From an optimization exercise on the open Yosys and OpenROAD flow, aimed at small area, a short achievable clock period and few clock cycles per item; shortcuts taken in it are not production practice. The RTL was checked by simulation tests, not by an equivalence proof against the original design. Not every run is shown, and edits may drop behaviour that the tests do not exercise.

===== config.mk =====
export PLATFORM = sky130hd
export DESIGN_NAME = lab08_md5
export DESIGN_NICKNAME = lab08_md5
export VERILOG_FILES = /design/flow/design.v
export SDC_FILE = /design/flow/constraint.sdc
export NUM_CORES = 4
export LEC_CHECK = 0
export CAP_MARGIN = 20
export CORE_MARGIN = 2
export CORE_UTILIZATION = 40
export SLEW_MARGIN = 20

===== constraint.sdc =====
create_clock -name core_clock -period 11.0 [get_ports {clk}]
set_input_delay 2.2000 -clock core_clock [delete_from_list [all_inputs] [get_ports {clk}]]
set_output_delay 2.2000 -clock core_clock [all_outputs]
set_load 0.01 [all_outputs]

===== design.v =====
`timescale 1ns / 1ps
module lab08_md5(
  input            clk,
  input            reset_n,
  input            start,
  input  [63:0]    msg_in,
  output           ready,
  output           done,
  output [127:0]   digest
);
localparam [3:0]  S_MAIN_INIT = 4'b0000, S_MAIN_SMD5 = 4'b0001,
                  S_MAIN_16WD = 4'b0010, S_MAIN_FGCA = 4'b0011,
                  S_MAIN_SHIF = 4'b0100, S_ADD2_ANSW = 4'b0101,
                  S_ANS2_HASH = 4'b0110, S_HASH2_128 = 4'b0111;
reg  [3:0] P, P_next;
reg  [0:511] msg;
reg  [0:31] h0,h1,h2,h3;
reg  [31:0] a,b,c,d;
reg  [31:0] f,g;
reg  [9:0] i;
reg  [0:63] guess_num;
reg  [0:127] guess_hash;
reg  [4:0]  r_i;
reg  [31:0] k_i;
always @(*) begin
  case (i[5:4])
    2'd0: case (i[1:0]) 2'd0: r_i = 5'd7; 2'd1: r_i = 5'd12; 2'd2: r_i = 5'd17; default: r_i = 5'd22; endcase
    2'd1: case (i[1:0]) 2'd0: r_i = 5'd5; 2'd1: r_i = 5'd9;  2'd2: r_i = 5'd14; default: r_i = 5'd20; endcase
    2'd2: case (i[1:0]) 2'd0: r_i = 5'd4; 2'd1: r_i = 5'd11; 2'd2: r_i = 5'd16; default: r_i = 5'd23; endcase
    default: case (i[1:0]) 2'd0: r_i = 5'd6; 2'd1: r_i = 5'd10; 2'd2: r_i = 5'd15; default: r_i = 5'd21; endcase
  endcase
end
always @(*) begin
  case (i[5:0])
    6'd0:  k_i = 32'hd76aa478; 6'd1:  k_i = 32'he8c7b756; 6'd2:  k_i = 32'h242070db; 6'd3:  k_i = 32'hc1bdceee;
    6'd4:  k_i = 32'hf57c0faf; 6'd5:  k_i = 32'h4787c62a; 6'd6:  k_i = 32'ha8304613; 6'd7:  k_i = 32'hfd469501;
    6'd8:  k_i = 32'h698098d8; 6'd9:  k_i = 32'h8b44f7af; 6'd10: k_i = 32'hffff5bb1; 6'd11: k_i = 32'h895cd7be;
    6'd12: k_i = 32'h6b901122; 6'd13: k_i = 32'hfd987193; 6'd14: k_i = 32'ha679438e; 6'd15: k_i = 32'h49b40821;
    6'd16: k_i = 32'hf61e2562; 6'd17: k_i = 32'hc040b340; 6'd18: k_i = 32'h265e5a51; 6'd19: k_i = 32'he9b6c7aa;
    6'd20: k_i = 32'hd62f105d; 6'd21: k_i = 32'h02441453; 6'd22: k_i = 32'hd8a1e681; 6'd23: k_i = 32'he7d3fbc8;
    6'd24: k_i = 32'h21e1cde6; 6'd25: k_i = 32'hc33707d6; 6'd26: k_i = 32'hf4d50d87; 6'd27: k_i = 32'h455a14ed;
    6'd28: k_i = 32'ha9e3e905; 6'd29: k_i = 32'hfcefa3f8; 6'd30: k_i = 32'h676f02d9; 6'd31: k_i = 32'h8d2a4c8a;
    6'd32: k_i = 32'hfffa3942; 6'd33: k_i = 32'h8771f681; 6'd34: k_i = 32'h6d9d6122; 6'd35: k_i = 32'hfde5380c;
    6'd36: k_i = 32'ha4beea44; 6'd37: k_i = 32'h4bdecfa9; 6'd38: k_i = 32'hf6bb4b60; 6'd39: k_i = 32'hbebfbc70;
    6'd40: k_i = 32'h289b7ec6; 6'd41: k_i = 32'heaa127fa; 6'd42: k_i = 32'hd4ef3085; 6'd43: k_i = 32'h04881d05;
    6'd44: k_i = 32'hd9d4d039; 6'd45: k_i = 32'he6db99e5; 6'd46: k_i = 32'h1fa27cf8; 6'd47: k_i = 32'hc4ac5665;
    6'd48: k_i = 32'hf4292244; 6'd49: k_i = 32'h432aff97; 6'd50: k_i = 32'hab9423a7; 6'd51: k_i = 32'hfc93a039;
    6'd52: k_i = 32'h655b59c3; 6'd53: k_i = 32'h8f0ccc92; 6'd54: k_i = 32'hffeff47d; 6'd55: k_i = 32'h85845dd1;
    6'd56: k_i = 32'h6fa87e4f; 6'd57: k_i = 32'hfe2ce6e0; 6'd58: k_i = 32'ha3014314; 6'd59: k_i = 32'h4e0811a1;
    6'd60: k_i = 32'hf7537e82; 6'd61: k_i = 32'hbd3af235; 6'd62: k_i = 32'h2ad7d2bb; default: k_i = 32'heb86d391;
  endcase
end
always @(posedge clk) begin
  if (~reset_n)
    P <= S_MAIN_INIT;
  else
    P <= P_next;
end
always @(*) begin
  case (P)
    S_MAIN_INIT:
      if (start == 1) P_next = S_MAIN_SMD5;
      else P_next = S_MAIN_INIT;
    S_MAIN_SMD5:
      P_next = S_MAIN_16WD;
    S_MAIN_16WD:
      if (i < 64) P_next = S_MAIN_FGCA;
      else P_next = S_ADD2_ANSW;
    S_MAIN_FGCA:
      P_next = S_MAIN_SHIF;
    S_MAIN_SHIF:
      P_next = S_MAIN_16WD;
    S_ADD2_ANSW:
      P_next = S_ANS2_HASH;
    S_ANS2_HASH:
      P_next = S_HASH2_128;
    S_HASH2_128:
      P_next = S_MAIN_INIT;
    default:
      P_next = S_MAIN_INIT;
  endcase
end
assign ready  = (P == S_MAIN_INIT);
assign done   = (P == S_HASH2_128);
assign digest = guess_hash;
always @(posedge clk) begin
  if (P == S_MAIN_INIT && start)
    guess_num <= msg_in;
end
always @(posedge clk) begin
  if (~reset_n || P_next == S_MAIN_SMD5)
    msg <= 0;
  else if (P == S_MAIN_SMD5) begin
    msg[0:63]    <= guess_num;
    msg[64:71]   <= 128;
    msg[448:455] <= 64;
  end
end
always @(posedge clk) begin
  if (~reset_n || (P == S_MAIN_SMD5)) begin
    a <= h0; b <= h1; c <= h2; d <= h3; i <= 0;
  end
  else if (P == S_MAIN_16WD && P_next == S_MAIN_FGCA) begin
    if (i < 16) begin
      f <= (b & c) | ((~b) & d);
      g <= i;
    end else if (i < 32) begin
      f <= (d & b) | ((~d) & c);
      g <= 5*i + 1;
    end else if (i < 48) begin
      f <= b ^ c ^ d;
      g <= 3*i + 5;
    end else if (i < 64) begin
      f <= c ^ (b | (~d));
      g <= 7*i;
    end
  end
  else if (P == S_MAIN_FGCA && P_next == S_MAIN_SHIF) begin
    if (i > 15) g <= {28'b0, g[3:0]};  
  end else if (P == S_MAIN_SHIF && P_next == S_MAIN_16WD) begin
    i <= i + 1;
    d <= c;
    c <= b;
    a <= d;
    b <= b + (((a + f + k_i + {msg[(32*g+24)+:8], msg[(32*g+16)+:8], msg[(32*g+8)+:8], msg[(32*g)+:8]}) << (r_i)) |
              ((a + f + k_i + {msg[(32*g+24)+:8], msg[(32*g+16)+:8], msg[(32*g+8)+:8], msg[(32*g)+:8]}) >> (32 - r_i)));
  end
end
always @(posedge clk) begin
  if (~reset_n || P_next == S_MAIN_SMD5) begin
    h0 <= 32'h67452301;
    h1 <= 32'hefcdab89;
    h2 <= 32'h98badcfe;
    h3 <= 32'h10325476;
  end else if (P == S_ADD2_ANSW && P_next == S_ANS2_HASH) begin
    h0 <= h0 + a;
    h1 <= h1 + b;
    h2 <= h2 + c;
    h3 <= h3 + d;
  end
end
always @(posedge clk) begin
  if (~reset_n || P_next == S_MAIN_SMD5)
    guess_hash <= 0;
  else if (P == S_ANS2_HASH && P_next == S_HASH2_128) begin
    guess_hash[ 0:  7] <= h0[24:31]; guess_hash[  8: 15] <= h0[16:23]; guess_hash[ 16: 23] <= h0[8:15]; guess_hash[ 24: 31] <= h0[0:7];
    guess_hash[32: 39] <= h1[24:31]; guess_hash[ 40: 47] <= h1[16:23]; guess_hash[ 48: 55] <= h1[8:15]; guess_hash[ 56: 63] <= h1[0:7];
    guess_hash[64: 71] <= h2[24:31]; guess_hash[ 72: 79] <= h2[16:23]; guess_hash[ 80: 87] <= h2[8:15]; guess_hash[ 88: 95] <= h2[0:7];
    guess_hash[96:103] <= h3[24:31]; guess_hash[104:111] <= h3[16:23]; guess_hash[112:119] <= h3[8:15]; guess_hash[120:127] <= h3[0:7];
  end
end
endmodule

===== run.sh =====
#!/bin/bash
# synth_recipe.tcl (not shown) runs the flow's synth.tcl, then flattens the netlist and writes it again
# the make line also repeats each setting of config.mk as NAME=value (left out here)
make -C /OpenROAD-flow-scripts/flow DESIGN_CONFIG=/design/flow/config.mk WORK_HOME=/design/flow/orfs CLKGATE_MAP_FILE= SYNTH_SCRIPT=/design/flow/synth_recipe.tcl finish

run_1/congestion_map.png
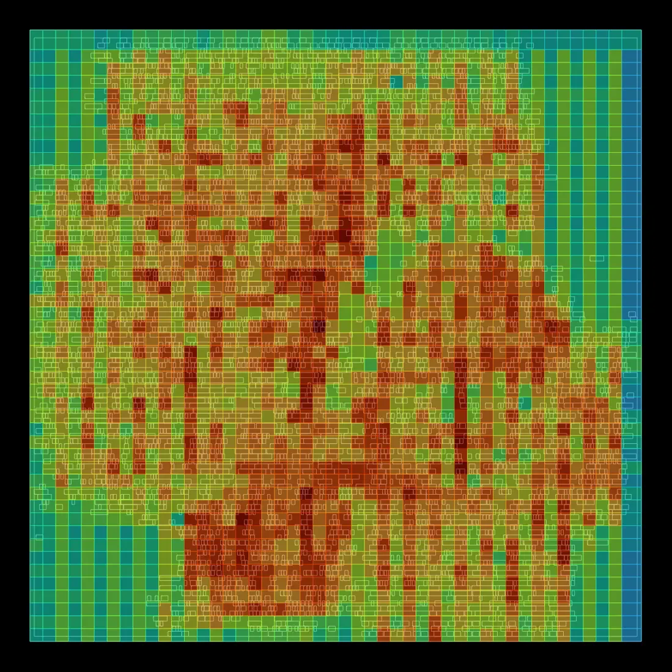
final core occ: 45.4%
routed length per instance: 23.3 µm
GR Util met1: 39.2%
met2 Resource Use GR: 42.6%
All-Layer GR Usage: 28.0%

run_1/top_view.png
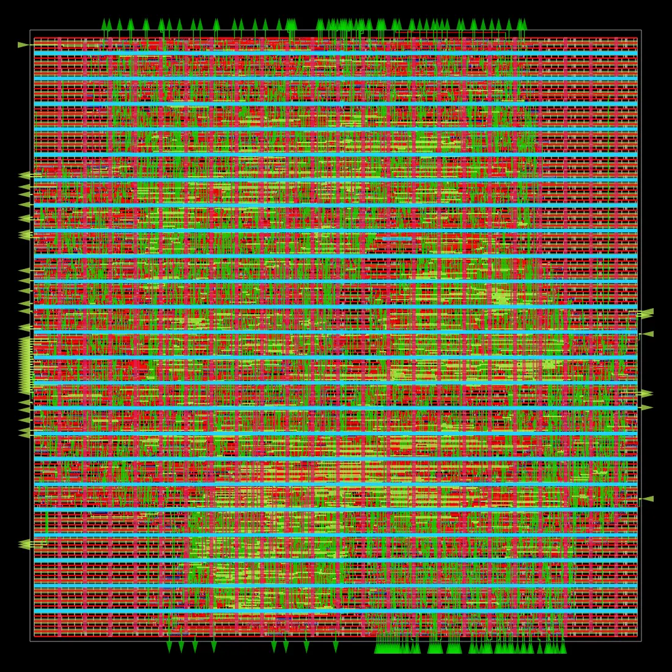
final instance area: 47100 µm²
die area: 108000 µm²
Die Wd: 328 µm
drt total wl: 155000 µm
Finished Layout Cells: 6673

run_1/class_map.png
Bar = 100 µm.
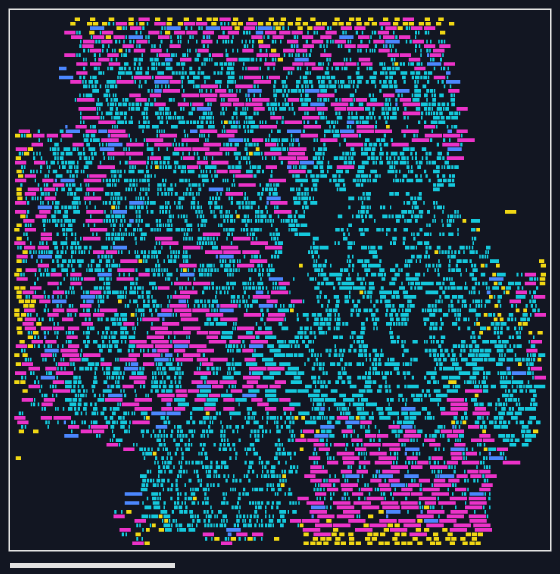
Magenta marks registers, cells 596, share of their area 31%. Blue marks clock drivers and dummy loads, cells 133, share of their area 5.1%. Cyan marks remaining logic cells, cells 4303, share of their area 58%. Yellow marks remaining buffers and delay cells, cells 260, share of their area 5.4%.

run_1/m1.png
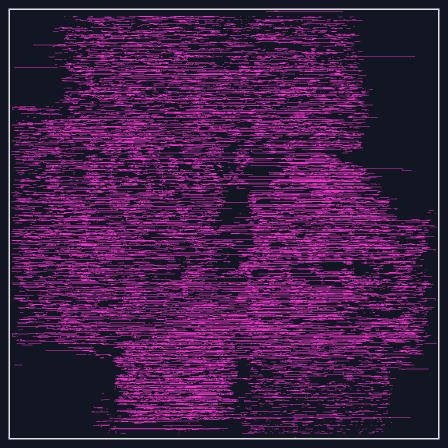
The layer carries 67.8 mm of wire. The wires run mostly horizontal.

==> flow_summary_export.csv, run 1 <==
group,metric,value,unit
status,status,"complete, no violations",
clocking,cts_inserted_buffers,72,
setup_path,crit_cells,31,
placement,port_buffers,196,
drt,viasPerCell,5.95,
synthesis,yosysTopAreaCellShare,17.5,%
setup_path,cpMostUsedCell,"fa_1",
synthesis,synth-xor-area-share,4.39,%
timing,skew,36.6,ps
synthesis,syn_nets,5654,
synthesis,synth.ff_latch_count,596,
grt,grt_pass1_wl,231000,µm
final_layout,final_common_cell,"nand2_1",
setup_path,cp-endpoint,"b[24]$_DFFE_PP_",
final_layout,clkCellAreaFrac,4.93,%
drt,met1_length,67800,µm
final_layout,multi_input_comb_cells,4209,
drt,ant_nets,0,
floorplan,taps,1380,
setup_path,critPathCaptureType,"flop",
synthesis,synth_area_leaders,"dfxtp_1, edfxtp_1, nand2_1",
synthesis,synth_edf_count,230,
setup_path,cpMaxStageDelayCell,"a2111oi_0",
grt,antenna_found_initial,12,
setup_path,r2r-start,"g[3]$_DFFE_PP_",
final_layout,register_area,14200,µm²
hold_path,min-delay-start,"guess_hash[2]$_SDFFE_PP0P_",
final_layout,dominant_cells,"multi-input combinational cells",
final_layout,top_register,"guess_hash",
drt,routed.top_layer,"met5",
synthesis,synth.area.mux_share,4.00,%
hold_path,worstHoldPathType,"flop to flop",
final_layout,multi_input_area,26000,µm²
timing,rsz0062_at_grt,"no",
drt,met2_wirelength,67200,µm
setup_path,crit_path_max_incr_delay,650,ps
final_layout,seq_area_share,30.2,%
floorplan,core,104000,µm²
synthesis,synthTopCellsByCount,"nand2_1, a21oi_1, nor2_1",
grt,grt_pass1_vias,36435,
final_layout,multi_input_area_share,55.2,%
timing,whs,451,ps
final_layout,fin_nets,5604,
synthesis,syn_inst,5283,
floorplan,num_io_pins,197,
drt,first_pass_iters,6,
setup_path,cp_max_fo,30,
final_layout,area_share_nonclk_buffers,5.22,%
clocking,max-clock-path-buffers,3,
floorplan,rows,118,
final_layout,seq_cells,596,
timing,hold_viol_final,0,
placement,placed_area,44800,µm²
clocking,clkTransAtPathRegs,60,ps
clocking,clock-sinks,596,
grt,grt_util_met3,5.14,%
placement,pre_cts_slack,1800,ps
timing,fin_ws,1920,ps
synthesis,synth_largest_area_cell,"dfxtp_1",
floorplan,start_util,40.4,%
clocking,holdBufCountCts,0,
final_layout,nNonClkInverters,94,
clocking,clock-root-buffer,"clkbuf_16",
placement,place_inst,6538,
synthesis,synth_flop_cell,"dfxtp_1",
final_layout,nClkBuffers,102,
final_layout,fillCellCount,10254,
setup_path,reg2reg_depth,31,
timing,min_period,9080,ps
final_layout,diodes,1,
timing,finalSetupTns,0,ps
grt,overflow,0,
grt,grt_max_degree,165,
timing,slew_violations,0,
clocking,cts_htree_levels,3,
timing,fmax,110,MHz
synthesis,seq_area_frac_synth,33.9,%
timing,maxSlewHeadroom,14.4,%
synthesis,ys_types,105,
synthesis,synthAdderAreaFrac,10.3,%
final_layout,largest_reg_flops,128,
hold_path,min_to,"guess_hash[2]$_SDFFE_PP0P_",
hold_path,hold_depth,2,
synthesis,avgSynthCellArea,7.95,µm²
clocking,clk_latency,660,ps
setup_path,crit_required,11370,ps
setup_path,crit_type,"flop to flop",
drt,met3_length,14000,µm
grt,gr-max-usage-layer,"met2",
synthesis,syn_area,42000,µm²
synthesis,synth_compound_area_share,23.7,%
synthesis,async_reset_ff_share,0,%
drt,route.detailed.drc,0,
clocking,cts_tree,"built",
setup_path,regToRegSetupSlack,1920,ps
setup_path,cp-start-kind,"flop",
timing,fin_crit_sh,82.6,%
setup_path,path_buf_inv,1,
synthesis,ys_warn_count,1,
setup_path,critPathTopFamily,"compound AO/OA/AOI/OAI gates",
final_layout,nNonClkBuffers,260,
final_layout,drive_gt1_share,5.86,%
final_layout,most-common-layout-cells,"nand2_1, a21oi_1, nor2_1, dfxtp_1, o21ai_0",
setup_path,worstPathArrival,9460,ps
drt,vias,39712,
clocking,cts_setup_buffers,0,
timing,worst_pin_slew,1280,ps
drt,drt_iter0_drc,4583,
final_layout,syn_to_final_growth,12.3,%
run,max_cap_viol_count,0,
placement,dp_hpwl,113000,µm
timing,setup_viol,0,
synthesis,synthSimpleGateAreaFrac,19.2,%
clocking,cts_resized,0,
synthesis,synth_most_common_cell,"nand2_1",
setup_path,r2r-end,"b[24]$_DFFE_PP_",
setup_path,startpoint,"g[3]$_DFFE_PP_",
placement,gp_congestion,0.993,
synthesis,synth_top_family_by_area,"compound AO/OA/AOI/OAI gates",
final_layout,reg_top3,"guess_hash (128), msg (65), guess_num (64)",
Testbench counts for the RTL of run 1, summed over its fixed seeds: cycles 38,016, hashes 192.
run_1/util_map.png
Bar = 100 µm. The die is cut into 33 by 33 equal tiles; white is low, dark blue is high, 0 to 100% covered.
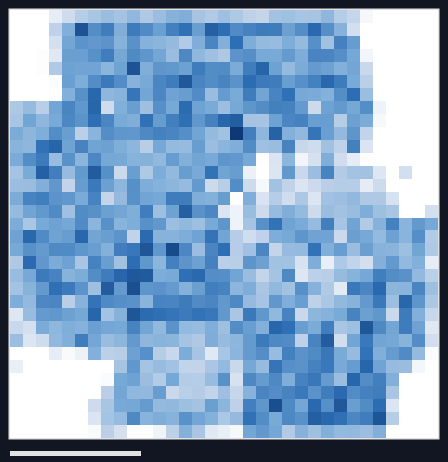

==> run 2: a larger rewrite; changed files in full <==
==> design.v <==
`timescale 1ns / 1ps
module lab08_md5(
  input            clk,
  input            reset_n,
  input            start,
  input  [63:0]    msg_in,
  output           ready,
  output           done,
  output [127:0]   digest
);
reg  [6:0]  i;
reg         pend;             
reg         dn;
reg  [31:0] w0, w1;           
reg  [31:0] q, b, c, d;
wire acc  = start & ready;
wire idle = (i == 7'd127);
wire go   = idle & pend;
wire fin  = i[6];
assign ready  = ~pend & (i >= 7'd54);
assign done   = dn;
function [31:0] bswap(input [31:0] x);
  bswap = {x[7:0], x[15:8], x[23:16], x[31:24]};
endfunction
assign digest = {bswap(d), bswap(q), bswap(b), bswap(c)};
wire [6:0] n = i + 7'd1;
reg  [31:0] kn;
always @(*) begin
  case (n)
      7'd0: kn = 32'h3eafc779;
      7'd1: kn = 32'he8c7b756;
      7'd2: kn = 32'h2420715b;
      7'd3: kn = 32'hc1bdceee;
      7'd4: kn = 32'hf57c0faf;
      7'd5: kn = 32'h4787c62a;
      7'd6: kn = 32'ha8304613;
      7'd7: kn = 32'hfd469501;
      7'd8: kn = 32'h698098d8;
      7'd9: kn = 32'h8b44f7af;
      7'd10: kn = 32'hffff5bb1;
      7'd11: kn = 32'h895cd7be;
      7'd12: kn = 32'h6b901122;
      7'd13: kn = 32'hfd987193;
      7'd14: kn = 32'ha67943ce;
      7'd15: kn = 32'h49b40821;
      7'd16: kn = 32'hf61e2562;
      7'd17: kn = 32'hc040b340;
      7'd18: kn = 32'h265e5a51;
      7'd19: kn = 32'he9b6c7aa;
      7'd20: kn = 32'hd62f105d;
      7'd21: kn = 32'h02441453;
      7'd22: kn = 32'hd8a1e681;
      7'd23: kn = 32'he7d3fbc8;
      7'd24: kn = 32'h21e1cde6;
      7'd25: kn = 32'hc3370816;
      7'd26: kn = 32'hf4d50d87;
      7'd27: kn = 32'h455a14ed;
      7'd28: kn = 32'ha9e3e905;
      7'd29: kn = 32'hfcefa478;
      7'd30: kn = 32'h676f02d9;
      7'd31: kn = 32'h8d2a4c8a;
      7'd32: kn = 32'hfffa3942;
      7'd33: kn = 32'h8771f681;
      7'd34: kn = 32'h6d9d6122;
      7'd35: kn = 32'hfde5384c;
      7'd36: kn = 32'ha4beea44;
      7'd37: kn = 32'h4bdecfa9;
      7'd38: kn = 32'hf6bb4b60;
      7'd39: kn = 32'hbebfbc70;
      7'd40: kn = 32'h289b7ec6;
      7'd41: kn = 32'heaa127fa;
      7'd42: kn = 32'hd4ef3085;
      7'd43: kn = 32'h04881d05;
      7'd44: kn = 32'hd9d4d039;
      7'd45: kn = 32'he6db99e5;
      7'd46: kn = 32'h1fa27cf8;
      7'd47: kn = 32'hc4ac56e5;
      7'd48: kn = 32'hf4292244;
      7'd49: kn = 32'h432aff97;
      7'd50: kn = 32'hab9423e7;
      7'd51: kn = 32'hfc93a039;
      7'd52: kn = 32'h655b59c3;
      7'd53: kn = 32'h8f0ccc92;
      7'd54: kn = 32'hffeff47d;
      7'd55: kn = 32'h85845dd1;
      7'd56: kn = 32'h6fa87e4f;
      7'd57: kn = 32'hfe2ce6e0;
      7'd58: kn = 32'ha3014314;
      7'd59: kn = 32'h4e0811a1;
      7'd60: kn = 32'hf7537e82;
      7'd61: kn = 32'hbd3af235;
      7'd62: kn = 32'h2ad7d33b;
      7'd63: kn = 32'heb86d391;
      7'd64: kn = 32'h67452301;
      7'd65: kn = 32'h10325476;
      7'd66: kn = 32'h98badcfe;
      7'd67: kn = 32'hefcdab89;
    default: kn = 32'h0;
  endcase
end
reg [3:0] gn;
always @(*) begin
  case (n[5:4])
    2'd0: gn = n[3:0];
    2'd1: gn = n[3:0] * 4'd5 + 4'd1;
    2'd2: gn = n[3:0] * 4'd3 + 4'd5;
    default: gn = n[3:0] * 4'd7;
  endcase
end
wire [31:0] wn = n[6] ? 32'h0 : (gn == 4'd0) ? w0 : (gn == 4'd1) ? w1 : 32'h0;
reg [31:0] f;
always @(*) begin
  if (fin) f = 32'h0;
  else case (i[5:4])
    2'd0: f = d ^ (b & (c ^ d));
    2'd1: f = c ^ (d & (b ^ c));
    2'd2: f = b ^ c ^ d;
    default: f = c ^ (b | ~d);
  endcase
end
reg [4:0] s;
always @(*) begin
  if (fin) s = 5'd0;
  else case ({i[5:4], i[1:0]})
    4'd0:  s = 5'd7;  4'd1:  s = 5'd12; 4'd2:  s = 5'd17; 4'd3:  s = 5'd22;
    4'd4:  s = 5'd5;  4'd5:  s = 5'd9;  4'd6:  s = 5'd14; 4'd7:  s = 5'd20;
    4'd8:  s = 5'd4;  4'd9:  s = 5'd11; 4'd10: s = 5'd16; 4'd11: s = 5'd23;
    4'd12: s = 5'd6;  4'd13: s = 5'd10; 4'd14: s = 5'd15; default: s = 5'd21;
  endcase
end
wire [31:0] t  = q + f;
wire [31:0] r0 = s[0] ? {t[30:0],  t[31]}     : t;
wire [31:0] r1 = s[1] ? {r0[29:0], r0[31:30]} : r0;
wire [31:0] r2 = s[2] ? {r1[27:0], r1[31:28]} : r1;
wire [31:0] r3 = s[3] ? {r2[23:0], r2[31:24]} : r2;
wire [31:0] r4 = s[4] ? {r3[15:0], r3[31:16]} : r3;
wire [31:0] bn = (fin ? 32'h0 : b) + r4;
wire [31:0] qn = (go ? 32'h0 : d) + kn + wn;
always @(posedge clk) begin
  q <= qn;
  b <= go ? 32'hefcdab89 : bn;
  c <= go ? 32'h98badcfe : b;
  d <= go ? 32'h10325476 : c;
end
always @(posedge clk) begin
  if (acc) begin
    w0 <= bswap(msg_in[63:32]);
    w1 <= bswap(msg_in[31:0]);
  end
end
always @(posedge clk) begin
  if (~reset_n) begin
    i    <= 7'd127;
    pend <= 1'b0;
    dn   <= 1'b0;
  end else begin
    dn <= (i == 7'd66);
    if (acc) pend <= 1'b1;
    else if (go) pend <= 1'b0;
    if (i == 7'd66) i <= 7'd127;
    else if (~idle | go) i <= n;
  end
end
endmodule
run_2/util_map.png
Bar = 50 µm. The die is cut into 23 by 23 equal tiles; white is low, dark blue is high, 0 to 100% covered.
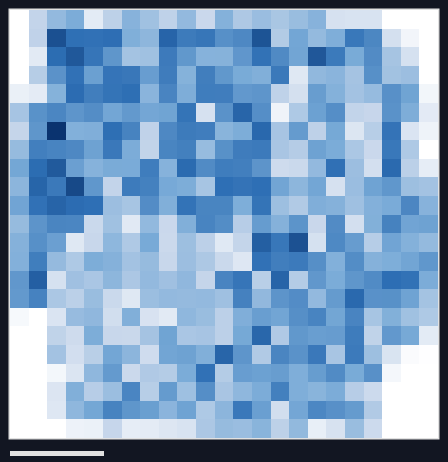
The mean over all tiles is 44%. The fullest tile reaches 99%. The emptiest ninth of the die: south-west. 4.7% of the tiles are over 75% full. 7.0% of the tiles are nearly empty.

run_2/class_map.png
Bar = 50 µm.
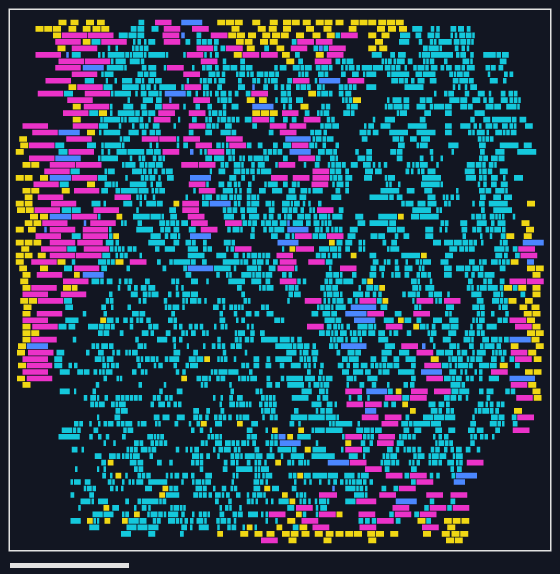
Cyan marks remaining logic cells, cells 2163, share of their area 65%. Magenta marks registers, cells 206, share of their area 21%. Blue marks clock drivers and dummy loads, cells 47, share of their area 4.1%. Yellow marks remaining buffers and delay cells, cells 243, share of their area 10%.

==> run 2 against run 1 <==
Compared with the run above: first-iteration DRC count is 44% lower; cell area shrank 50%; die area is 52% lower; hold slack improved by 88 ps; synthesized cell count down 52%; non-clock buffer count decreased by 17; sequential share of layout area fell by 9.8 points; clock skew up 11 ps; largest cell class unchanged.
==> flow_summary_export.csv, run 2 <==
group,metric,value,unit
setup_path,startpoint,"i[4]$_SDFFE_PP1N_",
drt,viasPerCell,6.22,
setup_path,crit_required,11450,ps
clocking,holdBufCountCts,0,
setup_path,crit_path_max_incr_delay,690,ps
drt,drt_iter0_drc,2575,
drt,wire_per_inst,24.5,µm
floorplan,die_area,51500,µm²
setup_path,reg2reg_depth,30,
setup_path,r2r-start,"i[4]$_SDFFE_PP1N_",
setup_path,r2r-end,"b[30]$_SDFF_PP1_",
placement,dp_hpwl,62000,µm
clocking,cts_inserted_buffers,26,
clocking,cts_setup_buffers,0,
grt,grt_util_met3,4.81,%
final_layout,multi_input_comb_cells,2082,
synthesis,async_reset_ff_share,0,%
grt,use_met2,48.5,%
setup_path,regToRegSetupSlack,1750,ps
clocking,clk_latency,590,ps
clocking,cts_tree,"built",
drt,ant_nets,0,
setup_path,path_buf_inv,1,
final_layout,syn_to_final_growth,17.8,%
timing,finalSetupTns,0,ps
grt,grt.met1_usage,42.6,%
setup_path,cp-start-kind,"flop",
timing,setup_viol,0,
floorplan,num_io_pins,197,
final_layout,seq_cells,206,
clocking,cts_htree_levels,1,
setup_path,cpMaxStageDelayCell,"dfxtp_4",
run,max_cap_viol_count,0,
synthesis,synth_edf_count,64,
final_layout,nNonClkInverters,81,
synthesis,synth_compound_area_share,28.0,%
timing,slew_violations,0,
synthesis,synth_top_family_by_area,"compound AO/OA/AOI/OAI gates",
placement,gp_congestion,1.03,
setup_path,cp_max_fo,60,
timing,worst_pin_slew,1190,ps
timing,whs,539,ps
grt,gr-max-usage-layer,"met2",
hold_path,hold_depth,1,
final_layout,dominant_cells,"multi-input combinational cells",
floorplan,core,49000,µm²
grt,grt_pass1_wl,121000,µm
synthesis,synth.area.mux_share,6.90,%
synthesis,ys_warn_count,1,
drt,met1_length,34500,µm
grt,grt_pass1_vias,19241,
synthesis,syn_nets,2760,
floorplan,start_util,40.6,%
grt,overflow,0,
final_layout,drive_gt1_share,8.31,%
synthesis,syn_inst,2536,
setup_path,crit_cells,30,
final_layout,nClkBuffers,32,
synthesis,synthAdderAreaFrac,11.3,%
setup_path,worstPathArrival,9700,ps
status,status,"complete, no violations",
drt,finalWirelength,81300,µm
synthesis,yosysTopAreaCellShare,14.3,%
drt,vias,20678,
setup_path,critPathCaptureType,"flop",
synthesis,syn_area,19900,µm²
final_layout,most-common-layout-cells,"nand2_1, o21ai_0, a21oi_1, nor2_1, clkdlybuf4s50_1",
synthesis,seq_area_frac_synth,24.0,%
hold_path,min-delay-start,"c[13]$_SDFF_PP0_",
placement,port_buffers,196,
synthesis,ys_types,90,
final_layout,fillCellCount,4817,
grt,antenna_found_initial,1,
grt,grt_max_degree,80,
final_layout,final_common_cell,"nand2_1",
clocking,clkTransAtPathRegs,60,ps
grt,groute.usage.overall,30.9,%
floorplan,taps,664,
clocking,clock-sinks,206,
final_layout,fin_nets,2864,
timing,rsz0062_at_grt,"no",
drt,first_pass_iters,7,
hold_path,worstHoldPathType,"flop to flop",
final_layout,seq_area_share,20.4,%
placement,place_inst,3276,
synthesis,synth-xor-area-share,5.63,%
drt,route.detailed.drc,0,
final_layout,register_area,4770,µm²
floorplan,rows,81,
synthesis,synthTopCellsByCount,"nand2_1, o21ai_0, a21oi_1",
drt,routed.top_layer,"met4",
synthesis,synth.ff_latch_count,206,
final_layout,diodes,1,
clocking,clock-root-buffer,"clkbuf_16",
synthesis,synth_area_leaders,"dfxtp_1, edfxtp_1, ha_1",
placement,pre_cts_slack,1900,ps
synthesis,synth_largest_area_cell,"dfxtp_1",
Testbench counts for the RTL of run 2, summed over its fixed seeds: cycles 13,072, hashes 192.
run_2/top_view.png
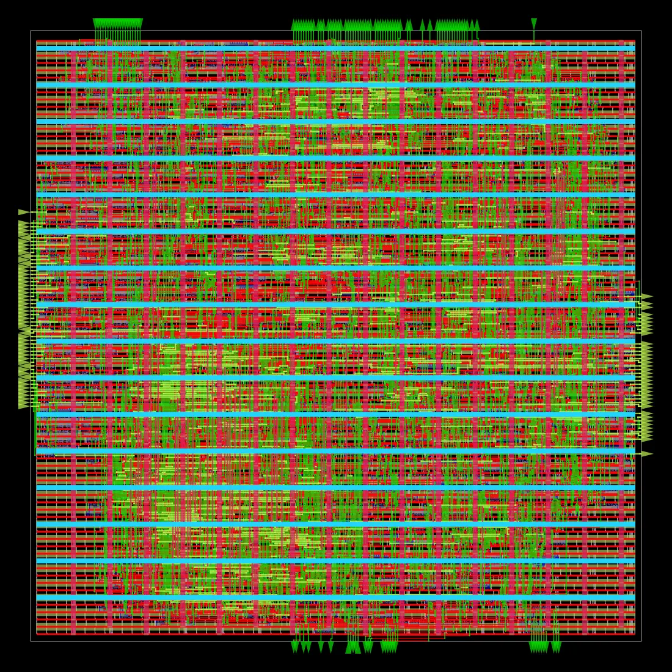
final core occ: 47.8%
Die Span Y: 227 µm
Finished Layout Cells: 3324
Die Wd: 227 µm

run_2/closeup.png
Region (32, 32) to (82, 82) µm. Cells in grey, sequential cells in the stronger grey; small squares are vias.
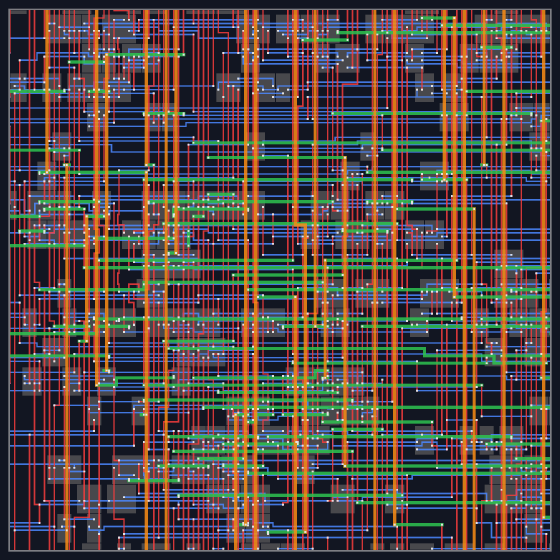

--- run 3 (diff from run 2) ---
--- a/config.mk
+++ b/config.mk
@@ -6,4 +6,5 @@
 export NUM_CORES = 4
 export LEC_CHECK = 0
+export ABC_AREA = 1
 export CAP_MARGIN = 20
 export CORE_MARGIN = 2
run_3/closeup.png
Region (32, 32) to (82, 82) µm. Cells in grey, sequential cells in the stronger grey; small squares are vias.
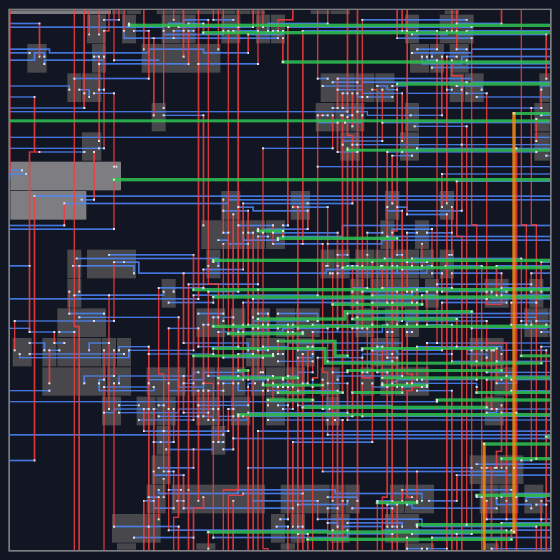
Blue marks M1. Red marks M2. Orange marks M4. Green marks M3.
Sequential cells in the window: 2. Most frequent: nand2_1 (25), o21ai_0 (22). 124 logic cells have their middle in the window. Netlist names of flops here include `w0` (1), `w1` (1).

run_3/congestion_map.png
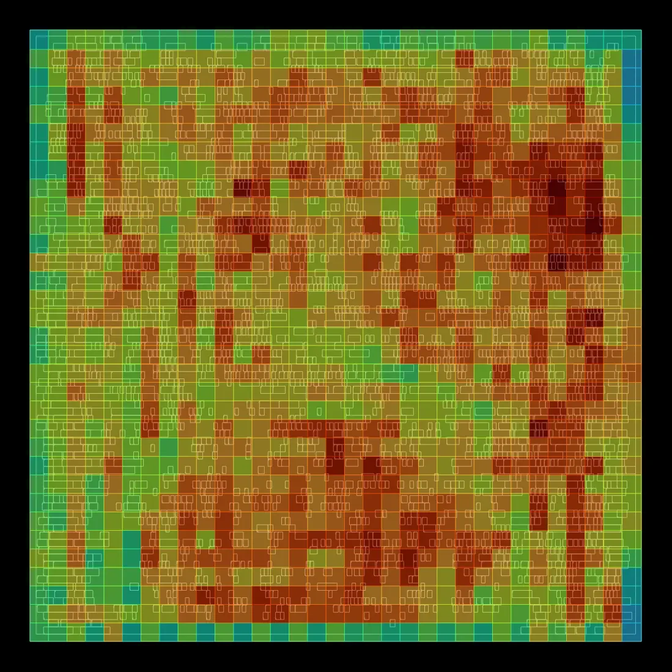
GR Util met1: 50.3%
final core occ: 47.2%

run_3/top_view.png
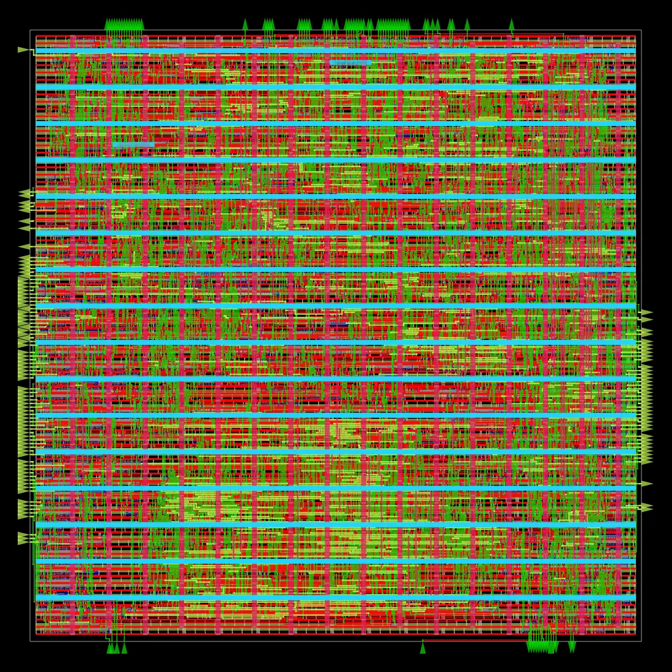
Finished Layout Cells: 3958
die area: 52000 µm²

==> run 3 against run 2 <==
Compared with the run above: hold slack worse by 27 ps; clock-buffer cell count down 2; final cell count up 19%; largest cell class unchanged; still clean.
==> flow_summary_export.csv, run 3 <==
group,metric,value,unit
synthesis,synthAdderAreaFrac,11.1,%
synthesis,synth.ff_latch_count,206,
setup_path,cp-start-kind,"flop",
setup_path,crit_cells,36,
clocking,clkTransAtPathRegs,60,ps
synthesis,syn_inst,3139,
placement,pre_cts_slack,2980,ps
grt,gr-max-usage-layer,"met2",
floorplan,taps,672,
final_layout,fillCellCount,5213,
floorplan,die_x,228,µm
setup_path,r2r-start,"i[4]$_SDFFE_PP1N_",
setup_path,critPathCaptureType,"flop",
synthesis,yosysTopAreaCellShare,14.2,%
drt,ant_nets,0,
final_layout,multi_input_comb_cells,2375,
hold_path,worstHoldPathType,"flop to flop",
drt,route.detailed.drc,0,
drt,viasPerCell,5.77,
floorplan,num_io_pins,197,
grt,overflow,0,
floorplan,rows,82,
grt,use_met2,51.2,%
clocking,clock-root-buffer,"clkbuf_16",
setup_path,regToRegSetupSlack,2610,ps
setup_path,startpoint,"i[4]$_SDFFE_PP1N_",
setup_path,path_buf_inv,5,
clocking,clock-sinks,206,
clocking,cts_inserted_buffers,27,
synthesis,synth_compound_area_share,18.1,%
final_layout,final_common_cell,"nand2_1",
grt,groute.usage.overall,35.0,%
drt,wire_per_inst,23.7,µm
run,max_cap_viol_count,0,
timing,slew_violations,0,
setup_path,cp_max_fo,60,
setup_path,r2r-end,"b[24]$_SDFF_PP1_",
setup_path,crit_required,11420,ps
synthesis,synthTopCellsByCount,"nand2_1, inv_1, nand3_1",
final_layout,nNonClkInverters,430,
final_layout,register_area,4770,µm²
grt,grt_pass1_wl,138000,µm
final_layout,seq_area_share,20.3,%
synthesis,synth.area.mux_share,0.150,%
setup_path,cpMaxStageDelayCell,"a21boi_0",
synthesis,synth_most_common_cell,"nand2_1",
timing,finalSetupTns,0,ps
final_layout,seq_cells,206,
final_layout,dominant_cells,"multi-input combinational cells",
placement,place_inst,3908,
synthesis,synth_edf_count,64,
clocking,clk_latency,570,ps
synthesis,synth_area_leaders,"dfxtp_1, nand2_1, edfxtp_1",
setup_path,reg2reg_depth,36,
drt,routed.top_layer,"met5",
placement,gp_congestion,1.07,
final_layout,diodes,0,
final_layout,drive_gt1_share,4.47,%
hold_path,hold_depth,2,
setup_path,worstPathArrival,8810,ps
status,status,"complete, no violations",
grt,antenna_found_initial,3,
timing,worst_pin_slew,1130,ps
synthesis,synth_top_family_by_area,"simple AND/OR/NAND/NOR gates",
floorplan,start_util,40.3,%
final_layout,nClkBuffers,30,
timing,whs,511,ps
grt,grt_pass1_vias,21165,
drt,finalWirelength,93800,µm
final_layout,fin_nets,3489,
clocking,cts_setup_buffers,0,
grt,grt_util_met3,8.23,%
synthesis,ys_warn_count,1,
synthesis,seq_area_frac_synth,23.7,%
synthesis,synth-xor-area-share,3.36,%
grt,grt_max_degree,74,
synthesis,syn_nets,3363,
synthesis,ys_types,65,
final_layout,most-common-layout-cells,"nand2_1, inv_1, nand3_1, nor2_1, o21ai_0",
final_layout,syn_to_final_growth,17.1,%
drt,first_pass_iters,8,
drt,vias,22845,
hold_path,min-delay-start,"c[0]$_SDFF_PP0_",
setup_path,cp-endpoint,"b[24]$_SDFF_PP1_",
clocking,cts_tree,"built",
setup_path,crit_path_max_incr_delay,880,ps
clocking,cts_htree_levels,1,
synthesis,synth_largest_area_cell,"dfxtp_1",
floorplan,core,49900,µm²
synthesis,syn_area,20100,µm²
placement,port_buffers,196,
timing,rsz0062_at_grt,"no",
synthesis,async_reset_ff_share,0,%
clocking,holdBufCountCts,0,
timing,setup_viol,0,
drt,met1_length,41800,µm
drt,drt_iter0_drc,2636,
placement,dp_hpwl,75200,µm
floorplan,die_h,228,µm
run_3/util_map.png
Bar = 50 µm. The die is cut into 23 by 23 equal tiles; white is low, dark blue is high, 0 to 100% covered.
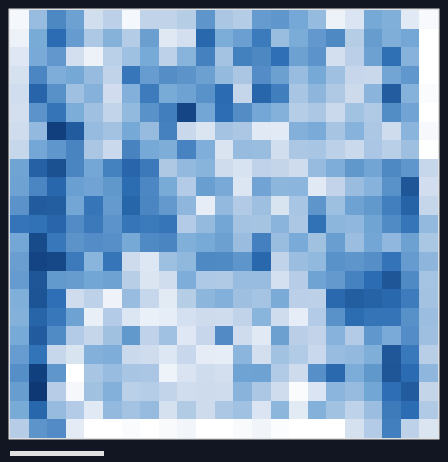

--- run 4 (diff from run 3) ---
--- a/design.v
+++ b/design.v
@@ -12,10 +12,13 @@
 reg         pend;             
 reg         dn;
+reg         go;               
 reg  [31:0] w0, w1;           
 reg  [31:0] q, b, c, d;
+reg  [3:0]  fs;               
+reg  [4:0]  s;                
+reg         fin;              
+reg  [6:0]  n;                
 wire acc  = start & ready;
 wire idle = (i == 7'd127);
-wire go   = idle & pend;
-wire fin  = i[6];
 assign ready  = ~pend & (i >= 7'd54);
 assign done   = dn;
@@ -24,5 +27,27 @@
 endfunction
 assign digest = {bswap(d), bswap(q), bswap(b), bswap(c)};
-wire [6:0] n = i + 7'd1;
+wire [6:0] i_nx = (~reset_n | (i == 7'd66)) ? 7'd127 : (go | ~idle) ? i + 7'd1 : i;
+wire pend_nx = reset_n & (acc | (pend & ~go));
+wire go_nx   = (i_nx == 7'd127) & pend_nx;
+reg  [4:0] s_nx;
+always @(*) begin
+  case ({i_nx[5:4], i_nx[1:0]})
+    4'd0:  s_nx = 5'd7;  4'd1:  s_nx = 5'd12; 4'd2:  s_nx = 5'd17; 4'd3:  s_nx = 5'd22;
+    4'd4:  s_nx = 5'd5;  4'd5:  s_nx = 5'd9;  4'd6:  s_nx = 5'd14; 4'd7:  s_nx = 5'd20;
+    4'd8:  s_nx = 5'd4;  4'd9:  s_nx = 5'd11; 4'd10: s_nx = 5'd16; 4'd11: s_nx = 5'd23;
+    4'd12: s_nx = 5'd6;  4'd13: s_nx = 5'd10; 4'd14: s_nx = 5'd15; default: s_nx = 5'd21;
+  endcase
+  if (i_nx[6]) s_nx = 5'd0;
+end
+always @(posedge clk) begin
+  i    <= i_nx;
+  pend <= pend_nx;
+  go   <= go_nx;
+  dn   <= reset_n & (i == 7'd66);
+  fin  <= i_nx[6];
+  fs   <= i_nx[6] ? 4'b0000 : (4'b0001 << i_nx[5:4]);
+  s    <= s_nx;
+  n    <= i_nx + 7'd1;
+end
 reg  [31:0] kn;
 always @(*) begin
@@ -109,24 +134,8 @@
 end
 wire [31:0] wn = n[6] ? 32'h0 : (gn == 4'd0) ? w0 : (gn == 4'd1) ? w1 : 32'h0;
-reg [31:0] f;
-always @(*) begin
-  if (fin) f = 32'h0;
-  else case (i[5:4])
-    2'd0: f = d ^ (b & (c ^ d));
-    2'd1: f = c ^ (d & (b ^ c));
-    2'd2: f = b ^ c ^ d;
-    default: f = c ^ (b | ~d);
-  endcase
-end
-reg [4:0] s;
-always @(*) begin
-  if (fin) s = 5'd0;
-  else case ({i[5:4], i[1:0]})
-    4'd0:  s = 5'd7;  4'd1:  s = 5'd12; 4'd2:  s = 5'd17; 4'd3:  s = 5'd22;
-    4'd4:  s = 5'd5;  4'd5:  s = 5'd9;  4'd6:  s = 5'd14; 4'd7:  s = 5'd20;
-    4'd8:  s = 5'd4;  4'd9:  s = 5'd11; 4'd10: s = 5'd16; 4'd11: s = 5'd23;
-    4'd12: s = 5'd6;  4'd13: s = 5'd10; 4'd14: s = 5'd15; default: s = 5'd21;
-  endcase
-end
+wire [31:0] f = ({32{fs[0]}} & (d ^ (b & (c ^ d)))) |
+                ({32{fs[1]}} & (c ^ (d & (b ^ c)))) |
+                ({32{fs[2]}} & (b ^ c ^ d)) |
+                ({32{fs[3]}} & (c ^ (b | ~d)));
 wire [31:0] t  = q + f;
 wire [31:0] r0 = s[0] ? {t[30:0],  t[31]}     : t;
@@ -149,16 +158,3 @@
   end
 end
-always @(posedge clk) begin
-  if (~reset_n) begin
-    i    <= 7'd127;
-    pend <= 1'b0;
-    dn   <= 1'b0;
-  end else begin
-    dn <= (i == 7'd66);
-    if (acc) pend <= 1'b1;
-    else if (go) pend <= 1'b0;
-    if (i == 7'd66) i <= 7'd127;
-    else if (~idle | go) i <= n;
-  end
-end
 endmodule
--- a/config.mk
+++ b/config.mk
@@ -10,3 +10,4 @@
 export CORE_MARGIN = 2
 export CORE_UTILIZATION = 40
+export SETUP_SLACK_MARGIN = 5
 export SLEW_MARGIN = 20
run_4/util_map.png
Bar = 50 µm. The die is cut into 24 by 24 equal tiles; white is low, dark blue is high, 0 to 100% covered.
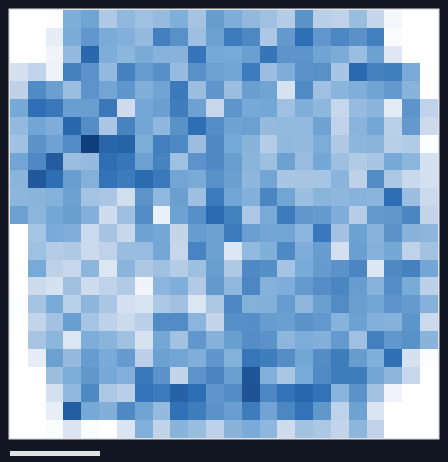
2.6% of the tiles are over 75% full. The fullest tile reaches 95%. The mean over all tiles is 44%. 7.5% of the tiles are nearly empty. The emptiest ninth of the die: south-west.

run_4/congestion_map.png
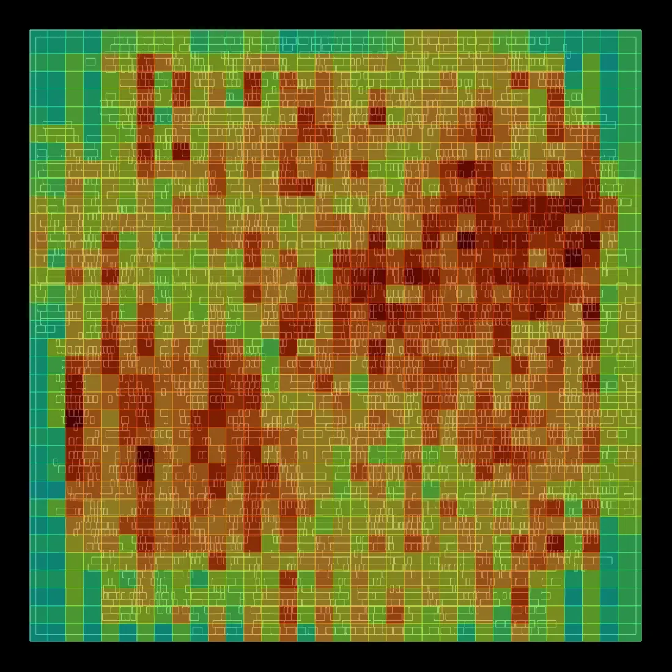
GR Util met1: 42.6%
met2 Resource Use GR: 52.1%

==> run 4 against run 3 <==
Compared with the run above: cell area increased by 9.0%; routed wire length decreased by 1.7%; die area increased by 7.8%; clock skew increased by 12 ps; sequential share of layout area increased by 1.9 points; utilization increased by 0.55 points; clock-buffer cell count increased by 8; final cell count increased by 9.1%; setup slack improved by 2600 ps; first-iteration DRC count decreased by 2.4%; non-clock buffer count increased by 6; highest routed layer is now met4.
==> flow_summary_export.csv, run 4 <==
group,metric,value,unit
status,status,"complete, no violations",
hold_path,hold_depth,2,
setup_path,path_buf_inv,6,
timing,setup_viol,0,
synthesis,seq_area_frac_synth,26.1,%
clocking,cts_setup_buffers,2,
floorplan,die_h,237,µm
final_layout,fin_area,25600,µm²
drt,routed.top_layer,"met4",
setup_path,cpMaxStageDelayCell,"ha_4",
synthesis,synth_most_common_cell,"nand2_1",
final_layout,multi_input_comb_cells,2632,
final_layout,stdcell_count,4320,
clocking,cts_tree,"built",
synthesis,synth_area_leaders,"nand2_1, dfxtp_1, nand3_1",
setup_path,crit_path_max_incr_delay,500,ps
clocking,cts_resized,6,
setup_path,crit_cells,20,
timing,whs,492,ps
floorplan,taps,696,
grt,gr-max-usage-layer,"met2",
final_layout,final_common_cell,"nand2_1",
placement,place_inst,4256,
hold_path,min_to,"d[0]$_SDFF_PP0_",
grt,grt_max_degree,99,
setup_path,critPathTopFamily,"buffers and inverters",
grt,grt_pass1_vias,22185,
final_layout,clkCellAreaFrac,4.05,%
drt,ant_nets,0,
setup_path,path_cells,"clkdlybuf4s50_1 > nand2_2 > inv_2 > nand2_2 > ha_1 > inv_1 > ha_4 > clkinvlp_4 > buf_4 > nor2_1 > inv_1 > nand2_1 > nand2_1 > nand2_1 > nand2_1 > o21ai_1 > nand2_1 > nand2_1 > nand2_1 > nand2_1",
final_layout,diodes,0,
timing,slew_violations,0,
clocking,clk_latency,600,ps
synthesis,avgSynthCellArea,6.27,µm²
clocking,clock-root-buffer,"clkbuf_16",
final_layout,fillCellCount,5615,
final_layout,register_area,5680,µm²
setup_path,critPathCaptureType,"flop",
synthesis,synth_flop_cell,"dfxtp_1",
setup_path,startpoint,"reset_n",
hold_path,worstHoldPathType,"flop to flop",
drt,met1_length,38600,µm
drt,drt_iter0_drc,2573,
synthesis,synth.ff_latch_count,250,
drt,finalWirelength,92200,µm
hold_path,min-delay-start,"c[0]$_SDFF_PP0_",
grt,grt_pass1_wl,138000,µm
setup_path,cp-endpoint,"kn[30]$_DFF_P_",
grt,antenna_found_initial,1,
setup_path,worstPathArrival,6280,ps
synthesis,ys_warn_count,1,
drt,first_pass_iters,8,
placement,port_buffers,196,
setup_path,regToRegSetupSlack,5290,ps
final_layout,drive_gt1_share,6.18,%
synthesis,synth_edf_count,64,
run,max_cap_viol_count,0,
setup_path,r2r-start,"fs[2]$_SDFF_PP0_",
floorplan,core,53700,µm²
clocking,holdBufCountCts,0,
clocking,cts_htree_levels,1,
final_layout,fin_util,47.7,%
placement,gp_congestion,1.05,
grt,overflow,0,
synthesis,syn_inst,3456,
synthesis,synth-xor-area-share,2.22,%
synthesis,synthAdderAreaFrac,10.2,%
timing,worst_pin_slew,962,ps
drt,met3_length,6980,µm
final_layout,syn_to_final_growth,18.2,%
synthesis,synthSimpleGateAreaFrac,37.2,%
grt,groute.usage.overall,32.2,%
timing,fmax,173,MHz
final_layout,nClkBuffers,38,
drt,viasPerCell,5.56,
drt,route.detailed.drc,0,
final_layout,multi_input_area_share,54.7,%
setup_path,crit_type,"input port to flop",
synthesis,ys_types,52,
synthesis,synth_compound_area_share,14.0,%
synthesis,synth_top_family_by_area,"simple AND/OR/NAND/NOR gates",
synthesis,yosysTopAreaCellShare,17.5,%
drt,vias,24039,
final_layout,nNonClkInverters,454,
placement,placed_area,24200,µm²
synthesis,syn_nets,3678,
clocking,clkTransAtPathRegs,60,ps
placement,pre_cts_slack,4110,ps
synthesis,synth.area.mux_share,0,%
timing,fin_crit_sh,52.4,%
grt,grt_util_met3,4.19,%
final_layout,fin_nets,3822,
final_layout,multi_input_area,14000,µm²
synthesis,async_reset_ff_share,0,%
timing,hold_viol_final,0,
final_layout,nNonClkBuffers,231,
floorplan,die_area,56000,µm²
setup_path,cpMostUsedCell,"nand2_1",
final_layout,seq_cells,250,
floorplan,start_util,40.3,%
timing,rsz0062_at_grt,"yes",
setup_path,cp-start-kind,"input port",
timing,fin_ws,5240,ps
synthesis,synthTopCellsByCount,"nand2_1, inv_1, nand3_1",
synthesis,synth_largest_area_cell,"nand2_1",
drt,met2_wirelength,41600,µm
floorplan,num_io_pins,197,
clocking,max-clock-path-buffers,3,
drt,wire_per_inst,21.3,µm
final_layout,seq_area_share,22.2,%
timing,maxSlewHeadroom,35.6,%
timing,skew,27.7,ps
clocking,clock-sinks,250,
floorplan,die_x,237,µm
setup_path,r2r-end,"b[24]$_SDFF_PP1_",
final_layout,dominant_cells,"multi-input combinational cells",
final_layout,area_share_nonclk_buffers,8.94,%
setup_path,crit_required,11510,ps
timing,finalSetupTns,0,ps
clocking,cts_inserted_buffers,31,
placement,dp_hpwl,71900,µm
timing,min_period,5760,ps
synthesis,syn_area,21700,µm²
floorplan,rows,85,
setup_path,reg2reg_depth,34,
setup_path,cp_max_fo,26,
final_layout,most-common-layout-cells,"nand2_1, inv_1, nand3_1, nor2_1, o21ai_0",
Testbench counts for the RTL of run 4, summed over its fixed seeds: cycles 13,072, hashes 192.
run_4/closeup.png
Region (34, 34) to (84, 84) µm. Cells in grey, sequential cells in the stronger grey; small squares are vias.
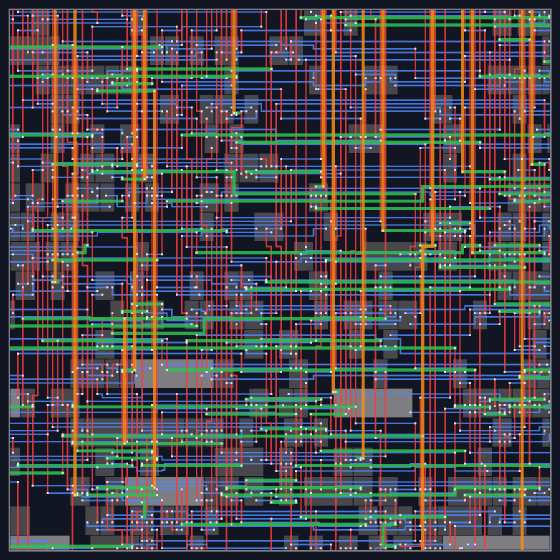
Blue marks M1. Green marks M3. Orange marks M4. Red marks M2.
Netlist names of flops here include `kn` (4), `w0` (1). Sequential cells in the window: 5. Most frequent: nand2_1 (71), nand3_1 (33), o21ai_0 (27). 199 logic cells have their middle in the window.

run_4/class_map.png
Bar = 50 µm.
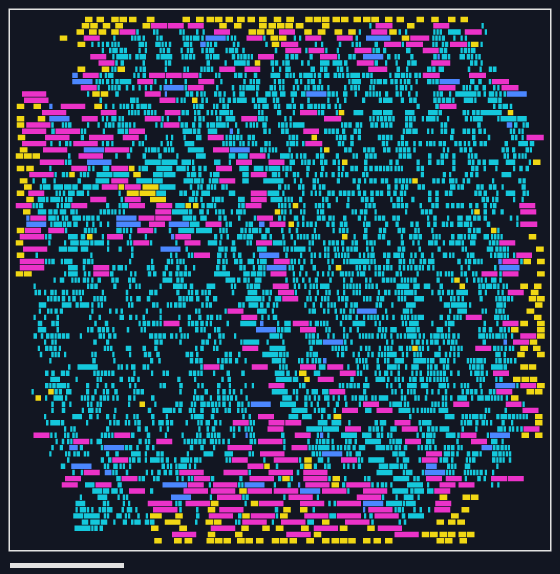

--- run 5 (diff from run 4) ---
--- a/config.mk
+++ b/config.mk
@@ -10,4 +10,4 @@
 export CORE_MARGIN = 2
 export CORE_UTILIZATION = 40
-export SETUP_SLACK_MARGIN = 5
+export SETUP_SLACK_MARGIN = 3
 export SLEW_MARGIN = 20
run_5/class_map.png
Bar = 50 µm.
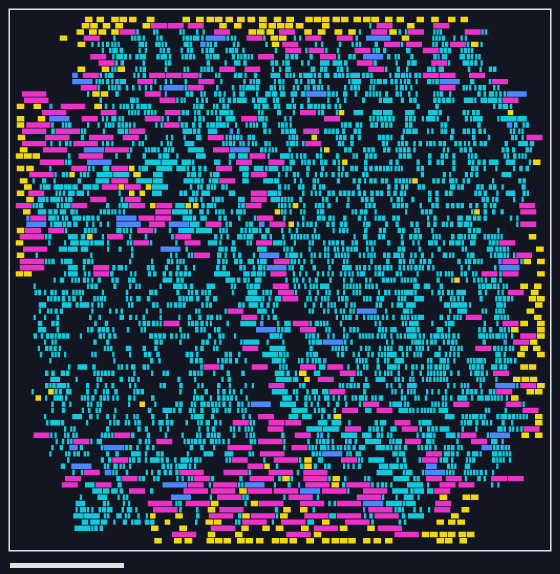
Cyan marks remaining logic cells, cells 3086, share of their area 64%. Yellow marks remaining buffers and delay cells, cells 224, share of their area 8.9%. Magenta marks registers, cells 250, share of their area 23%. Blue marks clock drivers and dummy loads, cells 57, share of their area 4.3%.

run_5/top_view.png
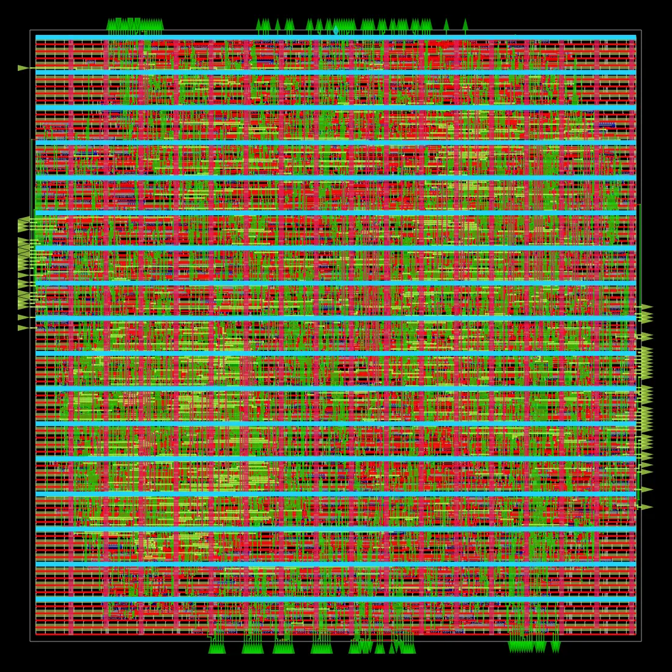
Ports: 197
final instance area: 25200 µm²
Die Wd: 237 µm

==> run 5 against run 4 <==
Compared with the run above: largest cell class unchanged; highest routed layer unchanged; synthesized area is the same; cell area shrank 1.6%.
==> flow_summary_export.csv, run 5 <==
group,metric,value,unit
final_layout,multi_input_comb_cells,2632,
final_layout,fin_nets,3815,
synthesis,syn_nets,3678,
setup_path,cpMaxStageDelayCell,"ha_1",
synthesis,synth.ff_latch_count,250,
synthesis,synth_compound_area_share,14.0,%
final_layout,clkCellAreaFrac,4.11,%
setup_path,critPathCaptureType,"flop",
synthesis,synth_most_common_cell,"nand2_1",
timing,slew_violations,0,
synthesis,yosysTopAreaCellShare,17.5,%
grt,gr-max-usage-layer,"met2",
clocking,cts_setup_buffers,0,
timing,fin_ws,4540,ps
timing,setup_viol,0,
floorplan,die_area,56000,µm²
synthesis,ys_types,52,
clocking,max-clock-path-buffers,3,
synthesis,avgSynthCellArea,6.27,µm²
drt,finalWirelength,91800,µm
setup_path,cp_max_fo,26,
grt,grt.met1_usage,42.7,%
setup_path,worstPathArrival,6980,ps
final_layout,area_share_nonclk_buffers,8.61,%
grt,grt_util_met3,4.10,%
timing,rsz0062_at_grt,"no",
setup_path,path_cells,"clkdlybuf4s50_1 > nand2_2 > inv_2 > nand2_2 > ha_1 > inv_1 > ha_1 > clkinv_1 > buf_4 > nor2_1 > inv_1 > nand2_1 > nand2_1 > nand2_1 > nand2_1 > o21ai_1 > nand2_1 > nand2_1 > nand2_1 > nand2_1",
grt,grt_pass1_vias,22133,
clocking,cts_resized,0,
clocking,clk_latency,600,ps
grt,antenna_found_initial,0,
placement,port_buffers,196,
timing,skew,20.3,ps
synthesis,synth_largest_area_cell,"nand2_1",
grt,grt_max_degree,99,
clocking,holdBufCountCts,0,
clocking,cts_tree,"built",
drt,met2_wirelength,41200,µm
status,status,"complete, no violations",
final_layout,fillCellCount,5638,
floorplan,taps,696,
placement,placed_area,24200,µm²
drt,drt_iter0_drc,2488,
setup_path,reg2reg_depth,35,
drt,met3_length,6730,µm
floorplan,rows,85,
timing,worst_pin_slew,999,ps
final_layout,seq_cells,250,
clocking,cts_htree_levels,1,
drt,vias,23888,
hold_path,worstHoldPathType,"flop to flop",
timing,fin_crit_sh,58.7,%
setup_path,path_buf_inv,6,
setup_path,startpoint,"reset_n",
setup_path,regToRegSetupSlack,4740,ps
floorplan,core,53700,µm²
final_layout,fin_util,47.0,%
clocking,clkTransAtPathRegs,60,ps
drt,met1_length,38900,µm
synthesis,synth-xor-area-share,2.22,%
timing,finalSetupTns,0,ps
placement,place_inst,4256,
final_layout,final_common_cell,"nand2_1",
synthesis,synth.area.mux_share,0,%
setup_path,cp-endpoint,"kn[30]$_DFF_P_",
setup_path,crit_path_max_incr_delay,890,ps
timing,hold_viol_final,0,
grt,overflow,0,
synthesis,synthSimpleGateAreaFrac,37.2,%
final_layout,nClkBuffers,38,
hold_path,min-delay-start,"c[25]$_SDFF_PP0_",
synthesis,syn_inst,3456,
clocking,clock-sinks,250,
final_layout,multi_input_area_share,54.6,%
final_layout,syn_to_final_growth,16.4,%
final_layout,diodes,0,
synthesis,seq_area_frac_synth,26.1,%
final_layout,seq_area_share,22.4,%
final_layout,nNonClkInverters,454,
grt,use_met2,52.0,%
clocking,cts_inserted_buffers,31,
drt,routed.top_layer,"met4",
grt,groute.usage.overall,32.1,%
placement,dp_hpwl,71900,µm
final_layout,stdcell_count,4313,
timing,min_period,6460,ps
hold_path,min_to,"d[25]$_SDFF_PP0_",
final_layout,multi_input_area,13800,µm²
grt,grt_pass1_wl,138000,µm
synthesis,synth_flop_cell,"dfxtp_1",
setup_path,cp-start-kind,"input port",
timing,maxSlewHeadroom,33.1,%
clocking,clock-root-buffer,"clkbuf_16",
setup_path,crit_required,11520,ps
placement,gp_congestion,1.05,
setup_path,crit_cells,20,
setup_path,critPathTopFamily,"buffers and inverters",
hold_path,hold_depth,2,
floorplan,start_util,40.3,%
drt,first_pass_iters,6,
synthesis,synth_edf_count,64,
synthesis,async_reset_ff_share,0,%
setup_path,crit_type,"input port to flop",
run,max_cap_viol_count,0,
drt,wire_per_inst,21.3,µm
final_layout,dominant_cells,"multi-input combinational cells",
timing,fmax,155,MHz
final_layout,register_area,5650,µm²
timing,whs,520,ps
synthesis,synthTopCellsByCount,"nand2_1, inv_1, nand3_1",
drt,viasPerCell,5.54,
drt,ant_nets,0,
synthesis,synth_area_leaders,"nand2_1, dfxtp_1, nand3_1",
final_layout,drive_gt1_share,4.12,%
final_layout,most-common-layout-cells,"nand2_1, nand3_1, inv_1, nor2_1, o21ai_0",
setup_path,r2r-start,"fs[2]$_SDFF_PP0_",
synthesis,syn_area,21700,µm²
synthesis,ys_warn_count,1,
placement,pre_cts_slack,4110,ps
synthesis,synthAdderAreaFrac,10.2,%
final_layout,nNonClkBuffers,224,
drt,route.detailed.drc,0,
setup_path,cpMostUsedCell,"nand2_1",
setup_path,r2r-end,"b[24]$_SDFF_PP1_",
synthesis,synth_top_family_by_area,"simple AND/OR/NAND/NOR gates",
run_5/closeup.png
Region (34, 34) to (84, 84) µm. Cells in grey, sequential cells in the stronger grey; small squares are vias.
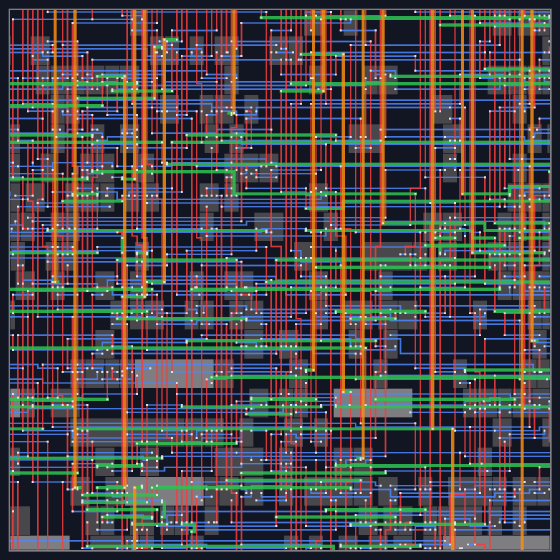
Red marks M2. Blue marks M1. Green marks M3. Orange marks M4.
Netlist names of flops here include `kn` (4), `w0` (1). Most frequent: nand2_1 (71), nand3_1 (33), o21ai_0 (27). 198 logic cells have their middle in the window. Sequential cells in the window: 5.

run_5/congestion_map.png
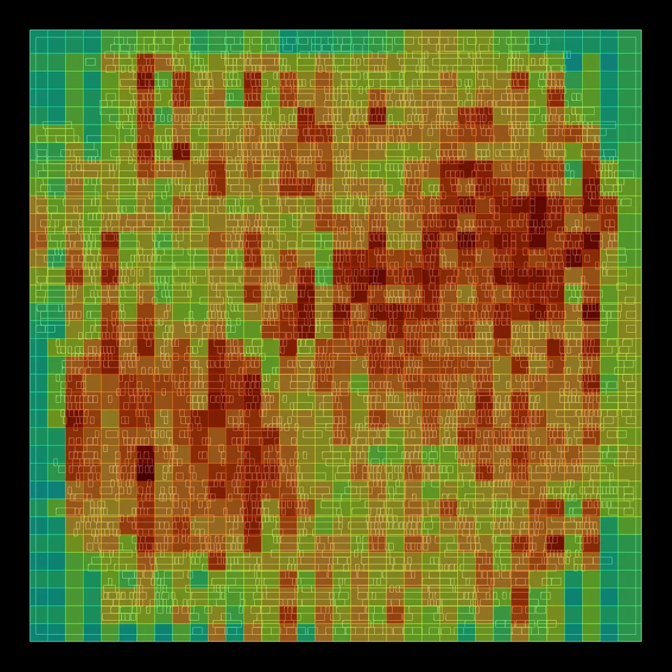

## Run 6: files that changed since run 5, shown whole
removed: run.sh
==> design.v <==
`timescale 1ns / 1ps
module lab08_md5(
  input            clk,
  input            reset_n,
  input            start,
  input  [63:0]    msg_in,
  output           ready,
  output           done,
  output [127:0]   digest
);
function [31:0] bswap(input [31:0] x);
  bswap = {x[7:0], x[15:8], x[23:16], x[31:24]};
endfunction
function [31:0] rotr4(input [31:0] x);
  rotr4 = {x[3:0], x[31:4]};
endfunction
reg         ph;                  
reg         ap;                  
reg  [1:0]  pend;                
reg         rdy;
reg  [31:0] w0a, w1a, w0b, w1b;    
reg  [31:0] q, b, c, d;          
reg  [6:0]  im;
reg  [3:0]  fs;                  
reg  [1:0]  dl;                  
reg         dn;
reg  [31:0] u, bm, cm, dm;       
reg  [6:0]  ix;
reg  [1:0]  bs;                  
reg         fin;
reg         go;                  
reg  [31:0] kr;                  
reg  [3:0]  ws;                  
wire acc = start & rdy;
assign ready = rdy;
assign done  = dn;
assign digest = {bswap(rotr4(d)), bswap(q), bswap(rotr4(b)), bswap(rotr4(c))};
wire [31:0] f = ({32{fs[0]}} & (d ^ (b & (c ^ d)))) |
                ({32{fs[1]}} & (c ^ (d & (b ^ c)))) |
                ({32{fs[2]}} & (b ^ c ^ d)) |
                ({32{fs[3]}} & (c ^ (b | ~d)));
wire [31:0] t = q + f;
reg  [31:0] t1;
always @(*) begin
  case (dl)
    2'd0: t1 = t;
    2'd1: t1 = {t[30:0], t[31]};
    2'd2: t1 = {t[29:0], t[31:30]};
    default: t1 = {t[28:0], t[31:29]};
  endcase
end
reg  [31:0] r;
always @(*) begin
  case (bs)
    2'd0: r = {u[27:0], u[31:28]};
    2'd1: r = {u[22:0], u[31:23]};
    2'd2: r = {u[17:0], u[31:18]};
    default: r = {u[11:0], u[31:12]};
  endcase
end
wire [31:0] bn = (fin ? 32'h0 : bm) + r;
wire [31:0] wn = ({32{ws[0]}} & w0a) | ({32{ws[1]}} & w1a) |
                 ({32{ws[2]}} & w0b) | ({32{ws[3]}} & w1b);
wire [31:0] qn = (go ? 32'h0 : dm) + kr + wn;
always @(posedge clk) begin
  u  <= t1;
  bm <= b;
  cm <= c;
  dm <= d;
  q  <= qn;
  b  <= go ? 32'hefcdab89 : bn;
  c  <= go ? 32'h98badcfe : bm;
  d  <= go ? 32'h10325476 : cm;
end
wire [6:0] i_nx = go ? 7'd0 : (ix == 7'd66 || ix == 7'd127) ? 7'd127 : ix + 7'd1;
wire [6:0] n1   = im + 7'd1;       
reg [1:0] dl_nx;
always @(*) begin
  case ({i_nx[5:4], i_nx[1:0]})
    4'd0: dl_nx = 2'd3; 4'd1: dl_nx = 2'd3; 4'd2: dl_nx = 2'd3; 4'd3: dl_nx = 2'd2;
    4'd4: dl_nx = 2'd1; 4'd5: dl_nx = 2'd0; 4'd6: dl_nx = 2'd0; 4'd7: dl_nx = 2'd0;
    4'd8: dl_nx = 2'd0; 4'd9: dl_nx = 2'd2; 4'd10: dl_nx = 2'd2; 4'd11: dl_nx = 2'd3;
    4'd12: dl_nx = 2'd2; 4'd13: dl_nx = 2'd1; 4'd14: dl_nx = 2'd1; default: dl_nx = 2'd1;
  endcase
  if (i_nx[6]) dl_nx = 2'd0;
end
reg [31:0] k_nx;
always @(*) begin
  case (n1)
      7'd0: k_nx = 32'h3eafc779;
      7'd1: k_nx = 32'he8c7b756;
      7'd2: k_nx = 32'h2420715b;
      7'd3: k_nx = 32'hc1bdceee;
      7'd4: k_nx = 32'hf57c0faf;
      7'd5: k_nx = 32'h4787c62a;
      7'd6: k_nx = 32'ha8304613;
      7'd7: k_nx = 32'hfd469501;
      7'd8: k_nx = 32'h698098d8;
      7'd9: k_nx = 32'h8b44f7af;
      7'd10: k_nx = 32'hffff5bb1;
      7'd11: k_nx = 32'h895cd7be;
      7'd12: k_nx = 32'h6b901122;
      7'd13: k_nx = 32'hfd987193;
      7'd14: k_nx = 32'ha67943ce;
      7'd15: k_nx = 32'h49b40821;
      7'd16: k_nx = 32'hf61e2562;
      7'd17: k_nx = 32'hc040b340;
      7'd18: k_nx = 32'h265e5a51;
      7'd19: k_nx = 32'he9b6c7aa;
      7'd20: k_nx = 32'hd62f105d;
      7'd21: k_nx = 32'h02441453;
      7'd22: k_nx = 32'hd8a1e681;
      7'd23: k_nx = 32'he7d3fbc8;
      7'd24: k_nx = 32'h21e1cde6;
      7'd25: k_nx = 32'hc3370816;
      7'd26: k_nx = 32'hf4d50d87;
      7'd27: k_nx = 32'h455a14ed;
      7'd28: k_nx = 32'ha9e3e905;
      7'd29: k_nx = 32'hfcefa478;
      7'd30: k_nx = 32'h676f02d9;
      7'd31: k_nx = 32'h8d2a4c8a;
      7'd32: k_nx = 32'hfffa3942;
      7'd33: k_nx = 32'h8771f681;
      7'd34: k_nx = 32'h6d9d6122;
      7'd35: k_nx = 32'hfde5384c;
      7'd36: k_nx = 32'ha4beea44;
      7'd37: k_nx = 32'h4bdecfa9;
      7'd38: k_nx = 32'hf6bb4b60;
      7'd39: k_nx = 32'hbebfbc70;
      7'd40: k_nx = 32'h289b7ec6;
      7'd41: k_nx = 32'heaa127fa;
      7'd42: k_nx = 32'hd4ef3085;
      7'd43: k_nx = 32'h04881d05;
      7'd44: k_nx = 32'hd9d4d039;
      7'd45: k_nx = 32'he6db99e5;
      7'd46: k_nx = 32'h1fa27cf8;
      7'd47: k_nx = 32'hc4ac56e5;
      7'd48: k_nx = 32'hf4292244;
      7'd49: k_nx = 32'h432aff97;
      7'd50: k_nx = 32'hab9423e7;
      7'd51: k_nx = 32'hfc93a039;
      7'd52: k_nx = 32'h655b59c3;
      7'd53: k_nx = 32'h8f0ccc92;
      7'd54: k_nx = 32'hffeff47d;
      7'd55: k_nx = 32'h85845dd1;
      7'd56: k_nx = 32'h6fa87e4f;
      7'd57: k_nx = 32'hfe2ce6e0;
      7'd58: k_nx = 32'ha3014314;
      7'd59: k_nx = 32'h4e0811a1;
      7'd60: k_nx = 32'hf7537e82;
      7'd61: k_nx = 32'hbd3af235;
      7'd62: k_nx = 32'h2ad7d33b;
      7'd63: k_nx = 32'heb86d391;
      7'd64: k_nx = 32'h67452301;
      7'd65: k_nx = 32'h10325476;
      7'd66: k_nx = 32'h98badcfe;
      7'd67: k_nx = 32'hefcdab89;
    default: k_nx = 32'h0;
  endcase
end
reg [3:0] g1;
always @(*) begin
  case (n1[5:4])
    2'd0: g1 = n1[3:0];
    2'd1: g1 = n1[3:0] * 4'd5 + 4'd1;
    2'd2: g1 = n1[3:0] * 4'd3 + 4'd5;
    default: g1 = n1[3:0] * 4'd7;
  endcase
end
wire w0sel = ~n1[6] & (g1 == 4'd0);
wire w1sel = ~n1[6] & (g1 == 4'd1);
wire [1:0] pend_nx;
assign pend_nx[0] = (acc & ~ap) | (pend[0] & ~(go &  ph));
assign pend_nx[1] = (acc &  ap) | (pend[1] & ~(go & ~ph));
wire       ap_nx  = ap ^ acc;
wire [6:0] step_ap = (ap_nx == ~ph) ? i_nx : im;
wire       rdy_nx  = ~pend_nx[ap_nx] & (step_ap >= 7'd55);
always @(posedge clk) begin
  if (~reset_n) begin
    ph   <= 1'b0;
    ap   <= 1'b0;
    pend <= 2'b00;
    rdy  <= 1'b1;
    im   <= 7'd127;
    ix   <= 7'd127;
    go   <= 1'b0;
    dn   <= 1'b0;
  end else begin
    ph   <= ~ph;
    ap   <= ap_nx;
    pend <= pend_nx;
    rdy  <= rdy_nx;
    im   <= i_nx;
    ix   <= im;
    go   <= (im == 7'd127) & pend_nx[ph];
    dn   <= (ix == 7'd66);
  end
end
always @(posedge clk) begin
  fs  <= i_nx[6] ? 4'b0000 : (4'b0001 << i_nx[5:4]);
  dl  <= dl_nx;
  bs  <= im[6] ? 2'd0 : im[1:0];
  fin <= im[6];
  kr  <= k_nx;
  ws  <= ph ? {w1sel, w0sel, 2'b00} : {2'b00, w1sel, w0sel};
end
always @(posedge clk) begin
  if (acc & ~ap) begin
    w0a <= bswap(msg_in[63:32]);
    w1a <= bswap(msg_in[31:0]);
  end
  if (acc & ap) begin
    w0b <= bswap(msg_in[63:32]);
    w1b <= bswap(msg_in[31:0]);
  end
end
endmodule
==> flow/run.sh <==
#!/bin/bash
set -euo pipefail
bash standard.sh SETUP_SLACK_MARGIN=7.7 "BUFFER_PORTS_ARGS=-buffer_cell sky130_fd_sc_hd__buf_1" finish > flow_make.log 2>&1
==> standard.sh <==
#!/bin/bash
# synth_recipe.tcl (not shown) runs the flow's synth.tcl, then flattens the netlist and writes it again
# the make line also repeats each setting of config.mk as NAME=value (left out here)
make -C /OpenROAD-flow-scripts/flow DESIGN_CONFIG=/design/flow/config.mk WORK_HOME=/design/flow/orfs CLKGATE_MAP_FILE= SYNTH_SCRIPT=/design/flow/synth_recipe.tcl "${@:-finish}"
==> config.mk <==
export PLATFORM = sky130hd
export DESIGN_NAME = lab08_md5
export DESIGN_NICKNAME = lab08_md5
export VERILOG_FILES = /design/flow/design.v
export SDC_FILE = /design/flow/constraint.sdc
export NUM_CORES = 4
export LEC_CHECK = 0
export ABC_AREA = 1
export CAP_MARGIN = 20
export CORE_MARGIN = 2
export CORE_UTILIZATION = 40
export SLEW_MARGIN = 20
run_6/congestion_map.png
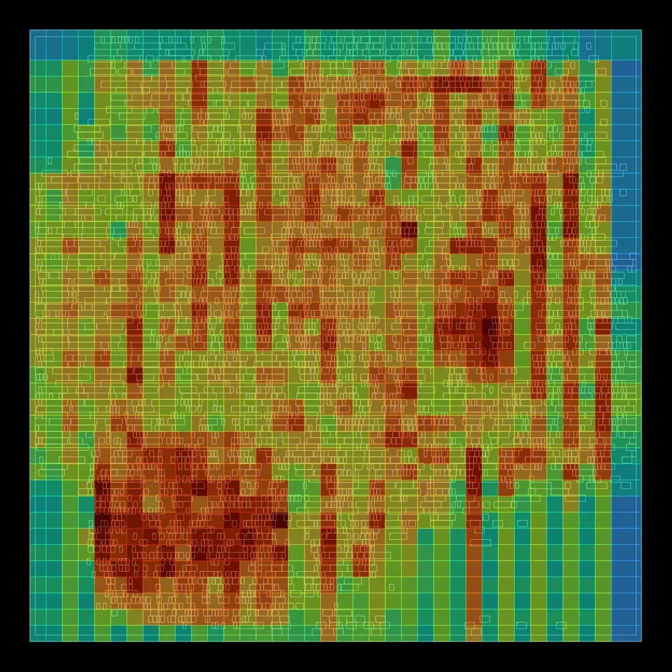
All-Layer GR Usage: 28.5%
GR Util met3: 4.83%
routed length per instance: 21.0 µm
gr busiest metal: met2
final core occ: 49.2%

run_6/top_view.png
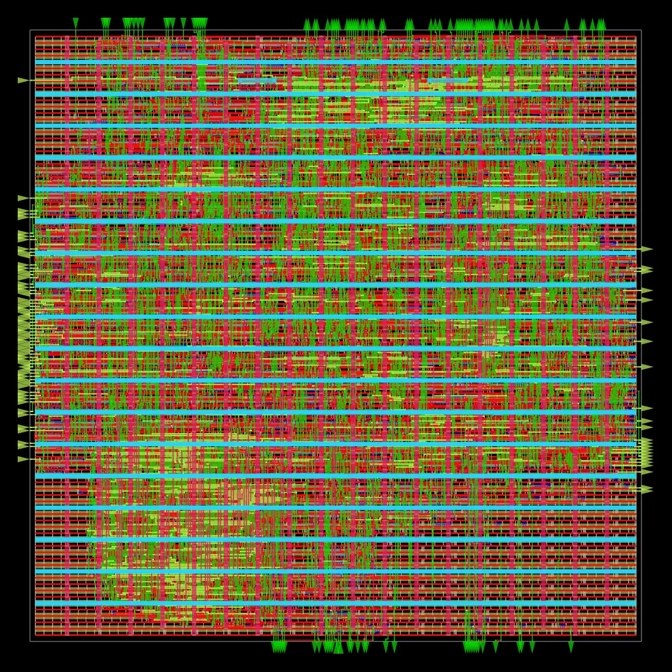
final instance area: 32300 µm²
drt total wl: 101000 µm

==> run 6 against run 5 <==
Compared with the run above: critical endpoint is now digest[126]; via count rose by 9.8%; register-to-register slack gained 3000 ps; final cell count increased by 11%; maximum frequency grew 90%; largest cell class unchanged; critical path type is now flop to output pin; hold slack worse by 130 ps.
==> flow_summary_export.csv, run 6 <==
group,metric,value,unit
placement,placed_area,28000,µm²
synthesis,syn_nets,3822,
clocking,cts_inserted_buffers,51,
drt,viasPerCell,5.48,
synthesis,syn_inst,3599,
timing,skew,29.3,ps
final_layout,register_area,10800,µm²
floorplan,num_io_pins,197,
hold_path,min-delay-start,"cm[29]$_DFF_P_",
drt,ant_nets,0,
clocking,max-clock-path-buffers,3,
setup_path,startpoint,"d[10]$_SDFF_PP1_",
grt,grt.met1_usage,37.9,%
grt,overflow,0,
timing,finalSetupTns,0,ps
setup_path,cp-start-kind,"flop",
placement,port_buffers,196,
final_layout,multi_input_comb_cells,2497,
floorplan,core,65600,µm²
synthesis,avgSynthCellArea,7.35,µm²
final_layout,nNonClkInverters,549,
clocking,cts_resized,522,
final_layout,dominant_cells,"multi-input combinational cells",
floorplan,rows,94,
setup_path,r2r-start,"ws[0]$_SDFF_PP0_",
synthesis,synthTopCellsByCount,"nand2_1, inv_1, nor2_1",
final_layout,diodes,0,
setup_path,crit_type,"flop to output pin",
setup_path,crit_path_max_incr_delay,450,ps
drt,met2_wirelength,45500,µm
setup_path,path_buf_inv,1,
synthesis,synth_flop_cell,"dfxtp_1",
drt,met3_length,8170,µm
timing,hold_viol_final,0,
final_layout,fin_nets,4103,
timing,rsz0062_at_grt,"yes",
status,status,"complete, no violations",
final_layout,clkCellAreaFrac,5.25,%
synthesis,synth_area_leaders,"dfxtp_1, edfxtp_1, nand2_1",
synthesis,yosysTopAreaCellShare,24.4,%
setup_path,cp_max_fo,4,
synthesis,synth_top_family_by_area,"simple AND/OR/NAND/NOR gates",
floorplan,die_area,68200,µm²
timing,whs,385,ps
placement,gp_congestion,1.06,
floorplan,start_util,40.3,%
synthesis,synth_compound_area_share,17.2,%
final_layout,fillCellCount,6472,
synthesis,synthSimpleGateAreaFrac,24.4,%
hold_path,hold_depth,2,
grt,grt_pass1_vias,24674,
timing,fmax,295,MHz
synthesis,synth.area.mux_share,0,%
drt,route.detailed.drc,0,
run,max_cap_viol_count,0,
timing,setup_viol,0,
setup_path,reg2reg_depth,14,
hold_path,min_to,"d[29]$_SDFF_PP0_",
synthesis,syn_area,26500,µm²
setup_path,cpMaxStageDelayCell,"dfxtp_4",
synthesis,seq_area_frac_synth,38.9,%
Testbench counts for the RTL of run 6, summed over its fixed seeds: cycles 13,072, hashes 192.
run_6/class_map.png
Bar = 100 µm.
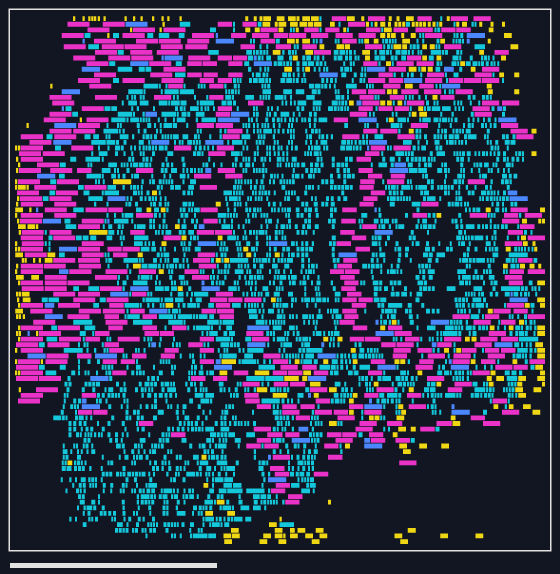
Yellow marks remaining buffers and delay cells, cells 331, share of their area 8.3%. Magenta marks registers, cells 450, share of their area 34%. Blue marks clock drivers and dummy loads, cells 94, share of their area 5.4%. Cyan marks remaining logic cells, cells 3046, share of their area 52%.

run_6/closeup.png
Region (40, 40) to (90, 90) µm. Cells in grey, sequential cells in the stronger grey; small squares are vias.
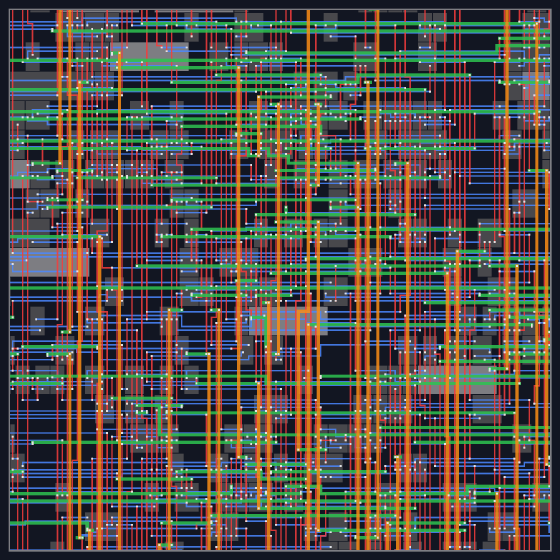

--- run 7 (changed files replaced; the others as in run 6) ---
==> design.v <==
`timescale 1ns / 1ps
module lab08_md5(
  input            clk,
  input            reset_n,
  input            start,
  input  [63:0]    msg_in,
  output           ready,
  output           done,
  output [127:0]   digest
);
function [31:0] bswap(input [31:0] x);
  bswap = {x[7:0], x[15:8], x[23:16], x[31:24]};
endfunction
function [31:0] rotr4(input [31:0] x);
  rotr4 = {x[3:0], x[31:4]};
endfunction
reg         ph;                  
reg         ap;                  
reg  [1:0]  pend;                
reg         rdy;
reg  [31:0] w0m, w1m;            
reg  [31:0] w0x, w1x;            
reg  [31:0] q, b, c, d;          
reg  [6:0]  im;
reg  [3:0]  fs;                  
reg  [1:0]  dl;                  
reg         dn;
reg         idl;                 
reg  [31:0] kr;                  
reg  [1:0]  ws;                  
reg  [31:0] u, bm, cm, qm;       
reg  [6:0]  ix;
reg  [1:0]  bs;                  
reg         fin;
reg         go;                  
wire acc = start & rdy;           
assign ready = rdy;
assign done  = dn;
assign digest = {bswap(rotr4(d)), bswap(q), bswap(rotr4(b)), bswap(rotr4(c))};
wire [31:0] f = ({32{fs[0]}} & (d ^ (b & (c ^ d)))) |
                ({32{fs[1]}} & (c ^ (d & (b ^ c)))) |
                ({32{fs[2]}} & (b ^ c ^ d)) |
                ({32{fs[3]}} & (c ^ (b | ~d)));
wire [31:0] t = q + f;
reg  [31:0] t1;
always @(*) begin
  case (dl)
    2'd0: t1 = t;
    2'd1: t1 = {t[30:0], t[31]};
    2'd2: t1 = {t[29:0], t[31:30]};
    default: t1 = {t[28:0], t[31:29]};
  endcase
end
wire [31:0] wn = ({32{ws[0]}} & w0m) | ({32{ws[1]}} & w1m);
wire [31:0] qn = (idl ? 32'h0 : d) + kr + wn;
reg  [31:0] r;
always @(*) begin
  case (bs)
    2'd0: r = {u[27:0], u[31:28]};
    2'd1: r = {u[22:0], u[31:23]};
    2'd2: r = {u[17:0], u[31:18]};
    default: r = {u[11:0], u[31:12]};
  endcase
end
wire [31:0] bn = (fin ? 32'h0 : bm) + r;
always @(posedge clk) begin
  u  <= t1;
  bm <= b;
  cm <= c;
  qm <= qn;
  q  <= qm;
  b  <= go ? 32'hefcdab89 : bn;
  c  <= go ? 32'h98badcfe : bm;
  d  <= go ? 32'h10325476 : cm;
end
wire [6:0] i_nx = go ? 7'd0 : (ix == 7'd66 || ix == 7'd127) ? 7'd127 : ix + 7'd1;
wire [6:0] n1   = go ? 7'd1 : (ix == 7'd66 || ix == 7'd127) ? 7'd0 : ix + 7'd2;
reg [1:0] dl_nx;
always @(*) begin
  case ({i_nx[5:4], i_nx[1:0]})
    4'd0: dl_nx = 2'd3; 4'd1: dl_nx = 2'd3; 4'd2: dl_nx = 2'd3; 4'd3: dl_nx = 2'd2;
    4'd4: dl_nx = 2'd1; 4'd5: dl_nx = 2'd0; 4'd6: dl_nx = 2'd0; 4'd7: dl_nx = 2'd0;
    4'd8: dl_nx = 2'd0; 4'd9: dl_nx = 2'd2; 4'd10: dl_nx = 2'd2; 4'd11: dl_nx = 2'd3;
    4'd12: dl_nx = 2'd2; 4'd13: dl_nx = 2'd1; 4'd14: dl_nx = 2'd1; default: dl_nx = 2'd1;
  endcase
  if (i_nx[6]) dl_nx = 2'd0;
end
reg [31:0] k_ix;
always @(*) begin
  case (ix)
      7'd0: k_ix = 32'h2420715b;
      7'd1: k_ix = 32'hc1bdceee;
      7'd2: k_ix = 32'hf57c0faf;
      7'd3: k_ix = 32'h4787c62a;
      7'd4: k_ix = 32'ha8304613;
      7'd5: k_ix = 32'hfd469501;
      7'd6: k_ix = 32'h698098d8;
      7'd7: k_ix = 32'h8b44f7af;
      7'd8: k_ix = 32'hffff5bb1;
      7'd9: k_ix = 32'h895cd7be;
      7'd10: k_ix = 32'h6b901122;
      7'd11: k_ix = 32'hfd987193;
      7'd12: k_ix = 32'ha67943ce;
      7'd13: k_ix = 32'h49b40821;
      7'd14: k_ix = 32'hf61e2562;
      7'd15: k_ix = 32'hc040b340;
      7'd16: k_ix = 32'h265e5a51;
      7'd17: k_ix = 32'he9b6c7aa;
      7'd18: k_ix = 32'hd62f105d;
      7'd19: k_ix = 32'h02441453;
      7'd20: k_ix = 32'hd8a1e681;
      7'd21: k_ix = 32'he7d3fbc8;
      7'd22: k_ix = 32'h21e1cde6;
      7'd23: k_ix = 32'hc3370816;
      7'd24: k_ix = 32'hf4d50d87;
      7'd25: k_ix = 32'h455a14ed;
      7'd26: k_ix = 32'ha9e3e905;
      7'd27: k_ix = 32'hfcefa478;
      7'd28: k_ix = 32'h676f02d9;
      7'd29: k_ix = 32'h8d2a4c8a;
      7'd30: k_ix = 32'hfffa3942;
      7'd31: k_ix = 32'h8771f681;
      7'd32: k_ix = 32'h6d9d6122;
      7'd33: k_ix = 32'hfde5384c;
      7'd34: k_ix = 32'ha4beea44;
      7'd35: k_ix = 32'h4bdecfa9;
      7'd36: k_ix = 32'hf6bb4b60;
      7'd37: k_ix = 32'hbebfbc70;
      7'd38: k_ix = 32'h289b7ec6;
      7'd39: k_ix = 32'heaa127fa;
      7'd40: k_ix = 32'hd4ef3085;
      7'd41: k_ix = 32'h04881d05;
      7'd42: k_ix = 32'hd9d4d039;
      7'd43: k_ix = 32'he6db99e5;
      7'd44: k_ix = 32'h1fa27cf8;
      7'd45: k_ix = 32'hc4ac56e5;
      7'd46: k_ix = 32'hf4292244;
      7'd47: k_ix = 32'h432aff97;
      7'd48: k_ix = 32'hab9423e7;
      7'd49: k_ix = 32'hfc93a039;
      7'd50: k_ix = 32'h655b59c3;
      7'd51: k_ix = 32'h8f0ccc92;
      7'd52: k_ix = 32'hffeff47d;
      7'd53: k_ix = 32'h85845dd1;
      7'd54: k_ix = 32'h6fa87e4f;
      7'd55: k_ix = 32'hfe2ce6e0;
      7'd56: k_ix = 32'ha3014314;
      7'd57: k_ix = 32'h4e0811a1;
      7'd58: k_ix = 32'hf7537e82;
      7'd59: k_ix = 32'hbd3af235;
      7'd60: k_ix = 32'h2ad7d33b;
      7'd61: k_ix = 32'heb86d391;
      7'd62: k_ix = 32'h67452301;
      7'd63: k_ix = 32'h10325476;
      7'd64: k_ix = 32'h98badcfe;
      7'd65: k_ix = 32'hefcdab89;
      7'd66: k_ix = 32'h3eafc779;
      7'd127: k_ix = 32'h3eafc779;
    default: k_ix = 32'h0;
  endcase
end
wire [31:0] k_nx = go ? 32'he8c7b756 : k_ix;
reg [3:0] g1;
always @(*) begin
  case (n1[5:4])
    2'd0: g1 = n1[3:0];
    2'd1: g1 = n1[3:0] * 4'd5 + 4'd1;
    2'd2: g1 = n1[3:0] * 4'd3 + 4'd5;
    default: g1 = n1[3:0] * 4'd7;
  endcase
end
wire w0sel = ~n1[6] & (g1 == 4'd0);
wire w1sel = ~n1[6] & (g1 == 4'd1);
wire [1:0] pend_nx;
assign pend_nx[0] = (acc & ~ap) | (pend[0] & ~(go &  ph));
assign pend_nx[1] = (acc &  ap) | (pend[1] & ~(go & ~ph));
wire       ap_nx  = ap ^ acc;
wire [6:0] step_ap = im;      
wire       rdy_nx  = (ap_nx == ph) & ~pend_nx[ap_nx] & (step_ap >= 7'd55);
always @(posedge clk) begin
  if (~reset_n) begin
    ph   <= 1'b1;
    ap   <= 1'b0;
    pend <= 2'b00;
    rdy  <= 1'b1;
    im   <= 7'd127;
    ix   <= 7'd127;
    go   <= 1'b0;
    dn   <= 1'b0;
  end else begin
    ph   <= ~ph;
    ap   <= ap_nx;
    pend <= pend_nx;
    rdy  <= rdy_nx;
    im   <= i_nx;
    ix   <= im;
    go   <= (im == 7'd127) & pend[ph];
    dn   <= (ix == 7'd66);
  end
end
always @(posedge clk) begin
  fs  <= i_nx[6] ? 4'b0000 : (4'b0001 << i_nx[5:4]);
  dl  <= dl_nx;
  bs  <= im[6] ? 2'd0 : im[1:0];
  fin <= im[6];
  idl <= (i_nx == 7'd127);
  kr  <= k_nx;
  ws  <= {w1sel, w0sel};
end
always @(posedge clk) begin
  w0x <= w0m;
  w1x <= w1m;
  w0m <= acc ? bswap(msg_in[63:32]) : w0x;
  w1m <= acc ? bswap(msg_in[31:0])  : w1x;
end
endmodule
==> flow/run.sh <==
#!/bin/bash
set -euo pipefail
bash standard.sh SETUP_SLACK_MARGIN=7.5 "BUFFER_PORTS_ARGS=-buffer_cell sky130_fd_sc_hd__buf_1" finish > flow_make.log 2>&1
run_7/closeup.png
Region (39, 39) to (89, 89) µm. Cells in grey, sequential cells in the stronger grey; small squares are vias.
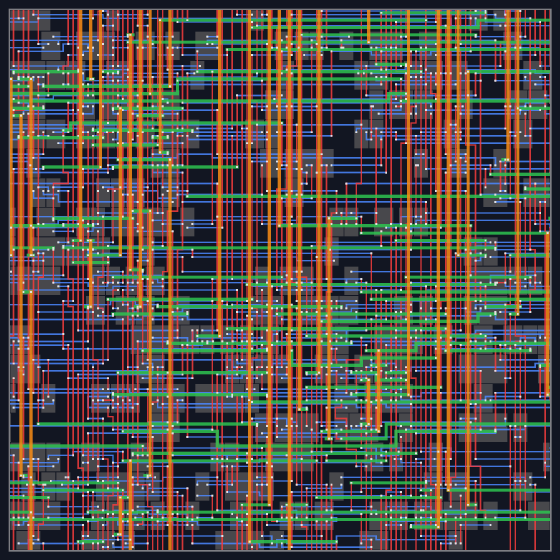
Green marks M3. Orange marks M4. Blue marks M1. Red marks M2.
Most frequent: nand2_1 (50), o21ai_0 (43), nor2_1 (25). Sequential cells in the window: 0. 209 logic cells have their middle in the window.

run_7/util_map.png
Bar = 100 µm. The die is cut into 26 by 26 equal tiles; white is low, dark blue is high, 0 to 100% covered.
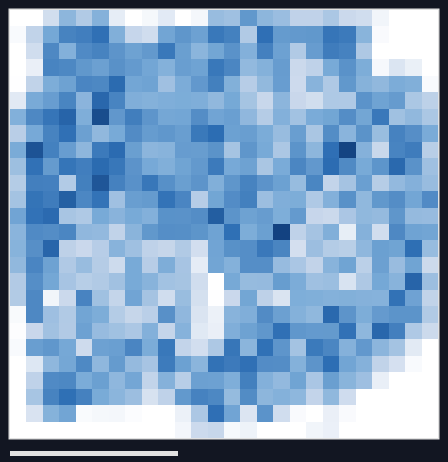
The fullest tile reaches 93%. The mean over all tiles is 43%. 3.1% of the tiles are over 75% full. 9.3% of the tiles are nearly empty.

run_7/top_view.png
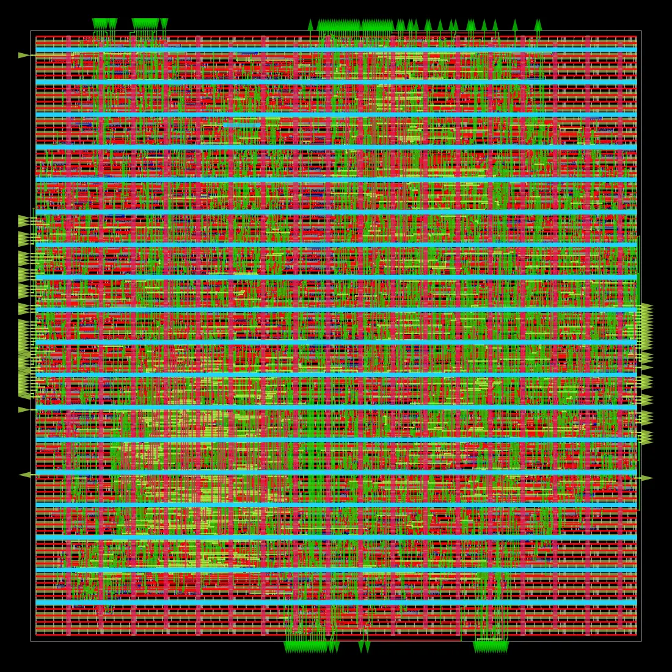
die area: 65300 µm²
Die Span Y: 255 µm
Die Wd: 255 µm

==> run 7 against run 6 <==
Compared with the run above: critical path depth is the same; flip-flop and latch count shrank 1; synthesized area shrank 4.4%; global-route usage grew 0.51 points; clock-buffer cell count grew 2; die area shrank 4.4%; critical path type unchanged.
==> flow_summary_export.csv, run 7 <==
group,metric,value,unit
status,status,"complete, no violations",
grt,overflow,0,
grt,groute.usage.overall,29.0,%
placement,dp_hpwl,75100,µm
setup_path,crit_path_max_incr_delay,470,ps
grt,antenna_found_initial,2,
clocking,cts_resized,99,
setup_path,cp-endpoint,"digest[104]",
floorplan,start_util,40.2,%
synthesis,synth_top_family_by_area,"simple AND/OR/NAND/NOR gates",
hold_path,min_to,"q[11]$_DFF_P_",
synthesis,synth_compound_area_share,18.2,%
grt,grt.met1_usage,37.2,%
clocking,cts_tree,"built",
final_layout,drive_gt1_share,7.54,%
grt,gr-max-usage-layer,"met2",
final_layout,fin_area,28900,µm²
timing,finalSetupTns,0,ps
clocking,clk_latency,630,ps
synthesis,synth_flop_cell,"dfxtp_1",
clocking,clock-sinks,449,
synthesis,synthAdderAreaFrac,9.18,%
setup_path,crit_type,"flop to output pin",
final_layout,diodes,1,
timing,fin_crit_sh,31.7,%
synthesis,syn_area,25300,µm²
synthesis,synth.ff_latch_count,449,
timing,hold_viol_final,0,
final_layout,nNonClkInverters,523,
placement,gp_congestion,1.03,
final_layout,seq_area_share,31.6,%
floorplan,rows,92,
synthesis,syn_inst,3620,
final_layout,nNonClkBuffers,236,
final_layout,most-common-layout-cells,"nand2_1, inv_1, dfxtp_1, nor2_1, o21ai_0",
setup_path,worstPathArrival,1290,ps
setup_path,r2r-end,"u[29]$_DFF_P_",
timing,skew,33.2,ps
timing,setup_viol,0,
drt,routed.top_layer,"met5",
clocking,cts_setup_buffers,2,
grt,grt_pass1_wl,146000,µm
setup_path,path_cells,"buf_2",
setup_path,path_buf_inv,1,
setup_path,cp-start-kind,"flop",
setup_path,reg2reg_depth,12,
synthesis,synth.area.mux_share,0,%
drt,route.detailed.drc,0,
setup_path,critPathTopFamily,"flip-flops",
timing,min_period,3490,ps
final_layout,final_common_cell,"nand2_1",
drt,vias,25243,
clocking,cts_inserted_buffers,50,
clocking,holdBufCountCts,0,
final_layout,seq_cells,449,
floorplan,taps,846,
synthesis,synth-xor-area-share,1.77,%
timing,maxSlewHeadroom,38.2,%
clocking,clock-root-buffer,"clkbuf_16",
timing,worst_pin_slew,927,ps
final_layout,fillCellCount,6629,
final_layout,nClkBuffers,66,
grt,use_met2,48.2,%
timing,slew_violations,0,
clocking,max-clock-path-buffers,3,
final_layout,fin_nets,4028,
final_layout,clkCellAreaFrac,5.78,%
drt,wire_per_inst,20.9,µm
grt,grt_pass1_vias,23970,
grt,grt_util_met3,3.87,%
run,max_cap_viol_count,0,
synthesis,syn_nets,3851,
setup_path,crit_required,8800,ps
hold_path,worstHoldPathType,"flop to flop",
synthesis,synth_area_leaders,"dfxtp_1, nand2_1, inv_1",
timing,whs,325,ps
synthesis,ys_types,62,
setup_path,cp_max_fo,4,
drt,drt_iter0_drc,2753,
placement,port_buffers,196,
final_layout,syn_to_final_growth,14.2,%
final_layout,fin_util,45.9,%
drt,met3_length,6870,µm
hold_path,hold_depth,0,
placement,placed_area,26800,µm²
synthesis,synth_edf_count,0,
final_layout,dominant_cells,"multi-input combinational cells",
drt,first_pass_iters,6,
floorplan,num_io_pins,197,
drt,finalWirelength,98000,µm
final_layout,area_share_nonclk_buffers,3.76,%
final_layout,multi_input_comb_cells,2537,
drt,met1_length,41100,µm
floorplan,core,62900,µm²
synthesis,seq_area_frac_synth,35.5,%
synthesis,synth_most_common_cell,"nand2_1",
timing,rsz0062_at_grt,"no",
setup_path,r2r-start,"fs[2]$_SDFF_PP0_",
setup_path,cpMaxStageDelayCell,"dfxtp_2",
timing,fmax,286,MHz
setup_path,crit_cells,1,
synthesis,async_reset_ff_share,0,%
grt,grt_max_degree,72,
setup_path,critPathCaptureType,"output pin",
synthesis,ys_warn_count,1,
clocking,clkTransAtPathRegs,60,ps
final_layout,stdcell_count,4680,
setup_path,startpoint,"d[20]$_SDFF_PP1_",
setup_path,regToRegSetupSlack,7680,ps
placement,place_inst,4575,
synthesis,avgSynthCellArea,6.99,µm²
synthesis,synth_largest_area_cell,"dfxtp_1",
final_layout,multi_input_area,13900,µm²
placement,pre_cts_slack,6810,ps
drt,ant_nets,0,
drt,met2_wirelength,45000,µm
final_layout,multi_input_area_share,48.3,%
drt,viasPerCell,5.39,
synthesis,yosysTopAreaCellShare,35.5,%
clocking,cts_htree_levels,2,
timing,fin_ws,7510,ps
hold_path,min-delay-start,"qm[11]$_DFF_P_",
synthesis,synthTopCellsByCount,"nand2_1, inv_1, dfxtp_1",
synthesis,synthSimpleGateAreaFrac,25.6,%
final_layout,register_area,9140,µm²
Testbench counts for the RTL of run 7, summed over its fixed seeds: cycles 13,080, hashes 192.

## Gallery

Signal wires on met1.
panel A
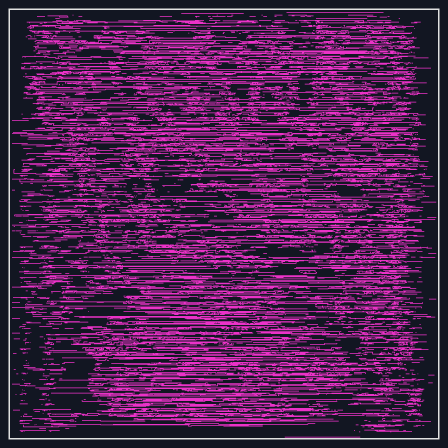
panel B
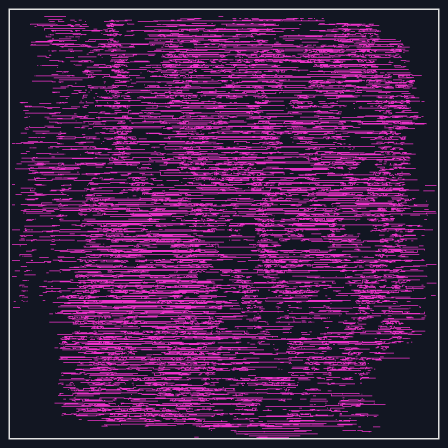
panel C
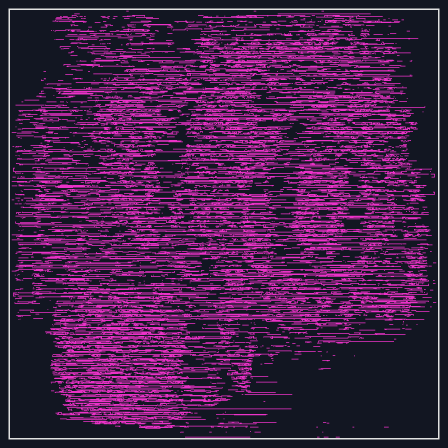
panel D
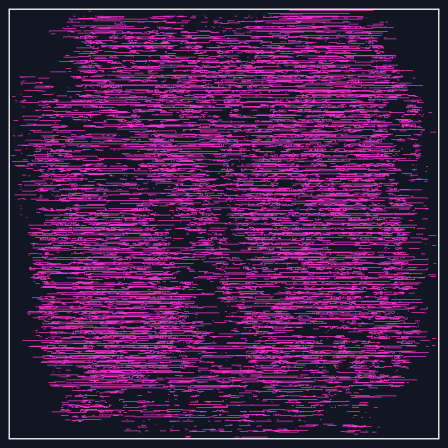
panel E
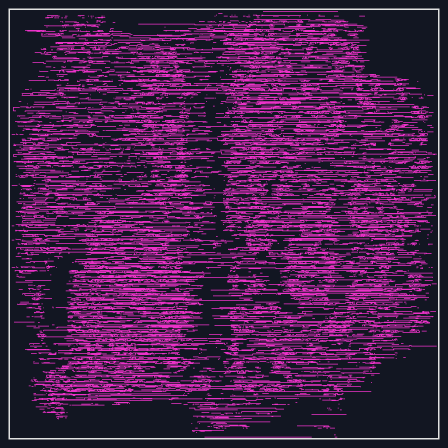
Panel A is run 3.
Panel B is run 2.
Panel E is run 7.
Panel C is run 6.
Panel D is run 4.

-- separate check: timing with driven ports --
The results above use ideal ports. As a check the final layouts listed here were re-extracted and re-timed, cells and wires unchanged. Step 1 sets driving cells, clkbuf_16 on the clock port and buf_2 on the other inputs (assumed; they add their load-dependent delay and slew). Step 2 adds t to the input delays and takes it off the output delays; t is the mean of the earliest and latest rising clock arrival at the registers after step 1. Input paths then give back, and output paths get back, about the clock's delay inside the block. Three values: ideal ports, drivers, drivers and shift; two values: the first two.
run | t, ns | setup WS [ns] | worst setup path at the end
run 1 | 0.721 | 1.916 / 1.916 / 1.916 | register to register
run 2 | 0.617 | 1.750 / 1.750 / 1.750 | register to register
run 3 | 0.625 | 2.612 / 2.612 / 2.612 | register to register
run 4 | 0.653 | 5.236 / 5.276 / 4.622 | input to register
run 5 | 0.653 | 4.540 / 4.580 / 3.926 | input to register
run 6 | 0.655 | 7.605 / 7.544 / 7.270 | input to register
run 7 | 0.688 | 7.509 / 7.442 / 7.073 | input to register
After both steps setup and hold are still met in every run listed.
